What follows belongs to an exercise in optimizing a design on an open flow for small area and a short achievable clock period; a production flow would make more cautious choices.
In this exercise RTL edits were held to simulation tests only and were not proved equivalent to the original.
Not every run is shown, and edits may drop behaviour that the tests do not exercise.
Power is estimated from default activity; no workload was simulated.

**design/flow/constraint.sdc**
```tcl
create_clock -name core_clock -period 14.0 [get_ports {clk}]
set_input_delay 2.8000 -clock core_clock [delete_from_list [all_inputs] [get_ports {clk}]]
set_output_delay 2.8000 -clock core_clock [all_outputs]
set_load 0.01 [all_outputs]
```
**design/flow/design.v**
```verilog
module controller(input  logic [5:0] op, funct,
                  input  logic       zero,
                  output logic [1:0] memtoreg, 
                  output logic       memwrite,
                  output logic [2:0] int_cause,
                  output logic       cause_write,
                  output logic       exit_kernel,
                  output logic       jump_reg,
                  input  logic       overflow,
                  input  logic       kernel_mode,
                  output logic       write_c0,
                  output logic       alusrc,
                  output logic       regdst, regwrite,
                  output logic       branch,
                  output logic       jump,
                  output logic [2:0] alucontrol);
  logic [1:0] aluop;
  maindec md
            (
                .op             (op),
                .funct          (funct),
                .kernel_mode    (kernel_mode),
                .overflow       (overflow),
                .int_cause      (int_cause),
                .cause_write    (cause_write),
                .exit_kernel    (exit_kernel),
                .jump_reg       (jump_reg),
                .write_c0       (write_c0),
                .memtoreg       (memtoreg), 
                .memwrite       (memwrite), 
                .branch         (branch),
                .alusrc         (alusrc), 
                .regdst         (regdst), 
                .regwrite       (regwrite),
                .jump           (jump),
                .aluop          (aluop)
            );
  aludec  ad(funct, aluop, alucontrol);
endmodule 
module maindec(input  logic [5:0] op,
               input  logic [5:0] funct,
               input  logic       kernel_mode,
               input  logic       overflow,
               output logic [2:0] int_cause,
               output logic       cause_write,
               output logic       exit_kernel,
               output logic       jump_reg,
               output logic       write_c0,
               output logic [1:0] memtoreg, 
               output logic       memwrite, branch, alusrc,
               output logic       regdst, regwrite,
               output logic       jump,
               output logic [1:0] aluop);
  logic [10:0] controls;
  always_comb
    if(overflow)
        int_cause = 3'b001; 
    else if((op == 6'b010000 ||
            op == 6'b111100 ||
            op == 6'b111000) && kernel_mode) 
        int_cause = 3'b010;  
    else  
        case (op)
            6'b000000: case(funct)           
                        6'b000000: int_cause = 0;  
                        6'b100000: int_cause = 0;  
                        6'b100010: int_cause = 0;  
                        6'b100100: int_cause = 0;  
                        6'b100101: int_cause = 0;  
                        6'b101010: int_cause = 0;  
                        default:   int_cause = 3'b011;  
                       endcase  
            6'b100011: int_cause = 0;  
            6'b101011: int_cause = 0;  
            6'b000100: int_cause = 0;  
            6'b001000: int_cause = 0;  
            6'b000010: int_cause = 0;  
            6'b010000: int_cause = 0;  
            6'b111100: int_cause = 0;  
            6'b111000: int_cause = 0;  
            6'b110000: int_cause = 0;  
            6'b110001: int_cause = 0;  
            default:   int_cause = 3'b011;  
        endcase
  assign cause_write = (int_cause != 0) ? 1'b1 : 1'b0;
  assign exit_kernel = (op == 6'b111000) ? 1'b1 : 1'b0;
  assign write_c0    = (op == 6'b111100) ? 1'b1 : 1'b0;
  assign {regwrite, regdst, alusrc, branch, memwrite,
          memtoreg, jump_reg, jump, aluop} = controls;
  always_comb
    case(op)
      6'b000000: controls <= 11'b11000000010;  
      6'b100011: controls <= 11'b10100010000;  
      6'b101011: controls <= 11'b00101000000;  
      6'b000100: controls <= 11'b00010000001;  
      6'b001000: controls <= 11'b10100000000;  
      6'b000010: controls <= 11'b00000000100;  
      6'b010000: if(~kernel_mode)
                    controls <= 11'b11000100000;  
                 else                                            
                    controls <= 0;
      6'b111100: if(~kernel_mode)
                    controls <= 11'b00000000000;  
                 else 
                    controls <= 0;
      6'b111000: if(~kernel_mode)
                    controls <= 11'b00000000000;  
                 else 
                    controls <= 0;
      6'b110000: controls <= 11'b00000001000;  
      6'b110001: controls <= 11'b00000000000;  
      default:   controls <= 11'b00000000000;  
    endcase
endmodule 
module aludec(input  logic [5:0] funct,
              input  logic [1:0] aluop,
              output logic [2:0] alucontrol);
  always_comb
    case(aluop)
      2'b00: alucontrol <= 3'b010;   
      2'b01: alucontrol <= 3'b110;   
      default: case(funct)           
          6'b000000: alucontrol <= 3'b011;  
          6'b100000: alucontrol <= 3'b010;  
          6'b100010: alucontrol <= 3'b110;  
          6'b100100: alucontrol <= 3'b000;  
          6'b100101: alucontrol <= 3'b001;  
          6'b101010: alucontrol <= 3'b111;  
          default:   alucontrol <= 3'bxxx;  
        endcase
    endcase
endmodule 
module alu(
           input  logic        alusrcE,
           input  logic [31:0] a, b,
           input  logic        op_add, op_sub,    
           input  logic        op_arith,          
           input  logic        op_slt, op_sll, op_and, op_or,
           input  logic        invb,              
           input  logic [4:0]  shamt,
           output logic [31:0] result,
           output logic        c31,
           output logic        ov1, ov0);
  logic        nb31, immneg, unused;
  logic [31:0] sum, bx;
  assign bx = invb ? ~b : b;
  assign {c31, sum[30:0], unused} = {1'b0, a[30:0], 1'b1} + {1'b0, bx[30:0], invb};
  assign sum[31] = a[31] ^ bx[31] ^ c31;
  assign nb31 = ~b[31] ^ (b[30:0] == 31'd0);
  assign immneg = alusrcE & b[15];
  always_comb begin
    ov1 = (op_add & (((a[31] | bx[31]) & ~immneg) | (a[31] & immneg & (a[31] ^ bx[31]))))
        | (op_sub & ((a[31] & nb31 & (a[31] ^ bx[31])) | (~a[31] & ~nb31 & (a[31] ~^ bx[31]))));
    ov0 = (op_add & (((a[31] & bx[31]) & ~immneg) | (a[31] & immneg & (a[31] ~^ bx[31]))))
        | (op_sub & ((a[31] & nb31 & (a[31] ~^ bx[31])) | (~a[31] & ~nb31 & (a[31] ^ bx[31]))));
  end
  assign result = ({32{op_sll}}   & (a << shamt))
                | ({32{op_and}}   & (a & b))
                | ({32{op_or}}    & (a | b))
                | ({32{op_arith}} & sum)
                | {31'd0, op_slt & sum[31]};
endmodule  
module regfile(input  logic        clk,
               input  logic        reset,
               input  logic        we3,
               input  logic [4:0]  ra1_next, ra2_next,
               input  logic [4:0]  wa3,
               input  logic [31:0] wd3,
               output logic [31:0] rd1, rd2);
  logic [31:0] rf[31:0];
  logic [31:1] valid, valid_next, wen;
  logic [31:1] en1, en2;
  logic [31:0] dec1, dec2;
  assign dec1 = 32'd1 << ra1_next;
  assign dec2 = 32'd1 << ra2_next;
generate
  for (genvar i = 1; i < 32; i++) begin : g_reg
    assign wen[i] = we3 && wa3 == i;
    assign valid_next[i] = valid[i] | wen[i];
    always_ff @(posedge clk)
        if (wen[i])
            rf[i] <= wd3;
    always_ff @(posedge reset, posedge clk)
        if (reset)
            valid[i] <= 1'b0;
        else
            valid[i] <= valid_next[i];
  end
endgenerate
  always_ff @(posedge clk) begin
    en1 <= dec1[31:1] & valid_next;
    en2 <= dec2[31:1] & valid_next;
  end
  always_comb begin
    rd1 = 32'd0;
    rd2 = 32'd0;
    for (int i = 1; i < 32; i++) begin
      rd1 = rd1 | ({32{en1[i]}} & rf[i]);
      rd2 = rd2 | ({32{en2[i]}} & rf[i]);
    end
  end
endmodule  
module coprocessor_0
(
    input  logic reset,
    input  logic clk,
    input  logic        write_c0M,
    input  logic [31:0] resultM,
    input  logic [4:0]  writeregM,
    input  logic [31:0] pcF,
    input  logic [2:0]  int_cause,
    input  logic        cause_write,
    input  logic [4:0]  rtD,
    output logic [31:0] c0D,
    output logic        kernel_mode, 
    input  logic        exit_kernel
);
logic [2:0]  cause_reg;
logic [31:0] epc, epc_raw;
logic [31:0] point_table;
logic        point_table_valid;
always_ff @(posedge reset, posedge clk)
    if(reset)
        kernel_mode <= 0;
    else if(exit_kernel)
        kernel_mode <= 1;
    else if(cause_write)
        kernel_mode <= 0;
always_ff @(posedge reset, posedge clk)
    if(reset)
        cause_reg <= 0;
    else if(cause_write)
        cause_reg <= int_cause;
always_ff @(posedge clk)
    if(cause_write)
        epc_raw <= pcF;
assign epc = (cause_reg == 3'd0) ? 32'd0
           : epc_raw - ((cause_reg == 3'b001) ? 32'd8 : 32'd4);
always_ff @(posedge clk)
    if(write_c0M && writeregM == 5'b00011)
        point_table <= resultM;
always_ff @(posedge reset, posedge clk)
    if(reset)
        point_table_valid <= 0;
    else if(write_c0M && writeregM == 5'b00011)
        point_table_valid <= 1;
always_comb
    case(rtD)
        5'b00000: c0D = {31'd0, kernel_mode};
        5'b00001: c0D = {29'd0, cause_reg};
        5'b00010: c0D = epc;
        5'b00011: c0D = point_table_valid ? point_table : 32'd0;
        default:  c0D = 0;
    endcase
endmodule  
module CPU
(
    input  logic        reset,
    input  logic        clk,
    output logic [31:0] pc,         
    input  logic [31:0] instr,      
    output logic [31:0] writedata,  
    output logic [31:0] aluout,     
    output logic        memwrite,   
    input  logic [31:0] readdata    
);
logic [31:0] pcF, pcplus4F;
logic stall_F;
logic regwriteD;
logic [1:0] memtoregD;
logic memwriteD;
logic [2:0] alucontrolD;
logic alusrcD;
logic regdstD;
logic jumpD;
logic [31:0] instrD, pcbranchD, signimmD, pcjumpD;
logic [4:0] rsD, rtD, rdD, writeregD;
logic branchD, equalD, pcsrcD;
logic [31:0] rd1D, rd2D;
logic squashedD;
logic [15:0] instrD_hi, instrD_lo;
assign instrD = {instrD_hi, instrD_lo};
logic kernel_mode;
logic [2:0] int_cause;
logic cause_write;
logic exit_kernel;
logic jump_regD;
logic [31:0] c0D;
logic write_c0D;
logic stall_D;
logic clearD;
logic bubble_next;
logic bypassA, bypassB;
logic regwriteE;
logic [1:0] memtoregE;
logic memwriteE;
logic alusrcE;
logic write_c0E;
logic op_addE, op_subE, op_arithE, op_sltE, op_sllE, op_andE, op_orE, invbE;
logic fA_c0E, fA_aluE, fA_rfE;       
logic fB_c0E, fB_aluE, fB_rfE;       
logic fc0_ME;                        
logic [31:0] mux_c0E;
logic c31E, ov1E, ov0E;
logic [2:0] int_causeD;
logic cause_writeD;
logic flushE;
logic overflowE;
logic [15:0] immE;
logic [31:0] signimmE, rd1E, rd2E;
logic [4:0] rtE, writeregE;
logic [31:0] srcAE, srcBE;
logic [31:0] aluoutE, writedataE;
logic [31:0] c0E;
logic regwriteM;
logic [1:0] memtoregM;
logic memwriteM;
logic write_c0M;
logic [31:0] aluoutM, writedataM, resultM;
logic [4:0] writeregM;
logic [31:0] c0M;
logic [31:0] AD_mux_out, BD_mux_out;
logic fwdAD, fwdBD;
logic fwdAE_next, fwdBE_next, c0_next;
logic sel_exc, sel_jr, sel_j, sel_br, sel_p4, sel_hold;
assign sel_exc  = cause_write;
assign sel_jr   = ~cause_write & jump_regD;
assign sel_j    = ~cause_write & jumpD;
assign sel_br   = ~cause_write & ~stall_F & pcsrcD;
assign sel_p4   = ~cause_write & ~jump_regD & ~jumpD & ~stall_F & ~pcsrcD;
assign sel_hold = ~cause_write & ~jump_regD & ~jumpD & stall_F;
always_ff @(posedge reset, posedge clk)
    if(reset)
        pcF <= 0;
    else
        pcF <= ({32{sel_exc}}  & 32'd72)    
             | ({32{sel_jr}}   & AD_mux_out)
             | ({32{sel_j}}    & pcjumpD)
             | ({32{sel_br}}   & pcbranchD)
             | ({32{sel_p4}}   & pcplus4F)
             | ({32{sel_hold}} & pcF);
assign pcplus4F = pcF + 32'd4;
assign clearD = (jump_regD && !stall_D) || jumpD || cause_write || pcsrcD;
always_ff @(posedge reset, posedge clk)
    if(reset) begin
        instrD_hi <= {6'b110001, 10'd0};  
        squashedD     <= 1'b1;
    end
    else if(clearD) begin
        instrD_hi <= {6'b110001, 10'd0};  
        squashedD     <= 1'b1;
    end
    else if(~stall_D) begin
        instrD_hi <= instr[31:16];
        squashedD     <= 1'b0;
    end
logic [4:0] raA_next, raB_next;
assign raA_next = stall_D ? instrD[25:21] : instr[25:21];
assign raB_next = stall_D ? instrD[20:16] : instr[20:16];
always_ff @(posedge clk)
    if(~stall_D)
        instrD_lo <= instr[15:0];
assign signimmD  = {{16{instrD[15]}}, instrD[15:0]};
assign pcbranchD = pcF + {signimmD[29:0], 2'b00};
assign pcjumpD   = {pcF[31:28], instrD[25:0], 2'b00};
assign rsD = instrD[25:21];
assign rtD = instrD[20:16];
assign rdD = instrD[15:11];
assign pcsrcD = equalD & branchD;
assign writeregD = regdstD ? rdD : rtD;
assign fwdAD = rsD != 0 && rsD == writeregM && regwriteM;
assign fwdBD = rtD != 0 && rtD == writeregM && regwriteM;
logic [31:0] fwdM;
assign fwdM = (memtoregM == 2'b10) ? c0M : aluoutM;
assign AD_mux_out = fwdAD ? fwdM : rd1D;
assign BD_mux_out = fwdBD ? fwdM : rd2D;
assign equalD = (AD_mux_out == BD_mux_out);
always_comb
    if (memtoregM == 2'b10)
        resultM = c0M;
    else if(memtoregM == 2'b00)
        resultM = aluoutM;
    else
        resultM = readdata;
assign bypassA = fwdAD;
assign bypassB = fwdBD;
assign bubble_next = flushE || cause_write || squashedD;
always_ff @(posedge reset, posedge clk)
    if(reset) begin
        regwriteE   <= 0;
        memtoregE   <= 0;
        memwriteE   <= 0;
        alusrcE     <= 0;
        write_c0E   <= 0;
        op_addE     <= 0;
        op_subE     <= 0;
        op_arithE   <= 0;
        op_sltE     <= 0;
        op_sllE     <= 0;
        op_andE     <= 0;
        op_orE      <= 0;
        fA_c0E      <= 0;
        fA_aluE     <= 0;
        fA_rfE      <= 0;
        fB_c0E      <= 0;
        fB_aluE     <= 0;
        fB_rfE      <= 0;
        fc0_ME      <= 0;
    end
    else if(bubble_next) begin
        regwriteE   <= 0;
        memtoregE   <= 0;
        memwriteE   <= 0;
        alusrcE     <= 0;
        write_c0E   <= 0;
        op_addE     <= 0;
        op_subE     <= 0;
        op_arithE   <= 0;
        op_sltE     <= 0;
        op_sllE     <= 0;
        op_andE     <= 0;
        op_orE      <= 0;
        fA_c0E      <= 0;
        fA_aluE     <= 0;
        fA_rfE      <= 0;
        fB_c0E      <= 0;
        fB_aluE     <= 0;
        fB_rfE      <= 0;
        fc0_ME      <= 0;
    end
    else begin
        regwriteE   <= regwriteD;
        memtoregE   <= memtoregD;
        memwriteE   <= memwriteD;
        alusrcE     <= alusrcD;
        write_c0E   <= write_c0D;
        op_addE     <= alucontrolD == 3'b010;
        op_subE     <= alucontrolD == 3'b110;
        op_arithE   <= alucontrolD[1:0] == 2'b10;
        op_sltE     <= alucontrolD == 3'b111;
        op_sllE     <= alucontrolD == 3'b011;
        op_andE     <= alucontrolD[1:0] == 2'b00;
        op_orE      <= alucontrolD[1:0] == 2'b01;
        fA_c0E      <= fwdAE_next &  c0_next;
        fA_aluE     <= fwdAE_next & ~c0_next;
        fA_rfE      <= ~fwdAE_next;
        fB_c0E      <= fwdBE_next &  c0_next;
        fB_aluE     <= fwdBE_next & ~c0_next;
        fB_rfE      <= ~fwdBE_next;
        fc0_ME      <= memtoregD == 2'b10 && write_c0E && writeregD == writeregE;
    end
assign fwdAE_next = rsD != 0 && rsD == writeregE && regwriteE;
assign fwdBE_next = rtD != 0 && rtD == writeregE && regwriteE;
assign c0_next    = memtoregE == 2'b10;
always_ff @(posedge clk) begin
    invbE     <= alucontrolD[2];
    rd1E      <= bypassA ? resultM : rd1D;
    rd2E      <= bypassB ? resultM : rd2D;
    rtE       <= rtD;
    writeregE <= writeregD;
    immE      <= instrD[15:0];
    c0E       <= (memtoregD == 2'b10 && write_c0M && writeregD == writeregM) ? c0M : c0D;
end
assign signimmE = {{16{immE[15]}}, immE};
assign mux_c0E = fc0_ME ? c0M : c0E;
assign srcAE = ({32{fA_c0E}}  & c0M)
             | ({32{fA_aluE}} & aluoutM)
             | ({32{fA_rfE}}  & rd1E);
assign writedataE = ({32{fB_c0E}}  & c0M)
                  | ({32{fB_aluE}} & aluoutM)
                  | ({32{fB_rfE}}  & rd2E);
assign srcBE = alusrcE ? signimmE : writedataE;
assign overflowE   = c31E ? ov1E : ov0E;
assign cause_write = c31E ? (ov1E | cause_writeD) : (ov0E | cause_writeD);
assign int_cause   = overflowE ? 3'b001 : int_causeD;
always_ff @(posedge reset, posedge clk)
    if(reset) begin
        regwriteM  <= 0;
        memtoregM  <= 0;
        memwriteM  <= 0;
        write_c0M  <= 0;
        aluoutM    <= 0;
        writedataM <= 0;
    end
    else if(overflowE)begin
        regwriteM  <= 0;
        memtoregM  <= 0;
        memwriteM  <= 0;
        write_c0M  <= 0;
        aluoutM    <= 0;
        writedataM <= 0;
    end
    else begin
        regwriteM  <= regwriteE;
        memtoregM  <= memtoregE;
        memwriteM  <= memwriteE;
        write_c0M  <= write_c0E;
        aluoutM    <= aluoutE;
        writedataM <= writedataE;
    end
always_ff @(posedge clk) begin
    writeregM  <= writeregE;
    c0M        <= mux_c0E;
end
always_comb
    if((rsD == rtE || rtD == rtE)
            && memtoregE == 2'b01)begin
                stall_F = 1;
                stall_D = 1;
                flushE  = 1;
    end
    else if(jump_regD && regwriteE && rsD == writeregE) begin
                stall_F = 0;
                stall_D = 1;
                flushE  = 0;
    end
    else if(branchD   && regwriteE &&
            (writeregE == rsD || writeregE == rtD))begin
                stall_F = 1;
                stall_D = 1;
                flushE  = 1;
    end
    else if(branchD   &&  memtoregM == 2'b01 &&
            (writeregM == rsD || writeregM == rtD))begin
                stall_F = 1;
                stall_D = 1;
                flushE  = 1;
    end
    else begin
        stall_F = 0;
        stall_D = 0;
        flushE  = 0;
    end
assign pc        = pcF;
assign writedata = writedataM;
assign aluout    = aluoutM;
assign memwrite  = memwriteM;
controller ctrl
    (
        .op             (instrD[31:26]),
        .funct          (instrD[5:0]),
        .int_cause      (int_causeD),
        .cause_write    (cause_writeD),
        .exit_kernel    (exit_kernel),
        .jump_reg       (jump_regD),
        .overflow       (1'b0),
        .kernel_mode    (kernel_mode),
        .write_c0       (write_c0D),
        .regwrite       (regwriteD),
        .memtoreg       (memtoregD),
        .memwrite       (memwriteD),
        .alucontrol     (alucontrolD),
        .alusrc         (alusrcD),
        .regdst         (regdstD),
        .branch         (branchD),
        .jump           (jumpD),
        .zero           (1'b0)
    );
coprocessor_0 c0
    (
        .reset          (reset),
        .clk            (clk),
        .write_c0M      (write_c0M),
        .resultM        (resultM),
        .writeregM      (writeregM),
        .pcF            (pcF),
        .int_cause      (int_cause),
        .cause_write    (cause_write),
        .rtD            (rtD),
        .c0D            (c0D),
        .kernel_mode    (kernel_mode),
        .exit_kernel    (exit_kernel)
    );
regfile rf
    (
        .clk            (clk),
        .reset          (reset),
        .we3            (regwriteM),
        .ra1_next       (raA_next),
        .ra2_next       (raB_next),
        .wa3            (writeregM),
        .wd3            (resultM),
        .rd1            (rd1D),
        .rd2            (rd2D)
    );
alu alu_i
    (
        .alusrcE        (alusrcE),
        .a              (srcAE),
        .b              (srcBE),
        .op_add         (op_addE),
        .op_sub         (op_subE),
        .op_arith       (op_arithE),
        .op_slt         (op_sltE),
        .op_sll         (op_sllE),
        .op_and         (op_andE),
        .op_or          (op_orE),
        .invb           (invbE),
        .shamt          (immE[10:6]),
        .result         (aluoutE),
        .c31            (c31E),
        .ov1            (ov1E),
        .ov0            (ov0E)
    );
endmodule  
```
**design/flow/flow/run.sh**
```bash
#!/bin/bash
# Standard ORFS layout (standard.sh: standard synthesis, floorplan,
# placement, CTS, routing) with the resizer's setup repair aimed at a
# larger slack margin, so that it sizes the critical paths for speed.
# The clock period and constraints are the standard flow's own.
set -euo pipefail
bash standard.sh SETUP_SLACK_MARGIN=10 finish > standard.log 2>&1
```
**design/flow/config.mk**
```make
export PLATFORM = sky130hd
export DESIGN_NAME = CPU
export DESIGN_NICKNAME = CPU
export VERILOG_FILES = /design/flow/design.v
export SDC_FILE = /design/flow/constraint.sdc
export NUM_CORES = 4
export LEC_CHECK = 0
export CAP_MARGIN = 20
export CORE_MARGIN = 2
export CORE_UTILIZATION = 40
export PLACE_DENSITY = 0.6
export SLEW_MARGIN = 20
```
**design/flow/standard.sh**
```bash
#!/bin/bash
# synth_recipe.tcl (not shown) runs the flow's synth.tcl, then flattens the netlist and writes it again
# the make line also repeats each setting of config.mk as NAME=value (left out here)
make -C /OpenROAD-flow-scripts/flow DESIGN_CONFIG=/design/flow/config.mk WORK_HOME=/design/flow/orfs CLKGATE_MAP_FILE= SYNTH_SCRIPT=/design/flow/synth_recipe.tcl "${@:-finish}"
```
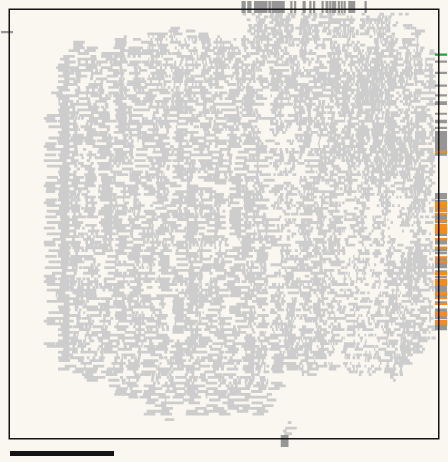
Figure 1: run 1, I/O pins on the die edge.
The bar under the picture is 100 um long. Pins as bars across the die edge, other pins in grey.
Key: `aluout` = orange [pins 32, direction output, edge east]; `reset` = green [pins 1, direction input, edge east]
All pins by edge: 105 east, 50 north, 7 south, 1 west.
die height: 413 um
die width: 413 um

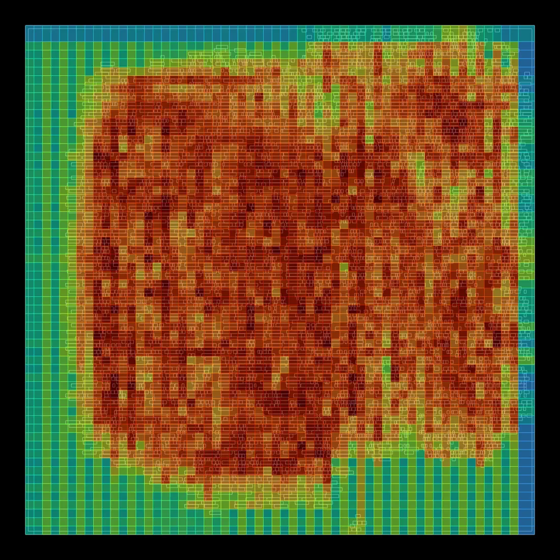
Figure 2: run 1, routing congestion.
M3 GR Usage: 0.170
global-route track usage on met2: 0.551
WL per Instance: 42.3 um
most crowded layer after global routing: met2

==> impl_metrics.ini, run 1 <==
[synthesis]
synthCells = 5502
synth_cell_types = 85
ys_top_cells_by_count = edfxtp_1, a22oi_1, nor2_1
synth_top_family_by_area = compound AO/OA/AOI/OAI gates
synth_mux_area_frac = 0.0223
synth-seq-cells = 1467
synth_fa_ha_area_frac = 0.0128
yosysTopAreaCell = edfxtp_1
synth.most_common_cell = edfxtp_1
syn_area_per_cell_um2 = 12.2
syn_area_mm2 = 0.0670
synth.net_count = 5634
ys_seq_area_frac = 0.616
synth_warnings = 7
synth-xor-area-share = 0.0247
yosys.area_share.simple = 0.103
synthTopCellsByArea = edfxtp_1, a22oi_1, dfrtp_1
synth_edf_count = 1104
synth_compound_area_frac = 0.193
synthFlopType = edfxtp_1
async_flop_share = 0.118
synth_top_area_frac = 0.495

[sta]
rsz0062_at_grt = true
setup-tns-final_ps = 0
fin_crit_sh = 0.343
max_slew_margin = 0.149
setup_violations = 0
hold_violations = 0
finalClockSkew_ps = 73.2
worst_pin_slew_ps = 1260
report.final.slew_viol_count = 0
period_minus_slack_ps = 4810
max_freq_mhz = 208

[worst_setup_path]
cp_num_buf_inv = 2
path_delay_family = simple AND/OR/NAND/NOR gates
start_kind = flop
crit_path_cell_trace = buf_4, a22oi_1, nand4_1, nor2_1, a31oi_4, xnor2_2, nand4_1, a2111oi_4, nand3_4, buf_12, and2_1, a222oi_1, o21ai_0
worstPathMaxFanout = 19
slowest_delay_ps = 830
slowest_stage = nor2_1
path_class = reg2reg
endpoint_kind = flop
crit_path_frequent_cell = nand4_1
crit_arrival_ps = 5500
worstPathRequired_ps = 14700

[final_layout]
fin_nets = 6046
drive_gt1_frac = 0.219
area_growth_pct = 22.7
regMostFlops = rf.rf
postLayoutCellArea_mm2 = 0.0822
largest_reg_flops = 992

[clock_tree]
cts.htree.levels = 4
clock_sinks = 1467
insertion_delay_ps = 850
cts_made_buffers = 158
cts.path.max_buffers = 3
cts_root_buffer = clkbuf_16
tritoncts = done
clk_pin_slew_ps = 60
hold_buffers = 0

[route]
finalWirelength_um = 350000
via_per_inst = 7.39
num_vias = 61078
ant_nets = 0
drtIter0Drc = 13512
firstDrtPassIters = 13
post-route-drc-count = 0

[die]
core_area_mm2 = 0.167
start_util = 0.402
die_area_mm2 = 0.171
ios = 163
rows = 150

[pwr]
p_per_area_mw_per_mm2 = 138
p_leak_nw = 27.9
fin_total_pwr_mw = 11.4
irDropWorstVdd_uv = 143

[flow_run]
maxCapViolCount = 0

[min_path]
hold_path_class = reg2reg

[grt]
grt_pass1_vias = 56261
grt_usage = 0.392
antenna_found_initial = 19
grt_pass1_wl_um = 462000
grt_max_degree = 67
globalRouteOverflowTotal = 0

[place]
gp_congestion = 1.02
io_buffers = 162
dp_hpwl_um = 205000
post_dp_cell_area_mm2 = 0.0719

[run_status]
status = finished clean
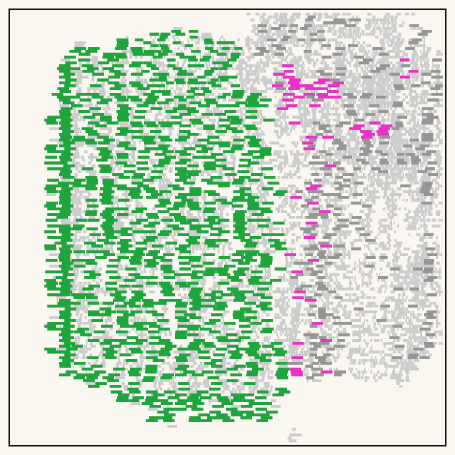
Figure 3: run 1, hierarchy map of the flops.
Key: `c0` = magenta [placed flops 68]; `rf` = green [placed flops 1085]
Another 314 sequential cells are not coloured.

==> run 1: path summary, 6_finish.rpt <==
| path | from | end | slack, ps | depth (start not counted) |
|---|---|---|---|---|
| setup / recovery | rf.en1[26] | pcF[27] | 9190 | 13 |
| setup reg to reg | rf.en1[26] | pcF[27] | 9190 | 13 |
| min in group asynchronous | reset | instrD_hi[11] | 2490 | 3 |
| hold / removal | c0E[21] | c0M[21] | 400 | 0 |
| max in group asynchronous | reset | aluoutM[23] | 10310 | 4 |
| hold reg to reg | c0E[21] | c0M[21] | 400 | 0 |
==> run 1: repair_timing <==
action | in CTS | in global routing
gates cloned | 22 | 9
gates resized for setup | 867 | 151
setup endpoints to repair | 404 | 567
setup buffers | 189 | 43
pin swaps | 128 | 43
==> run 1: report_power, final <==
part | internal [mW] | switching, mW | total, mW
clock network | 2.58 | 1.87 | 4.45
registers | 4.82 | 0.227 | 5.04
logic | 0.713 | 1.15 | 1.86
==> run 1: cells in the final DEF (no fill, tap or decap), types with 23 or more instances in the layout <==
cell             instances
o21ai_0                 86
a31oi_1                 49
clkinv_1                24
dfxtp_2                 60
xor2_1                  74
clkbuf_1                29
a21o_1                  36
mux2i_1                 68
a221oi_1                96
and3_1                  62
clkdlybuf4s50_1         65
clkinv_2                27
nor2_4                  95
and4_1                  24
clkbuf_16              165
nand2_1                237
o22ai_1                 23
buf_2                   26
ha_1                    58
nor2_1                 292
dfrtp_1                100
a222oi_1               101
a22o_1                  87
buf_12                  27
a21boi_0                23
nor3_1                 176
dfrtp_2                 68
edfxtp_1              1104
a22oi_1                819
nand4_1                168
a21oi_1                199
dfxtp_1                127
inv_1                  117
nand2b_1                25
buf_6                  105
o211ai_1                24
nand3_1                133
mux2_2                  44
buf_4                  350
xnor2_1                104
==> run 1: routing by layer <==
layer  wire length, um  global-route usage  share of wire
met1            115000               0.475           0.33
met2            139000               0.551           0.40
met3             60000               0.170           0.17
met4             35000               0.293           0.10
met5               528                   0         0.0015
==> run 1: area by class of cell <==
class / instances / area, um2
Antenna cell: 16 / 40.0
Fill cell: 14432 / 84600
Timing Repair inverter: 11 / 138
Multi-Input combinational cell: 3545 / 26000
Timing Repair Buffer: 602 / 5790
Clock inverter: 94 / 1160
Tap cell: 2204 / 2760
Sequential cell: 1467 / 41500
Clock buffer: 202 / 4330
Inverter: 129 / 531
==> run 1: cells by family (layout without fill, tap and decap cells) <==
kind of cell               after synthesis  after routing
AOI/OAI and AO/OA                     1756           1756
DFF                                   1467           1467
and+or+nand+nor                       1397           1403
buffers and inverters                  496           1038
xor gates and xnor gates               189            189
muxes                                  129            129
adders and majority gates               68             68
other                                    0             16
==> run 1: through the flow <==
step / hold slack [ps] / worst slack [ps] / utilization / cells
detailed placement: 389 / 7760 / 0.431 / 7692
finish: 401 / 9190 / 0.493 / 8270
CTS: 400 / 9440 / 0.486 / 8199
floorplan: 342 / 8990 / - / 5502
global placement: 386 / 7740 / 0.431 / 7691
global route: 403 / 9170 / 0.493 / 8255
==> inputs of run 2 (changes only) <==
--- a/design/flow/design.v
+++ b/design/flow/design.v
@@ -300,6 +300,7 @@
 logic fA_c0E, fA_aluE, fA_rfE;       
 logic fB_c0E, fB_aluE, fB_rfE;       
 logic fc0_ME;                        
+logic fX_c0E, fX_aluE, fX_rfE, fX_immE;  
 logic [31:0] mux_c0E;
 logic c31E, ov1E, ov0E;
 logic [2:0] int_causeD;
@@ -322,37 +323,38 @@
 logic [31:0] AD_mux_out, BD_mux_out;
 logic fwdAD, fwdBD;
 logic fwdAE_next, fwdBE_next, c0_next;
-logic sel_exc, sel_jr, sel_j, sel_br, sel_p4, sel_hold;
-assign sel_exc  = cause_write;
-assign sel_jr   = ~cause_write & jump_regD;
-assign sel_j    = ~cause_write & jumpD;
-assign sel_br   = ~cause_write & ~stall_F & pcsrcD;
-assign sel_p4   = ~cause_write & ~jump_regD & ~jumpD & ~stall_F & ~pcsrcD;
-assign sel_hold = ~cause_write & ~jump_regD & ~jumpD & stall_F;
+logic [31:0] pc_seq, pc_rest;
+logic br_taken;
+assign pc_seq   = jump_regD ? AD_mux_out :
+                  jumpD     ? pcjumpD    :
+                  stall_F   ? pcF        : pcplus4F;
+assign br_taken = pcsrcD & ~stall_F;    
+assign pc_rest  = br_taken ? pcbranchD : pc_seq;
 always_ff @(posedge reset, posedge clk)
     if(reset)
         pcF <= 0;
+    else if(cause_write)
+        pcF <= 32'd72; 
     else
-        pcF <= ({32{sel_exc}}  & 32'd72)    
-             | ({32{sel_jr}}   & AD_mux_out)
-             | ({32{sel_j}}    & pcjumpD)
-             | ({32{sel_br}}   & pcbranchD)
-             | ({32{sel_p4}}   & pcplus4F)
-             | ({32{sel_hold}} & pcF);
+        pcF <= pc_rest;
 assign pcplus4F = pcF + 32'd4;
 assign clearD = (jump_regD && !stall_D) || jumpD || cause_write || pcsrcD;
 always_ff @(posedge reset, posedge clk)
     if(reset) begin
         instrD_hi <= {6'b110001, 10'd0};  
-        squashedD     <= 1'b1;
+        squashedD <= 1'b1;
     end
-    else if(clearD) begin
+    else if(cause_write || pcsrcD) begin
         instrD_hi <= {6'b110001, 10'd0};  
-        squashedD     <= 1'b1;
+        squashedD <= 1'b1;
+    end
+    else if((jump_regD && !stall_D) || jumpD) begin
+        instrD_hi <= {6'b110001, 10'd0};  
+        squashedD <= 1'b1;
     end
     else if(~stall_D) begin
         instrD_hi <= instr[31:16];
-        squashedD     <= 1'b0;
+        squashedD <= 1'b0;
     end
 logic [4:0] raA_next, raB_next;
 assign raA_next = stall_D ? instrD[25:21] : instr[25:21];
@@ -384,7 +386,7 @@
         resultM = readdata;
 assign bypassA = fwdAD;
 assign bypassB = fwdBD;
-assign bubble_next = flushE || cause_write || squashedD;
+assign bubble_next = flushE || squashedD;    
 always_ff @(posedge reset, posedge clk)
     if(reset) begin
         regwriteE   <= 0;
@@ -406,6 +408,35 @@
         fB_aluE     <= 0;
         fB_rfE      <= 0;
         fc0_ME      <= 0;
+        fX_c0E      <= 0;
+        fX_aluE     <= 0;
+        fX_rfE      <= 0;
+        fX_immE     <= 0;
+    end
+    else if(cause_write) begin
+        regwriteE   <= 0;
+        memtoregE   <= 0;
+        memwriteE   <= 0;
+        alusrcE     <= 0;
+        write_c0E   <= 0;
+        op_addE     <= 0;
+        op_subE     <= 0;
+        op_arithE   <= 0;
+        op_sltE     <= 0;
+        op_sllE     <= 0;
+        op_andE     <= 0;
+        op_orE      <= 0;
+        fA_c0E      <= 0;
+        fA_aluE     <= 0;
+        fA_rfE      <= 0;
+        fB_c0E      <= 0;
+        fB_aluE     <= 0;
+        fB_rfE      <= 0;
+        fc0_ME      <= 0;
+        fX_c0E      <= 0;
+        fX_aluE     <= 0;
+        fX_rfE      <= 0;
+        fX_immE     <= 0;
     end
     else if(bubble_next) begin
         regwriteE   <= 0;
@@ -427,6 +458,10 @@
         fB_aluE     <= 0;
         fB_rfE      <= 0;
         fc0_ME      <= 0;
+        fX_c0E      <= 0;
+        fX_aluE     <= 0;
+        fX_rfE      <= 0;
+        fX_immE     <= 0;
     end
     else begin
         regwriteE   <= regwriteD;
@@ -448,6 +483,10 @@
         fB_aluE     <= fwdBE_next & ~c0_next;
         fB_rfE      <= ~fwdBE_next;
         fc0_ME      <= memtoregD == 2'b10 && write_c0E && writeregD == writeregE;
+        fX_c0E      <= ~alusrcD & fwdBE_next &  c0_next;
+        fX_aluE     <= ~alusrcD & fwdBE_next & ~c0_next;
+        fX_rfE      <= ~alusrcD & ~fwdBE_next;
+        fX_immE     <= alusrcD;
     end
 assign fwdAE_next = rsD != 0 && rsD == writeregE && regwriteE;
 assign fwdBE_next = rtD != 0 && rtD == writeregE && regwriteE;
@@ -469,7 +508,10 @@
 assign writedataE = ({32{fB_c0E}}  & c0M)
                   | ({32{fB_aluE}} & aluoutM)
                   | ({32{fB_rfE}}  & rd2E);
-assign srcBE = alusrcE ? signimmE : writedataE;
+assign srcBE = ({32{fX_c0E}}  & c0M)
+             | ({32{fX_aluE}} & aluoutM)
+             | ({32{fX_rfE}}  & rd2E)
+             | ({32{fX_immE}} & signimmE);
 assign overflowE   = c31E ? ov1E : ov0E;
 assign cause_write = c31E ? (ov1E | cause_writeD) : (ov0E | cause_writeD);
 assign int_cause   = overflowE ? 3'b001 : int_causeD;
--- a/design/flow/config.mk
+++ b/design/flow/config.mk
@@ -8,5 +8,7 @@
 export CAP_MARGIN = 20
 export CORE_MARGIN = 2
 export CORE_UTILIZATION = 40
+export CTS_CLUSTER_DIAMETER = 100
+export CTS_CLUSTER_SIZE = 20
 export PLACE_DENSITY = 0.6
 export SLEW_MARGIN = 20
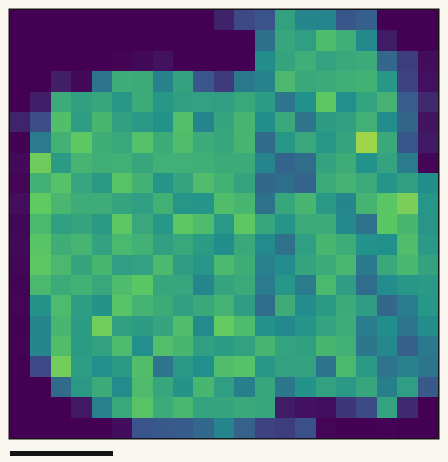
Figure 4: run 2, cell density map.
The bar under the picture is 100 um long. 21 x 21 tiles, from dark purple (low) to yellow (high), 0 to 100% covered.
1.6% of the tiles are over 75% full. The fullest tile reaches 85%. The emptiest ninth of the die: north-west. 15% of the tiles are nearly empty. The mean over all tiles is 44%.

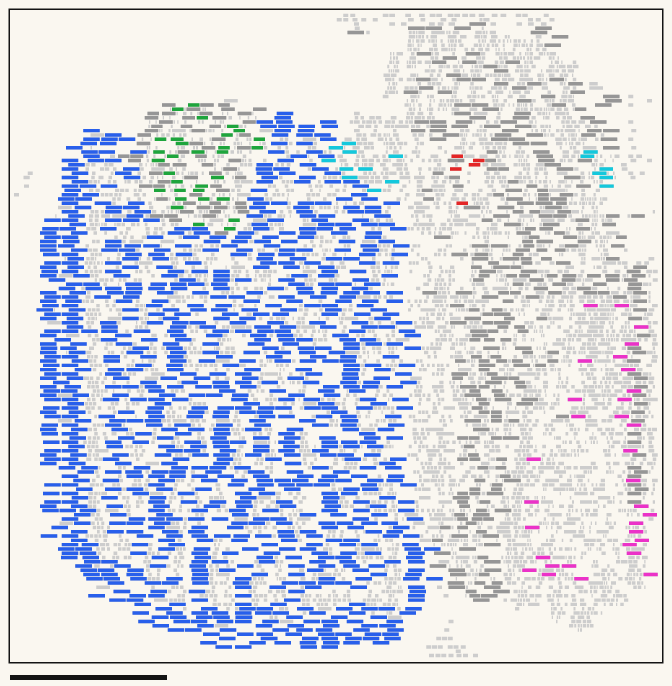
Figure 5: run 2, register map, names as in the netlist.
The bar under the picture is 100 um long.
Key: `rf.en1` = green [placed flops 31]; `writeregM` = red [placed flops 5]; `aluoutM` = magenta [placed flops 32]; `instrD_hi` = cyan [placed flops 16]; `rf.rf` = blue [placed flops 992]
Another 394 sequential cells are not coloured.

==> run 2 against run 1 <==
Still clean; global-route usage barely moved; power down 11%; wire length rose by 1.9%; critical path depth unchanged; clock power is 38% lower; register-to-register slack better by 260 ps; sequential share of layout area is 2.3 points higher; worst hold slack gained 5.6 ps; via count grew 0.10%; highest routed layer unchanged.
==> impl_metrics.ini, run 2 <==
[synthesis]
synth_top_area_frac = 0.489
syn_area_mm2 = 0.0677
synthFlopType = edfxtp_1
synth_cell_types = 84
synth.net_count = 5687
synthTopCellsByArea = edfxtp_1, a22oi_1, dfrtp_1

[route]
num_vias = 61140
post-route-drc-count = 0
drtIter0Drc = 13887
ant_nets = 0

[final_layout]
area_growth_pct = 16.5
largest_reg_flops = 992
multi_input_area_mm2 = 0.0266
regArea_mm2 = 0.0416
fillers = 15062

[clock_tree]
clk_pin_slew_ps = 90
cts.path.max_buffers = 3
insertion_delay_ps = 800
clock_sinks = 1470
cts_root_buffer = clkbuf_16

[sta]
hold_violations = 0
max_freq_mhz = 220
setup_violations = 0
setup-tns-final_ps = 0
fin_crit_sh = 0.325
rsz0062_at_grt = true

[worst_setup_path]
crit_path_cell_trace = buf_4, a22oi_1, nand4_1, nor2_1, a31oi_1, xnor2_1, nand4_1, nor4_4, nand4b_1, clkbuf_16, buf_12, mux2i_1, a211o_1
endpoint_kind = flop
path_delay_family = simple AND/OR/NAND/NOR gates
worstPathRequired_ps = 14630
r2r_end = pcF[3]
start_kind = flop
slowest_delay_ps = 800
crit_arrival_ps = 5180
r2r_start = rf.en2[13]
worstPathMaxFanout = 18

[min_path]
whs_endpoint = c0M[8]
hold_depth = 0

[run_status]
status = finished clean

[place]
post_dp_cell_area_mm2 = 0.0724
gp_congestion = 1.01

[grt]
grt_pass1_vias = 55798
top_usage_layer = met2
grt_pass1_wl_um = 470000

[pwr]
p_per_area_mw_per_mm2 = 127

[die]
ios = 163
start_util = 0.401
rows = 151
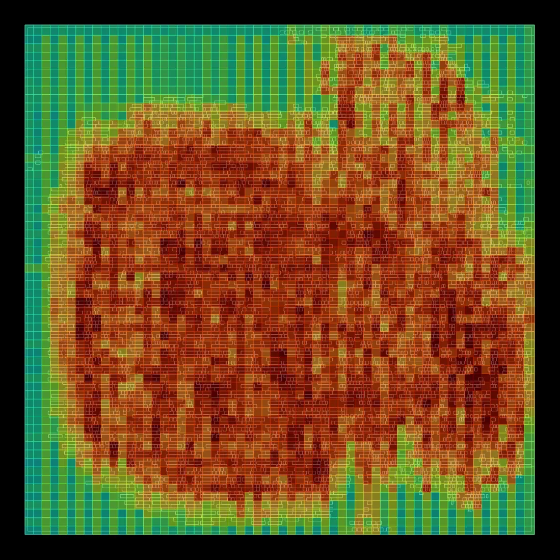
Figure 6: run 2, routing congestion.
GRT Total Usage: 0.393
global-route track usage on met2: 0.562
Final Core Density: 0.468

-- run 2: worst max path at each step --
stage	slack, ps	cells after the start	endpoint	start
after floorplan	8950	1	aluoutM[0]	reset
after global placement	8310	15	fX_c0E	fX_immE
after detailed placement	8410	15	fX_aluE	fX_immE
after CTS	9630	16	fX_aluE	fX_c0E
after global routing	9440	15	fX_c0E	fA_c0E
final	9450	13	pcF[3]	rf.en2[13]
-- run 2: cell type report --
class / count / area share
Antenna cell: 17 / 0.000539
Clock buffer: 126 / 0.0295
Clock inverter: 14 / 0.00287
Inverter: 112 / 0.00604
Multi-Input combinational cell: 3614 / 0.337
Sequential cell: 1470 / 0.527
Tap cell: 2218 / 0.0352
Timing Repair Buffer: 511 / 0.0600
Timing Repair inverter: 15 / 0.00139
-- run 2: where the power goes --
part | switching (mW) | internal, mW
Combinational | 1.42 | 0.752
Clock | 1.57 | 1.18
Sequential | 0.270 | 4.87
-- run 2: repair_timing --
item,CTS,global route
gates resized for setup,712,234
setup endpoints to repair,653,743
pin swaps,22,43
buffers inserted,117,52
cloned,29,23
-- run 2: routing by layer --
| layer | share of wire | vias to the layer above |
|---|---|---|
| li1 | - | 22736 |
| met1 | 0.32 | 29741 |
| met2 | 0.40 | 6669 |
| met3 | 0.17 | 1972 |
| met4 | 0.098 | 22 |
| met5 | 0.0023 | - |
-- run 2: metrics by stage --
step	util	hold WS (ps)	setup slack, ps	power [mW]	cells
CTS	0.458	410	9630	9.85	8003
floorplan	-	342	8950	6.18	5555
finish	0.468	406	9450	10.1	8097
detailed placement	0.429	389	8410	6.85	7717
global route	0.468	409	9440	10.3	8081
global placement	0.429	385	8310	6.84	7717
-- run 2: kinds of logic after synthesis --
logic type | count (synthesis) | synth area share
compound gates | 1717 | 0.185
flops | 1470 | 0.611
simple gates | 1420 | 0.104
buf+inv | 500 | 0.0295
xor+xnor | 201 | 0.0260
mux | 181 | 0.0324
fa+ha+maj | 66 | 0.0124
==> inputs of run 3 (changes only) <==
==> design/flow/flow/run.sh (replaced) <==
#!/bin/bash
# Standard ORFS layout (standard.sh: standard synthesis, floorplan,
# placement, CTS, routing) with the resizer's setup repair aimed at a
# larger slack margin, so that it sizes the critical paths for speed, and
# the ports buffered with buf_2 cells.  The clock period and constraints
# are the standard flow's own.
set -euo pipefail
bash standard.sh SETUP_SLACK_MARGIN=9.7 BUFFER_PORTS_ARGS="-buffer_cell sky130_fd_sc_hd__buf_2" finish > standard.log 2>&1
--- a/design/flow/config.mk
+++ b/design/flow/config.mk
@@ -7,7 +7,7 @@
 export LEC_CHECK = 0
 export CAP_MARGIN = 20
 export CORE_MARGIN = 2
-export CORE_UTILIZATION = 40
+export CORE_UTILIZATION = 50
 export CTS_CLUSTER_DIAMETER = 100
 export CTS_CLUSTER_SIZE = 20
 export PLACE_DENSITY = 0.6
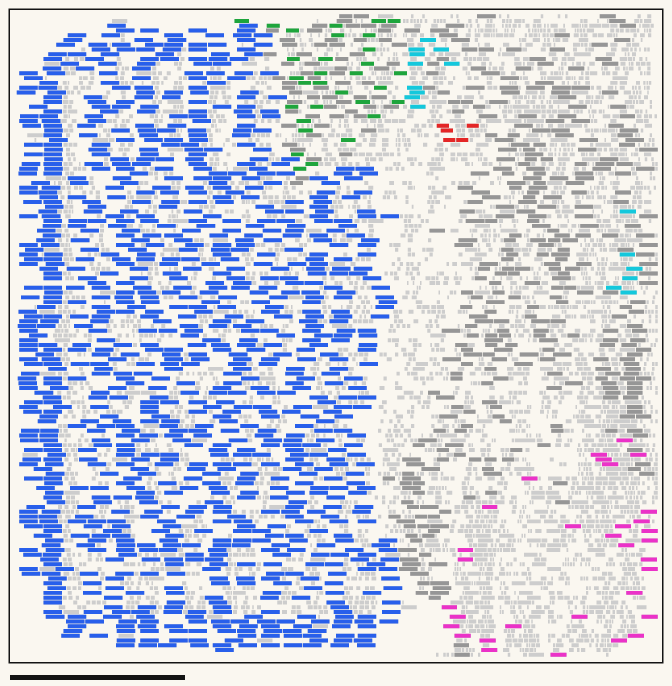
Figure 7: run 3, register map, names as in the netlist.
The bar under the picture is 100 um long.
Key: `instrD_hi` = cyan [placed flops 16]; `writeregM` = red [placed flops 5]; `aluoutM` = magenta [placed flops 32, where south-east]; `rf.en1` = green [placed flops 31, where north]; `rf.rf` = blue [placed flops 992]
Another 394 sequential cells are not coloured.

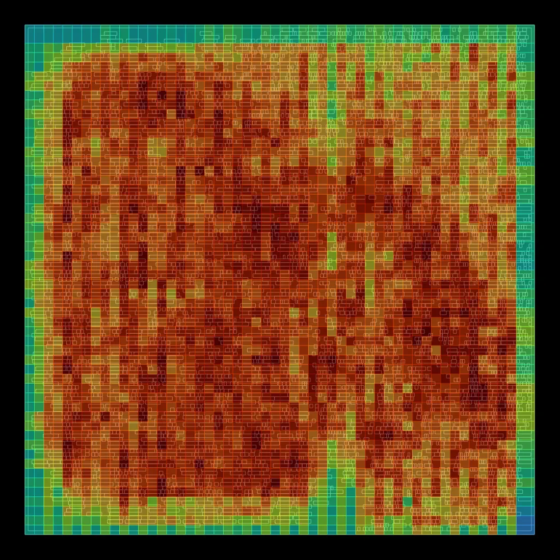
Figure 8: run 3, routing congestion.
grt met1 use: 0.595
M3 GR Usage: 0.217
GRT Total Usage: 0.485
WL per Instance: 45.7 um
global-route track usage on met2: 0.690

==> run 3 against run 2 <==
Sequential power about the same; via count decreased by 0.93%; worst hold slack got worse by 7.0 ps; critical path depth increased by 3; maximum frequency decreased by 3.2%; critical path type unchanged; largest power group unchanged.
==> impl_metrics.ini, run 3 <==
[route]
drtIter0Drc = 13843
via_per_inst = 8.00
post-route-drc-count = 0
firstDrtPassIters = 13
num_vias = 60570
ant_nets = 0

[die]
core_area_mm2 = 0.135
dieWidth_um = 372
die_y_um = 372
ios = 163

[synthesis]
synth_top_family_by_area = compound AO/OA/AOI/OAI gates
synth_cell_types = 84
synth_edf_count = 1104
synth-seq-cells = 1470
yosysTopAreaCell = edfxtp_1
syn_area_mm2 = 0.0677
ys_top_cells_by_count = edfxtp_1, a22oi_1, nor2_1
yosys.area_share.simple = 0.104
synthFlopType = edfxtp_1
synth_mux_area_frac = 0.0324
synth_warnings = 7
synth_top_area_frac = 0.489
syn_area_per_cell_um2 = 12.2
synth_fa_ha_area_frac = 0.0124
synth-xor-area-share = 0.0260
synth.most_common_cell = edfxtp_1
synth_compound_area_frac = 0.185
synthCells = 5555

[sta]
report.final.slew_viol_count = 0
period_minus_slack_ps = 4700
fin_crit_sh = 0.335
max_freq_mhz = 213
finalClockSkew_ps = 42.9
setup_violations = 0
rsz0062_at_grt = true

[final_layout]
fin_nets = 5838
regArea_mm2 = 0.0415
regMostFlops = rf.rf
mostFrequentLayoutCells = edfxtp_1, a22oi_1, nor2_1, nand2_1, a21oi_1
fillers = 11101
postLayoutCellArea_mm2 = 0.0769
drive_gt1_frac = 0.179

[worst_setup_path]
path_class = reg2reg
critPathLaunch = fA_c0E
crit_arrival_ps = 5370
worstPathRequired_ps = 14680
worstPathMaxFanout = 7

[clock_tree]
cts.path.max_buffers = 3
insertion_delay_ps = 770
hold_buffers = 0
cts_made_buffers = 86
cts.htree.levels = 3
clock_sinks = 1470
cts_root_buffer = clkbuf_16

[pwr]
p_leak_nw = 25.6
p_per_area_mw_per_mm2 = 134
pwr-share-comb = 0.232
clkPwrFrac = 0.267
p_switching_mw = 3.29
switching_share = 0.319
pwr-share-seq = 0.500
irDropWorstVdd_uv = 123

[run_status]
status = finished clean

[flow_run]
maxCapViolCount = 0

[place]
dp_hpwl_um = 203000
preCtsSetupSlack_ps = 8530
post_dp_cell_area_mm2 = 0.0708
io_buffers = 162

[grt]
grt_pass1_vias = 54865
antenna_found_initial = 34
grt_pass1_wl_um = 458000
globalRouteOverflowTotal = 0

[min_path]
hold_path_class = reg2reg
hold_start = c0E[17]
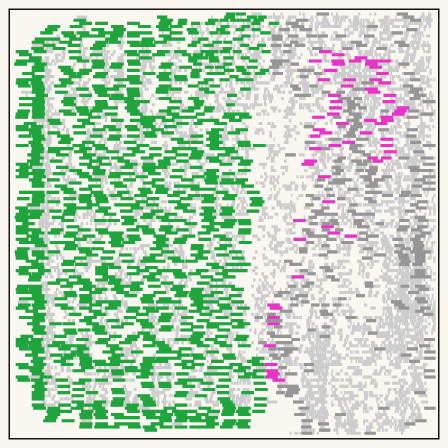
Figure 9: run 3, hierarchy map of the flops.
Key: `c0` = magenta [placed flops 68]; `rf` = green [placed flops 1085]
Another 317 sequential cells are not coloured.
Final Core Density: 0.570
die area: 0.138 mm2
Post-Layout Cell Count: 7567

run 3: final timing paths:
kind	depth (start not counted)	to
setup / recovery	16	instrD_hi[10]
hold / removal	0	c0M[17]
setup reg to reg	16	instrD_hi[10]
hold reg to reg	0	c0M[17]
max in group asynchronous	3	instrD_hi[1]
min in group asynchronous	2	aluoutM[29]
run 3: final cells by class:
| type | instances | area share |
|---|---|---|
| Sequential cell | 1470 | 0.540 |
| Multi-Input combinational cell | 3592 | 0.340 |
| Timing Repair Buffer | 444 | 0.0516 |
| Clock buffer | 132 | 0.0308 |
| Tap cell | 1781 | 0.0290 |
| Inverter | 112 | 0.00552 |
| Clock inverter | 12 | 0.00221 |
| Antenna cell | 24 | 0.000781 |
run 3: cells by family (layout without fill, tap and decap cells):
family,count (synthesis),after routing
other cells,0,24
simple gates,1420,1427
compound gates,1717,1717
flops,1470,1470
xor+xnor,201,201
mux,181,181
fa+ha+maj,66,66
buf+inv,500,700
run 3: critical path: stages (launching register included):
cell      delay (ps)
dfrtp_1          420
buf_12           150
a222oi_1         470
inv_1            180
ha_4             280
and4_1           200
a32o_2           280
or3_4            340
o311a_4          370
a221oi_4         290
nor2_4            90
a221oi_4         350
mux2_4           390
buf_16           160
nand3b_4         250
buf_12           200
nand3b_1         160
run 3: through the flow:
step	hold WS, ps	instances
final	399	7567
after CTS	407	7513
after detailed placement	389	7268
after global routing	399	7545
after global placement	386	7268
after floorplan	342	5555
run 3: per-layer routing:
layer  vias up  part of all wire  track usage  wire length, um
li1      22522                 -            -                -
met1     29468              0.33        0.595           115000
met2      6644              0.40        0.690           140000
met3      1900              0.17        0.217            59700
met4        36             0.090        0.317            31200
met5         -            0.0011            0              365
run 3: timing repair:
action | CTS | global route
pin swaps | 63 | 24
setup buffers | 68 | 26
setup endpoints to repair | 278 | 187
cloned | 33 | 0
gates resized for setup | 299 | 139
run 3: power groups by stage:
stage	sequential [mW]	clock [mW]	combinational (mW)
6_report	5.17	2.76	2.40
4_1_cts	5.15	2.72	2.24
3_5_place_dp	5.24	0	1.57
3_3_place_gp	5.25	0	1.57
2_1_floorplan	5.10	0	1.05
5_1_grt	5.18	2.88	2.48
==> inputs of run 4 (changes only) <==
--- a/design/flow/flow/run.sh
+++ b/design/flow/flow/run.sh
@@ -5,4 +5,4 @@
 # the ports buffered with buf_2 cells.  The clock period and constraints
 # are the standard flow's own.
 set -euo pipefail
-bash standard.sh SETUP_SLACK_MARGIN=9.7 BUFFER_PORTS_ARGS="-buffer_cell sky130_fd_sc_hd__buf_2" finish > standard.log 2>&1
+bash standard.sh SETUP_SLACK_MARGIN=10 BUFFER_PORTS_ARGS="-buffer_cell sky130_fd_sc_hd__buf_2" finish > standard.log 2>&1
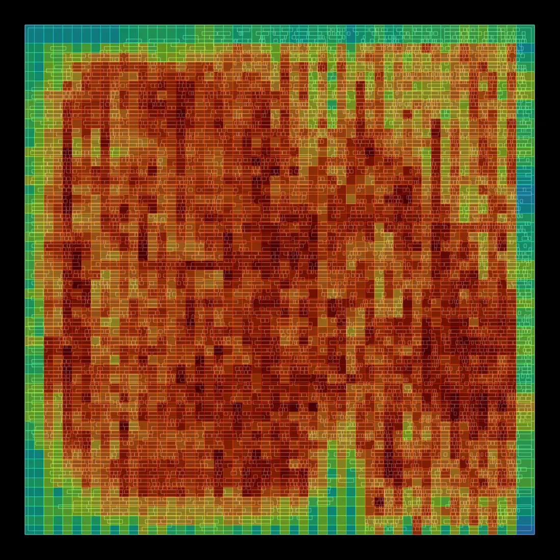
Figure 10: run 4, routing congestion.
M3 GR Usage: 0.232
WL per Instance: 45.6 um
grt met1 use: 0.596

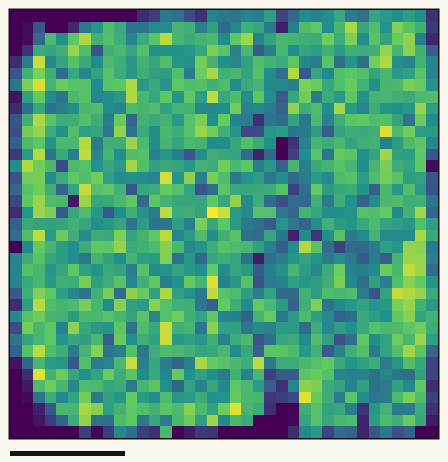
Figure 11: run 4, cell density map.
The bar under the picture is 100 um long. 37 x 37 tiles, from dark purple (low) to yellow (high), 0 to 100% covered.
13% of the tiles are over 75% full. The mean over all tiles is 55%. The fullest tile reaches 100%. 3.4% of the tiles are nearly empty.

==> run 4 against run 3 <==
Synthesized area unchanged; non-clock buffer count increased by 42; maximum frequency increased by 3.7%; power decreased by 1.4%; sequential power about the same; synthesized cell count unchanged; clock power about the same; sequential share of layout area decreased by 0.54 points; highest routed layer unchanged.
==> impl_metrics.ini, run 4 <==
[run_status]
status = finished clean

[grt]
grt_pass1_vias = 55491
grt_max_degree = 67
antenna_found_initial = 34
grt_usage = 0.487
grt_pass1_wl_um = 462000
globalRouteOverflowTotal = 0

[worst_setup_path]
crit_path_cell_trace = buf_12, a22oi_1, nand3_1, xor2_1, ha_1, a21oi_1, nand3_1, a221oi_2, nor2_2, a221oi_4, mux2_4, buf_16, nand3b_4, buf_12, nand3b_1
path_delay_family = compound AO/OA/AOI/OAI gates
cp_num_buf_inv = 3
path_class = reg2reg
start_kind = flop
crit_arrival_ps = 5200
slowest_stage = a22oi_1
worstPathRequired_ps = 14670
endpoint_kind = flop
worstPathMaxFanout = 33
slowest_delay_ps = 630

[place]
io_buffers = 162
preCtsSetupSlack_ps = 8560
post_dp_cell_area_mm2 = 0.0710
gp_congestion = 1.04
dp_hpwl_um = 206000

[die]
core_area_mm2 = 0.135
dieWidth_um = 372
ios = 163
die_y_um = 372
rows = 135
start_util = 0.502
die_area_mm2 = 0.138

[synthesis]
synthFlopType = edfxtp_1
synth.most_common_cell = edfxtp_1
ys_top_cells_by_count = edfxtp_1, a22oi_1, nor2_1
synthCells = 5555
synthTopCellsByArea = edfxtp_1, a22oi_1, dfrtp_1
yosysTopAreaCell = edfxtp_1
synth-seq-cells = 1470
synth_edf_count = 1104
synth.net_count = 5687
synth_cell_types = 84
synth_warnings = 7
synth_top_area_frac = 0.489
async_flop_share = 0.120
syn_area_per_cell_um2 = 12.2
ys_seq_area_frac = 0.611
syn_area_mm2 = 0.0677

[flow_run]
maxCapViolCount = 0

[clock_tree]
cts_made_buffers = 87
insertion_delay_ps = 780
cts.htree.levels = 3
clock_sinks = 1470
clk_pin_slew_ps = 100
hold_buffers = 0
cts_root_buffer = clkbuf_16
cts.path.max_buffers = 3
tritoncts = done

[sta]
setup_slack_ps = 9470
finalClockSkew_ps = 41.0
max_freq_mhz = 221
fin_crit_sh = 0.323
report.final.slew_viol_count = 0
max_slew_margin = 0.156
hold_violations = 0
worst_pin_slew_ps = 1260
setup-tns-final_ps = 0
period_minus_slack_ps = 4530
setup_violations = 0
rsz0062_at_grt = true
hold_ws_ps = 400

[min_path]
hold_path_class = reg2reg

[pwr]
irDropWorstVdd_uv = 124
p_per_area_mw_per_mm2 = 131
p_leak_nw = 25.9
fin_total_pwr_mw = 10.2

[final_layout]
regMostFlops = rf.rf
layout_commonest_cell = edfxtp_1
fillers = 10981
drive_gt1_frac = 0.194
postLayoutCellArea_mm2 = 0.0777
multi_input_area_mm2 = 0.0265
largest_reg_flops = 992
area_growth_pct = 14.8
regArea_mm2 = 0.0416
mostFrequentLayoutCells = edfxtp_1, a22oi_1, nor2_1, buf_4, nand2_1
fin_nets = 5895

[route]
post-route-drc-count = 0
firstDrtPassIters = 13
finalWirelength_um = 347000
ant_nets = 0
num_vias = 60969
via_per_inst = 8.01
drtIter0Drc = 14303
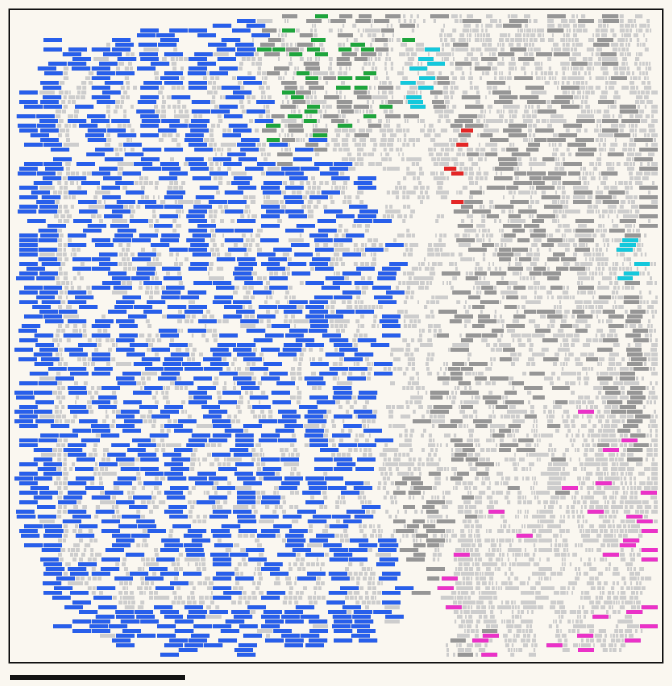
Figure 12: run 4, register map, names as in the netlist.
The bar under the picture is 100 um long.
Key: `rf.en1` = green [placed flops 31, where north]; `instrD_hi` = cyan [placed flops 16]; `rf.rf` = blue [placed flops 992]; `aluoutM` = magenta [placed flops 32, where south-east]; `writeregM` = red [placed flops 5]
Another 394 sequential cells are not coloured.

## run 4: cell counts after synthesis
No cell type changed its count.
## run 4: cell families after synthesis
| group | Yosys count | synth area share |
|---|---|---|
| flops | 1470 | 0.611 |
| mux | 181 | 0.0324 |
| compound gates | 1717 | 0.185 |
| fa+ha+maj | 66 | 0.0124 |
| xor+xnor | 201 | 0.0260 |
| simple gates | 1420 | 0.104 |
| buf+inv | 500 | 0.0295 |
## run 4: worst paths after layout
path                            startpoint              to  slack (ps)  cells after the start
worst min-delay path                c0E[4]          c0M[4]         400                      0
worst max register to register      fX_c0E   instrD_hi[10]        9470                     15
min in group asynchronous            reset  writedataM[25]        2300                      3
max in group asynchronous            reset    instrD_hi[1]       10270                      4
worst min register to register      c0E[4]          c0M[4]         400                      0
worst max-delay path                fX_c0E   instrD_hi[10]        9470                     15
## run 4: layout make-up
| cell class | count | share of cell area |
|---|---|---|
| Tap cell | 1781 | 0.0287 |
| Timing Repair inverter | 2 | 0.000193 |
| Antenna cell | 22 | 0.000708 |
| Multi-Input combinational cell | 3604 | 0.340 |
| Clock buffer | 120 | 0.0304 |
| Timing Repair Buffer | 486 | 0.0567 |
| Inverter | 112 | 0.00563 |
| Sequential cell | 1470 | 0.535 |
| Clock inverter | 13 | 0.00246 |
## run 4: stage by stage
| step | util | std cells |
|---|---|---|
| final | 0.576 | 7610 |
| after global routing | 0.576 | 7588 |
| after CTS | 0.569 | 7561 |
| after detailed placement | 0.526 | 7277 |
| after global placement | 0.526 | 7277 |
| after floorplan | - | 5555 |
## run 4: report_power, final
group	total, mW	internal (mW)	switching [mW]	leakage, nW
clock	2.78	1.20	1.57	1.23
combinational	2.25	0.863	1.39	12.5
sequential	5.15	4.87	0.274	12.2
total	10.2	6.94	3.23	25.9
## run 4: repair_timing
item | CTS | global route
cloned | 28 | 2
pin swaps | 66 | 16
setup endpoints to repair | 337 | 463
gates resized for setup | 417 | 118
setup buffers | 123 | 19
## run 4: layer usage
layer / GRT usage / share of wire
met3: 0.232 / 0.18
met5: 0.00315 / 0.0027
met2: 0.682 / 0.40
met1: 0.596 / 0.33
met4: 0.326 / 0.093
==> inputs of run 5 (changes only) <==
--- a/design/flow/config.mk
+++ b/design/flow/config.mk
@@ -10,5 +10,5 @@
 export CORE_UTILIZATION = 50
 export CTS_CLUSTER_DIAMETER = 100
 export CTS_CLUSTER_SIZE = 20
-export PLACE_DENSITY = 0.6
+export PLACE_DENSITY = 0.65
 export SLEW_MARGIN = 20
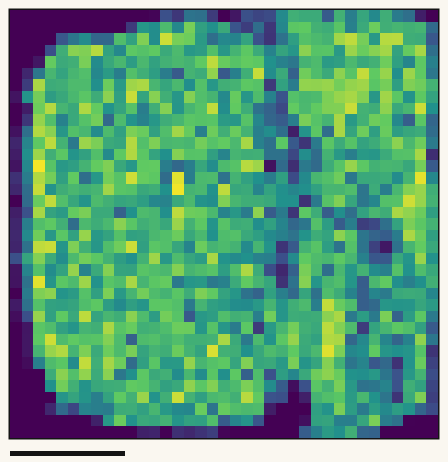
Figure 13: run 5, cell density map.
The bar under the picture is 100 um long. 37 x 37 tiles, from dark purple (low) to yellow (high), 0 to 100% covered.
The mean over all tiles is 54%. 18% of the tiles are over 75% full. 7.2% of the tiles are nearly empty.
initial core utilization: 0.502
Final Core Density: 0.574

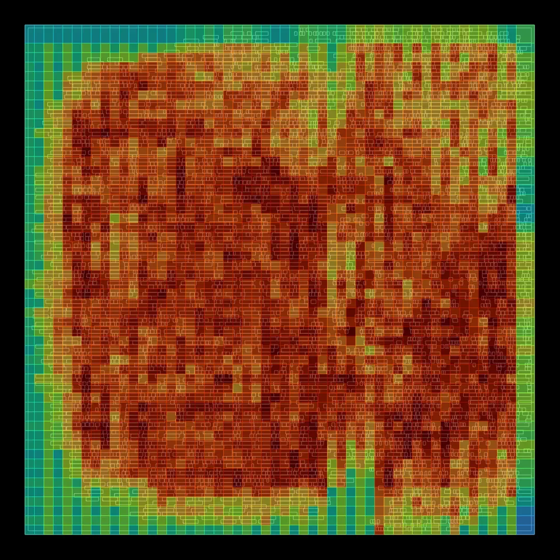
Figure 14: run 5, routing congestion.
M3 GR Usage: 0.211
grt met1 use: 0.569

==> run 5 against run 4 <==
Highest routed layer unchanged; sequential power is essentially flat; worst setup slack lost 110 ps; synthesized cell count is the same; largest cell class unchanged; combinational power grew 8%; largest power group unchanged; synthesized area is the same; clock power shrank 2%; utilization shrank 0.18 points.
==> impl_metrics.ini, run 5 <==
[route]
via_per_inst = 7.98
wl_per_cell_um = 44.6
firstDrtPassIters = 15
finalWirelength_um = 339000
post-route-drc-count = 0
num_vias = 60684
ant_nets = 0
drtIter0Drc = 14659

[synthesis]
synth_top_area_frac = 0.489
syn_area_per_cell_um2 = 12.2
synth.net_count = 5687
synth.most_common_cell = edfxtp_1
synth_cell_types = 84
ys_top_cells_by_count = edfxtp_1, a22oi_1, nor2_1
synthTopCellsByArea = edfxtp_1, a22oi_1, dfrtp_1
yosysTopAreaCell = edfxtp_1
synthFlopType = edfxtp_1
synth-seq-cells = 1470
syn_area_mm2 = 0.0677
synth_warnings = 7
ys_seq_area_frac = 0.611
async_flop_share = 0.120
synth_edf_count = 1104
synthCells = 5555

[grt]
grt_usage = 0.473
grt_pass1_vias = 55506
antenna_found_initial = 20
globalRouteOverflowTotal = 0
grt_max_degree = 146
grt_pass1_wl_um = 451000

[sta]
hold_violations = 0
rsz0062_at_grt = true
setup-tns-final_ps = 0
setup_slack_ps = 9370
setup_violations = 0
worst_pin_slew_ps = 1180
max_slew_margin = 0.216
finalClockSkew_ps = 54.0
report.final.slew_viol_count = 0
fin_crit_sh = 0.331
max_freq_mhz = 216
period_minus_slack_ps = 4630

[clock_tree]
tritoncts = done
cts.htree.levels = 3
clk_pin_slew_ps = 90
clock_sinks = 1470
insertion_delay_ps = 790
cts.path.max_buffers = 3
cts_root_buffer = clkbuf_16
cts_made_buffers = 86

[die]
die_area_mm2 = 0.138
rows = 135
dieWidth_um = 372
die_y_um = 372
core_area_mm2 = 0.135
ios = 163

[worst_setup_path]
critPathLaunch = fA_c0E
endpoint_kind = flop
r2r_end = pcF[29]
r2r_cells = 15
worstPathRequired_ps = 14650
path_class = reg2reg
crit_arrival_ps = 5280
r2r_slack_ps = 9370
worstPathMaxFanout = 6
r2r_start = fA_c0E
crit_end = pcF[29]
start_kind = flop

[run_status]
status = finished clean

[pwr]
irDropWorstVdd_uv = 126
fin_total_pwr_mw = 10.3
p_per_area_mw_per_mm2 = 133
p_leak_nw = 25.9

[place]
preCtsSetupSlack_ps = 8460
dp_hpwl_um = 200000
io_buffers = 162
gp_congestion = 1.03

[final_layout]
regMostFlops = rf.rf
fillers = 10816
multi_input_area_mm2 = 0.0261
drive_gt1_frac = 0.189
layout_commonest_cell = edfxtp_1
mostFrequentLayoutCells = edfxtp_1, a22oi_1, nor2_1, buf_4, nand2_1
largest_reg_flops = 992
area_growth_pct = 14.4
regArea_mm2 = 0.0416
fin_nets = 5898

[min_path]
hold_path_class = reg2reg

[flow_run]
maxCapViolCount = 0
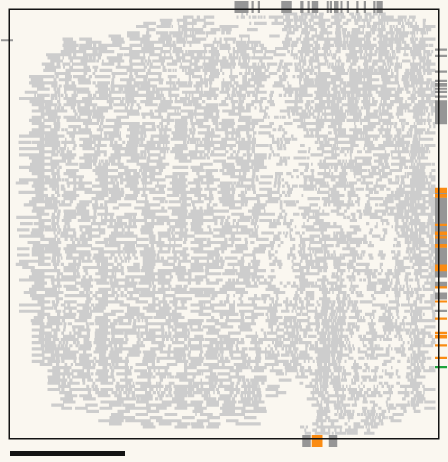
Figure 15: run 5, I/O pins on the die edge.
The bar under the picture is 100 um long. Pins as bars across the die edge, other pins in grey.
Key: `reset` = green [pins 1, direction input, edge east]; `aluout` = orange [pins 32, direction output, edge 23 east, 9 south]

[run 5: worst min path at each step]
| stage | startpoint | end | slack [ps] | cells past startpoint |
|---|---|---|---|---|
| CTS | c0E[11] | c0M[11] | 390 | 0 |
| floorplan | instrD_hi[0] | rtE[0] | 340 | 0 |
| finish | c0E[11] | c0M[11] | 410 | 0 |
| detailed placement | c0E[19] | c0M[19] | 390 | 0 |
| global placement | c0E[10] | c0M[10] | 390 | 0 |
| global route | c0E[11] | c0M[11] | 400 | 0 |
[run 5: kinds of logic (layout without fill, tap and decap cells)]
logic type | Yosys count | in the layout | share of synthesized area
other | 0 | 14 | 0
and+or+nand+nor | 1420 | 1428 | 0.104
buffers and inverters | 500 | 734 | 0.0295
muxes | 181 | 194 | 0.0324
xor gates and xnor gates | 201 | 201 | 0.0260
DFF | 1470 | 1470 | 0.611
adders and majority gates | 66 | 66 | 0.0124
AOI/OAI and AO/OA | 1717 | 1718 | 0.185
[run 5: where the power goes]
| group | total [mW] | internal (mW) | leakage [nW] | switching, mW |
|---|---|---|---|---|
| Combinational | 2.43 | 0.990 | 12.5 | 1.44 |
| Sequential | 5.14 | 4.87 | 12.2 | 0.263 |
| Clock | 2.72 | 1.16 | 1.20 | 1.56 |
| Total | 10.3 | 7.03 | 25.9 | 3.26 |
[run 5: worst max-delay path: stages, from the launching register on]
cell	delay [ps]
dfrtp_2	430
buf_12	150
a222oi_1	500
inv_1	170
ha_4	260
and4_1	190
a32o_2	240
or3_4	340
o311a_4	370
a221oi_4	290
nor2_4	90
a221oi_4	400
mux2_4	440
buf_16	190
or3b_4	380
o31ai_2	70
[run 5: per-layer routing]
layer	track usage	wire length (um)	up-vias
li1	-	-	22627
met2	0.666	136000	6804
met3	0.211	58900	2121
met4	0.355	35500	28
met5	0.0168	767	-
met1	0.569	108000	29104
[run 5: cell type report]
| type | count | area share |
|---|---|---|
| flip-flops and latches | 1470 | 0.537 |
| multi-input cells | 3607 | 0.337 |
| repair buffers | 489 | 0.0588 |
| clock buffers | 119 | 0.0294 |
| well taps | 1781 | 0.0288 |
| inverters | 112 | 0.00567 |
| clock inverters | 14 | 0.00302 |
| diodes | 14 | 0.000452 |
[run 5: repair_timing]
action	in CTS	in global routing
endpoints found under the setup margin	335	448
pin swaps	16	54
endpoints found under the hold margin	0	0
hold buffers	0	0
setup buffers	118	29
gates resized for setup	278	189
gates cloned	28	10
[run 5: through the flow]
step / utilization / cells / instance area [um2] / hold WS (ps)
2_1_floorplan: - / 5555 / 68000 / 342
3_3_place_gp: 0.526 / 7265 / 70900 / 386
3_5_place_dp: 0.526 / 7266 / 71000 / 390
4_1_cts: 0.564 / 7545 / 76100 / 394
5_1_grt: 0.574 / 7595 / 77500 / 401
6_report: 0.574 / 7606 / 77500 / 408
==> inputs of run 6 (changes only) <==
--- a/design/flow/config.mk
+++ b/design/flow/config.mk
@@ -7,7 +7,7 @@
 export LEC_CHECK = 0
 export CAP_MARGIN = 20
 export CORE_MARGIN = 2
-export CORE_UTILIZATION = 50
+export CORE_UTILIZATION = 45
 export CTS_CLUSTER_DIAMETER = 100
 export CTS_CLUSTER_SIZE = 20
 export PLACE_DENSITY = 0.65
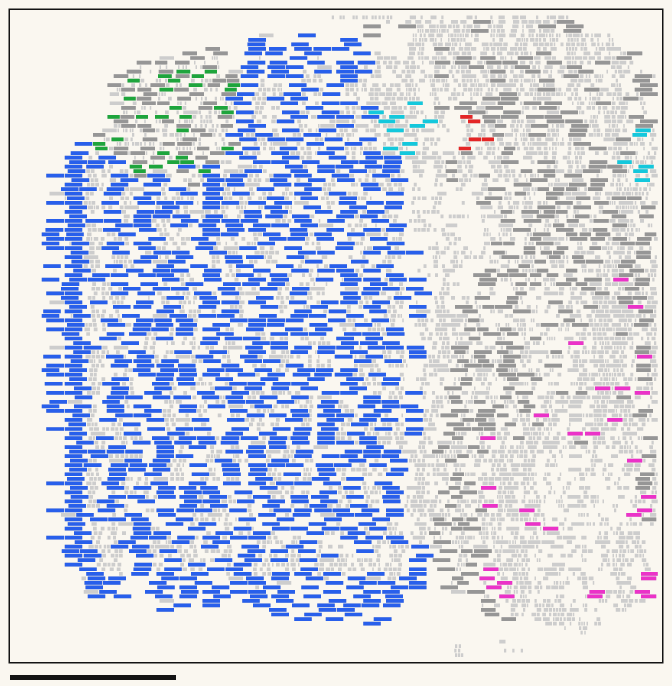
Figure 16: run 6, register map, names as in the netlist.
The bar under the picture is 100 um long.
Key: `rf.en1` = green [placed flops 31, where north-west]; `rf.rf` = blue [placed flops 992]; `instrD_hi` = cyan [placed flops 16]; `writeregM` = red [placed flops 5]; `aluoutM` = magenta [placed flops 32]
Another 394 sequential cells are not coloured.
Final Core Density: 0.520
P_seq: 5.13 mW
Seq area share: 0.535

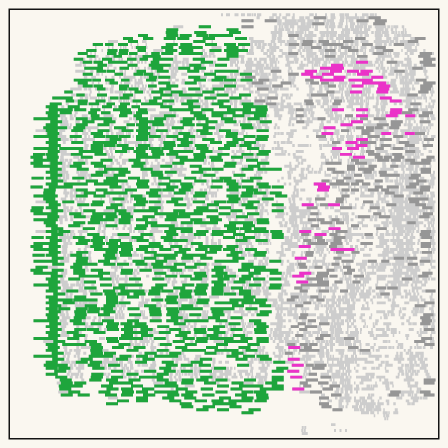
Figure 17: run 6, hierarchy map of the flops.
Key: `c0` = magenta [placed flops 68]; `rf` = green [placed flops 1085]
die area: 0.154 mm2
Post-Layout Cell Count: 7837

==> run 6 against run 5 <==
Cell count increased by 3.0%; wire length increased by 0.39%; maximum frequency increased by 3.6%; via count about the same; global-route usage decreased by 4.3 points; worst hold slack got worse by 19 ps; synthesized area unchanged; synthesized cell count unchanged; critical path depth decreased by 2.
==> impl_metrics.ini, run 6 <==
[grt]
grt_pass1_wl_um = 458000
grt_pass1_vias = 56296
top_usage_layer = met2
met2_usage = 0.603
globalRouteOverflowTotal = 0
grtUsageMet3 = 0.205
grt_max_degree = 69
grt_usage = 0.430
grt_util_met1 = 0.508

[pwr]
p_switching_mw = 3.24
pwr-share-comb = 0.221
p_per_area_mw_per_mm2 = 129
p_int_mw = 6.80
switching_share = 0.322
p_leak_nw = 25.9
clkPwrFrac = 0.269

[route]
finalWirelength_um = 341000
drtIter0Drc = 13686
via_per_inst = 7.75
wl_per_cell_um = 43.5
post-route-drc-count = 0
firstDrtPassIters = 12

[run_status]
status = finished clean

[synthesis]
syn_area_mm2 = 0.0677
synth-seq-cells = 1470
synth.most_common_cell = edfxtp_1
async_flop_share = 0.120
synth_edf_count = 1104
synth.net_count = 5687
synthFlopType = edfxtp_1
synthTopCellsByArea = edfxtp_1, a22oi_1, dfrtp_1

[final_layout]
fillers = 12663
regMostFlops = rf.rf
postLayoutCellArea_mm2 = 0.0779
layout_commonest_cell = edfxtp_1
area_growth_pct = 14.9

[sta]
finalClockSkew_ps = 38.7
fin_crit_sh = 0.320
period_minus_slack_ps = 4470
rsz0062_at_grt = true
worst_pin_slew_ps = 1210

[min_path]
hold_path_class = reg2reg

[die]
ios = 163
core_area_mm2 = 0.150

[clock_tree]
clock_sinks = 1470
cts_made_buffers = 85

[worst_setup_path]
endpoint_kind = flop
start_kind = flop
worstPathRequired_ps = 14670

[place]
place_inst = 7485
dp_hpwl_um = 195000
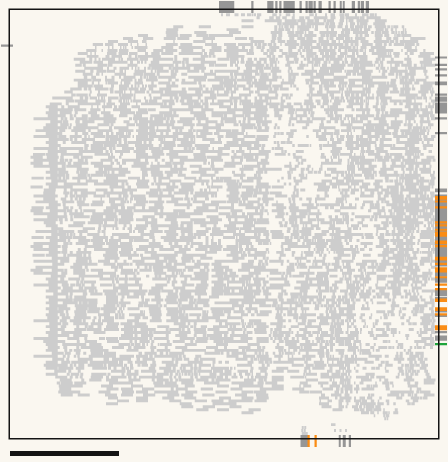
Figure 18: run 6, I/O pins on the die edge.
The bar under the picture is 100 um long. Pins as bars across the die edge, other pins in grey.
Key: `aluout` = orange [pins 32, direction output, edge 30 east, 2 south]; `reset` = green [pins 1, direction input, edge east]
die width: 392 um
I/O Buffers: 162

[run 6: cell count changes in the layout (fill, tap and decap cells not counted), moves of 8 or more]
cell	delta
buf_16	-13
dfrtp_2	+9
mux2_4	+9
dfrtp_1	-8
mux2i_4	+8
nand2_1	-8
nand2_2	+8
[run 6: layout make-up]
class,count,area (um2),share of cell area
diodes,19,47.5,0.000611
clock buffers,126,2300,0.0296
clock inverters,12,164,0.00211
inverters,112,432,0.00554
multi-input cells,3614,26600,0.342
flip-flops and latches,1470,41600,0.535
well taps,2016,2520,0.0324
repair buffers,468,4160,0.0534
[run 6: path summary, 6_finish.rpt]
check,endpoint,slack [ps],start
max in group asynchronous,rf.valid[7],10180,reset
max reg2reg,pcF[11],9530,rf.en2[8]
min,c0M[5],390,c0E[5]
min in group asynchronous,aluoutM[20],1960,reset
min reg2reg,c0M[5],390,c0E[5]
max,pcF[11],9530,rf.en2[8]
[run 6: kinds of logic after synthesis]
group | synth area share
compound gates | 0.185
flops | 0.611
simple gates | 0.104
buf+inv | 0.0295
xor+xnor | 0.0260
mux | 0.0324
fa+ha+maj | 0.0124
[run 6: power groups by stage]
stage                     Combinational [mW]  Clock (mW)  Sequential, mW
after CTS                               2.04        2.67            5.11
after floorplan                         1.08           0            5.10
after global routing                    2.27        2.82            5.14
after global placement                  1.55           0            5.26
after detailed placement                1.56           0            5.26
final                                   2.21        2.70            5.13
[run 6: layer usage]
metal  part of all wire  wire (um)
met3               0.18      59600
met5             0.0013        448
met4               0.11      35900
met2               0.40     136000
met1               0.32     109000
[run 6: worst max-delay path, cell delays in order, from the launching register on]
cell,delay [ps]
dfxtp_2,550
buf_4,430
a22oi_1,240
nand4_1,110
nor2_1,700
a31oi_1,220
xnor2_1,230
nand4_1,370
nor4_4,380
nand4b_1,130
buf_4,190
buf_12,160
mux2_1,340
a211oi_2,230
[run 6: timing repair]
item,4_1_cts,5_1_grt
resized for setup,408,137
setup buffers,127,28
pin swaps,61,24
endpoints found under the setup margin,395,452
endpoints found under the hold margin,0,0
gates cloned,35,0
[run 6: metrics by stage]
step / setup WS, ps / util
4_1_cts: 9620 / 0.513
2_1_floorplan: 8950 / -
5_1_grt: 9450 / 0.520
3_5_place_dp: 8330 / 0.475
6_report: 9530 / 0.520
3_3_place_gp: 8390 / 0.475
==> inputs of run 7 (changes only) <==
--- a/design/flow/config.mk
+++ b/design/flow/config.mk
@@ -10,5 +10,5 @@
 export CORE_UTILIZATION = 45
 export CTS_CLUSTER_DIAMETER = 100
 export CTS_CLUSTER_SIZE = 20
-export PLACE_DENSITY = 0.65
+export PLACE_DENSITY = 0.7
 export SLEW_MARGIN = 20
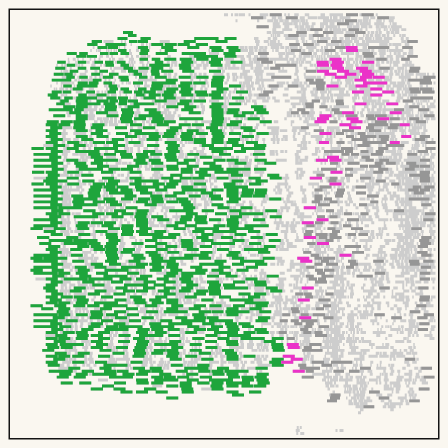
Figure 19: run 7, hierarchy map of the flops.
Key: `c0` = magenta [placed flops 68]; `rf` = green [placed flops 1085]
Another 317 sequential cells are not coloured.
Final Core Density: 0.517

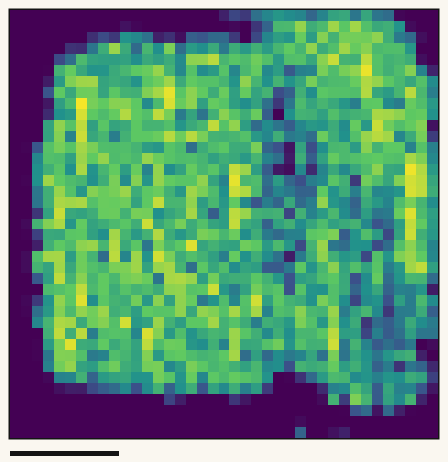
Figure 20: run 7, cell density map.
The bar under the picture is 100 um long. 39 x 39 tiles, from dark purple (low) to yellow (high), 0 to 100% covered.
18% of the tiles are nearly empty. 19% of the tiles are over 75% full. The mean over all tiles is 49%. The fullest tile reaches 99%.

==> run 7 against run 6 <==
Cell count stayed put; sequential power hardly changed; synthesized area stayed put; critical path depth is 3 higher; maximum frequency is 1.3% lower; largest cell class unchanged.
==> impl_metrics.ini, run 7 <==
[run_status]
status = finished clean

[grt]
grt_usage = 0.420
globalRouteOverflowTotal = 0
grt_pass1_vias = 55990
grt_max_degree = 139

[pwr]
pwr-share-seq = 0.517
clkPwrFrac = 0.272
p_per_area_mw_per_mm2 = 129
p_switching_mw = 3.18
irDropWorstVdd_uv = 114
pwr-share-comb = 0.211

[final_layout]
area_growth_pct = 14.1
layout_commonest_cell = edfxtp_1
drive_gt1_frac = 0.182
regMostFlops = rf.rf
regArea_mm2 = 0.0416
multi_input_area_mm2 = 0.0262
largest_reg_flops = 992
fin_nets = 5861
mostFrequentLayoutCells = edfxtp_1, a22oi_1, nor2_1, buf_4, nand2_1

[place]
io_buffers = 162
dp_hpwl_um = 193000

[die]
die_area_mm2 = 0.154
core_area_mm2 = 0.150
start_util = 0.453
ios = 163
dieWidth_um = 392

[clock_tree]
tritoncts = done
cts.htree.levels = 3
cts_made_buffers = 85
insertion_delay_ps = 780
cts.path.max_buffers = 3
clk_pin_slew_ps = 90

[worst_setup_path]
worstPathRequired_ps = 14690
endpoint_kind = flop
crit_path_cell_trace = buf_12, a222oi_1, inv_1, ha_4, and4_1, a32o_1, or3_4, o311a_4, a221oi_4, nor2_4, a221oi_4, buf_6, mux2_8, nand3b_4, buf_12, nand3b_1
path_delay_family = compound AO/OA/AOI/OAI gates
crit_arrival_ps = 5230
cp_num_buf_inv = 4
slowest_stage = a222oi_1
worstPathMaxFanout = 8
start_kind = flop

[synthesis]
synthFlopType = edfxtp_1
ys_seq_area_frac = 0.611
synth_top_area_frac = 0.489
yosysTopAreaCell = edfxtp_1
synth_warnings = 7
synth_cell_types = 84
synthTopCellsByArea = edfxtp_1, a22oi_1, dfrtp_1
ys_top_cells_by_count = edfxtp_1, a22oi_1, nor2_1
async_flop_share = 0.120
synth_edf_count = 1104
synth-seq-cells = 1470
synth.net_count = 5687

[sta]
report.final.slew_viol_count = 0
finalClockSkew_ps = 51.1
rsz0062_at_grt = true
max_freq_mhz = 221
setup_violations = 0
max_slew_margin = 0.123
period_minus_slack_ps = 4530
worst_pin_slew_ps = 1300
fin_crit_sh = 0.324

[flow_run]
maxCapViolCount = 0

[route]
finalWirelength_um = 335000
firstDrtPassIters = 14
drtIter0Drc = 14375
num_vias = 60978

[min_path]
hold_path_class = reg2reg
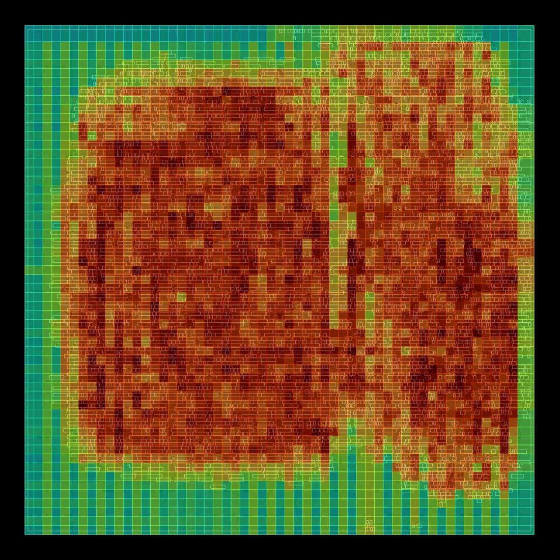
Figure 21: run 7, routing congestion.
WL per Instance: 42.7 um
global-route track usage on met2: 0.584

## run 7: area by class of cell
class                           count  share of cell area
Multi-Input combinational cell   3614               0.339
Timing Repair Buffer              446              0.0511
Antenna cell                       40             0.00130
Clock inverter                     13             0.00270
Clock buffer                      126              0.0295
Sequential cell                  1470               0.538
Inverter                          112             0.00568
Tap cell                         2016              0.0326
## run 7: path summary, 6_finish.rpt
path,start,cells after the start,end,slack (ps)
setup / recovery,fA_c0E,16,instrD_hi[14],9470
hold reg to reg,c0E[2],0,c0M[2],410
setup reg to reg,fA_c0E,16,instrD_hi[14],9470
hold / removal,c0E[2],0,c0M[2],410
min in group asynchronous,reset,2,aluoutM[20],2060
max in group asynchronous,reset,4,instrD_hi[0],10330
## run 7: per-stage QoR
stage	hold slack (ps)	cell area, um2	utilization	setup WS (ps)
6_report	406	77300	0.517	9470
3_5_place_dp	389	71100	0.476	8320
2_1_floorplan	342	68000	-	8950
3_3_place_gp	386	71100	0.475	8350
5_1_grt	399	77200	0.516	9390
4_1_cts	392	76500	0.511	9590
## run 7: logic make-up after synthesis
kind of cell	count (synthesis)	share of synthesized area
xor+xnor	201	0.0260
buf+inv	500	0.0295
compound gates	1717	0.185
mux	181	0.0324
flops	1470	0.611
fa+ha+maj	66	0.0124
simple gates	1420	0.104
## run 7: layer usage
layer | GRT usage | part of all wire | vias to the layer above
li1 | - | - | 22586
met1 | 0.496 | 0.31 | 29089
met2 | 0.584 | 0.40 | 7047
met3 | 0.205 | 0.18 | 2226
met4 | 0.318 | 0.10 | 30
met5 | 0.0163 | 0.0017 | -
## run 7: power groups by stage
| stage | sequential, mW | clock [mW] | combinational (mW) |
|---|---|---|---|
| CTS | 5.12 | 2.65 | 1.93 |
| detailed placement | 5.26 | 0 | 1.56 |
| floorplan | 5.10 | 0 | 1.08 |
| global placement | 5.25 | 0 | 1.54 |
| finish | 5.14 | 2.70 | 2.10 |
| global route | 5.16 | 2.81 | 2.16 |
## run 7: what timing repair did
action                                  CTS  global route
endpoints found under the setup margin  336           458
pin swaps                                48             6
endpoints found under the hold margin     0             0
resized for setup                       363           101
hold buffers                              0             0
setup buffers                           119             8
gates cloned                             30             5

what the ideal ports hide:
The results above use ideal ports. As a check the final layouts listed here were re-extracted and re-timed, cells and wires unchanged.
Step 1 assumes that a clkbuf_16 drives the clock port and a buf_2 every other input.
Step 2 also shifts input and output timing later by t, the mid clock arrival at the registers, as if the neighbouring blocks saw the same clock.
a / b / c = ideal / step 1 / step 2; a / b = the first two.
run	t (ns)	setup slack, ns	worst setup path after step 2
run 1	0.901	9.195 / 9.195 / 8.995	input to register
run 2	0.853	9.455 / 9.455 / 8.729	input to register
run 3	0.823	9.305 / 9.305 / 8.960	input to register
run 4	0.835	9.474 / 9.474 / 9.131	input to register
run 5	0.835	9.365 / 9.365 / 9.227	input to register
run 6	0.845	9.526 / 9.526 / 9.377	input to register
run 7	0.837	9.466 / 9.466 / 9.168	input to register
After both steps setup and hold are still met in every run listed. The setup slack of run 2, which loses most, moves by 0.000 ns with the drivers and by -0.726 ns with both steps.
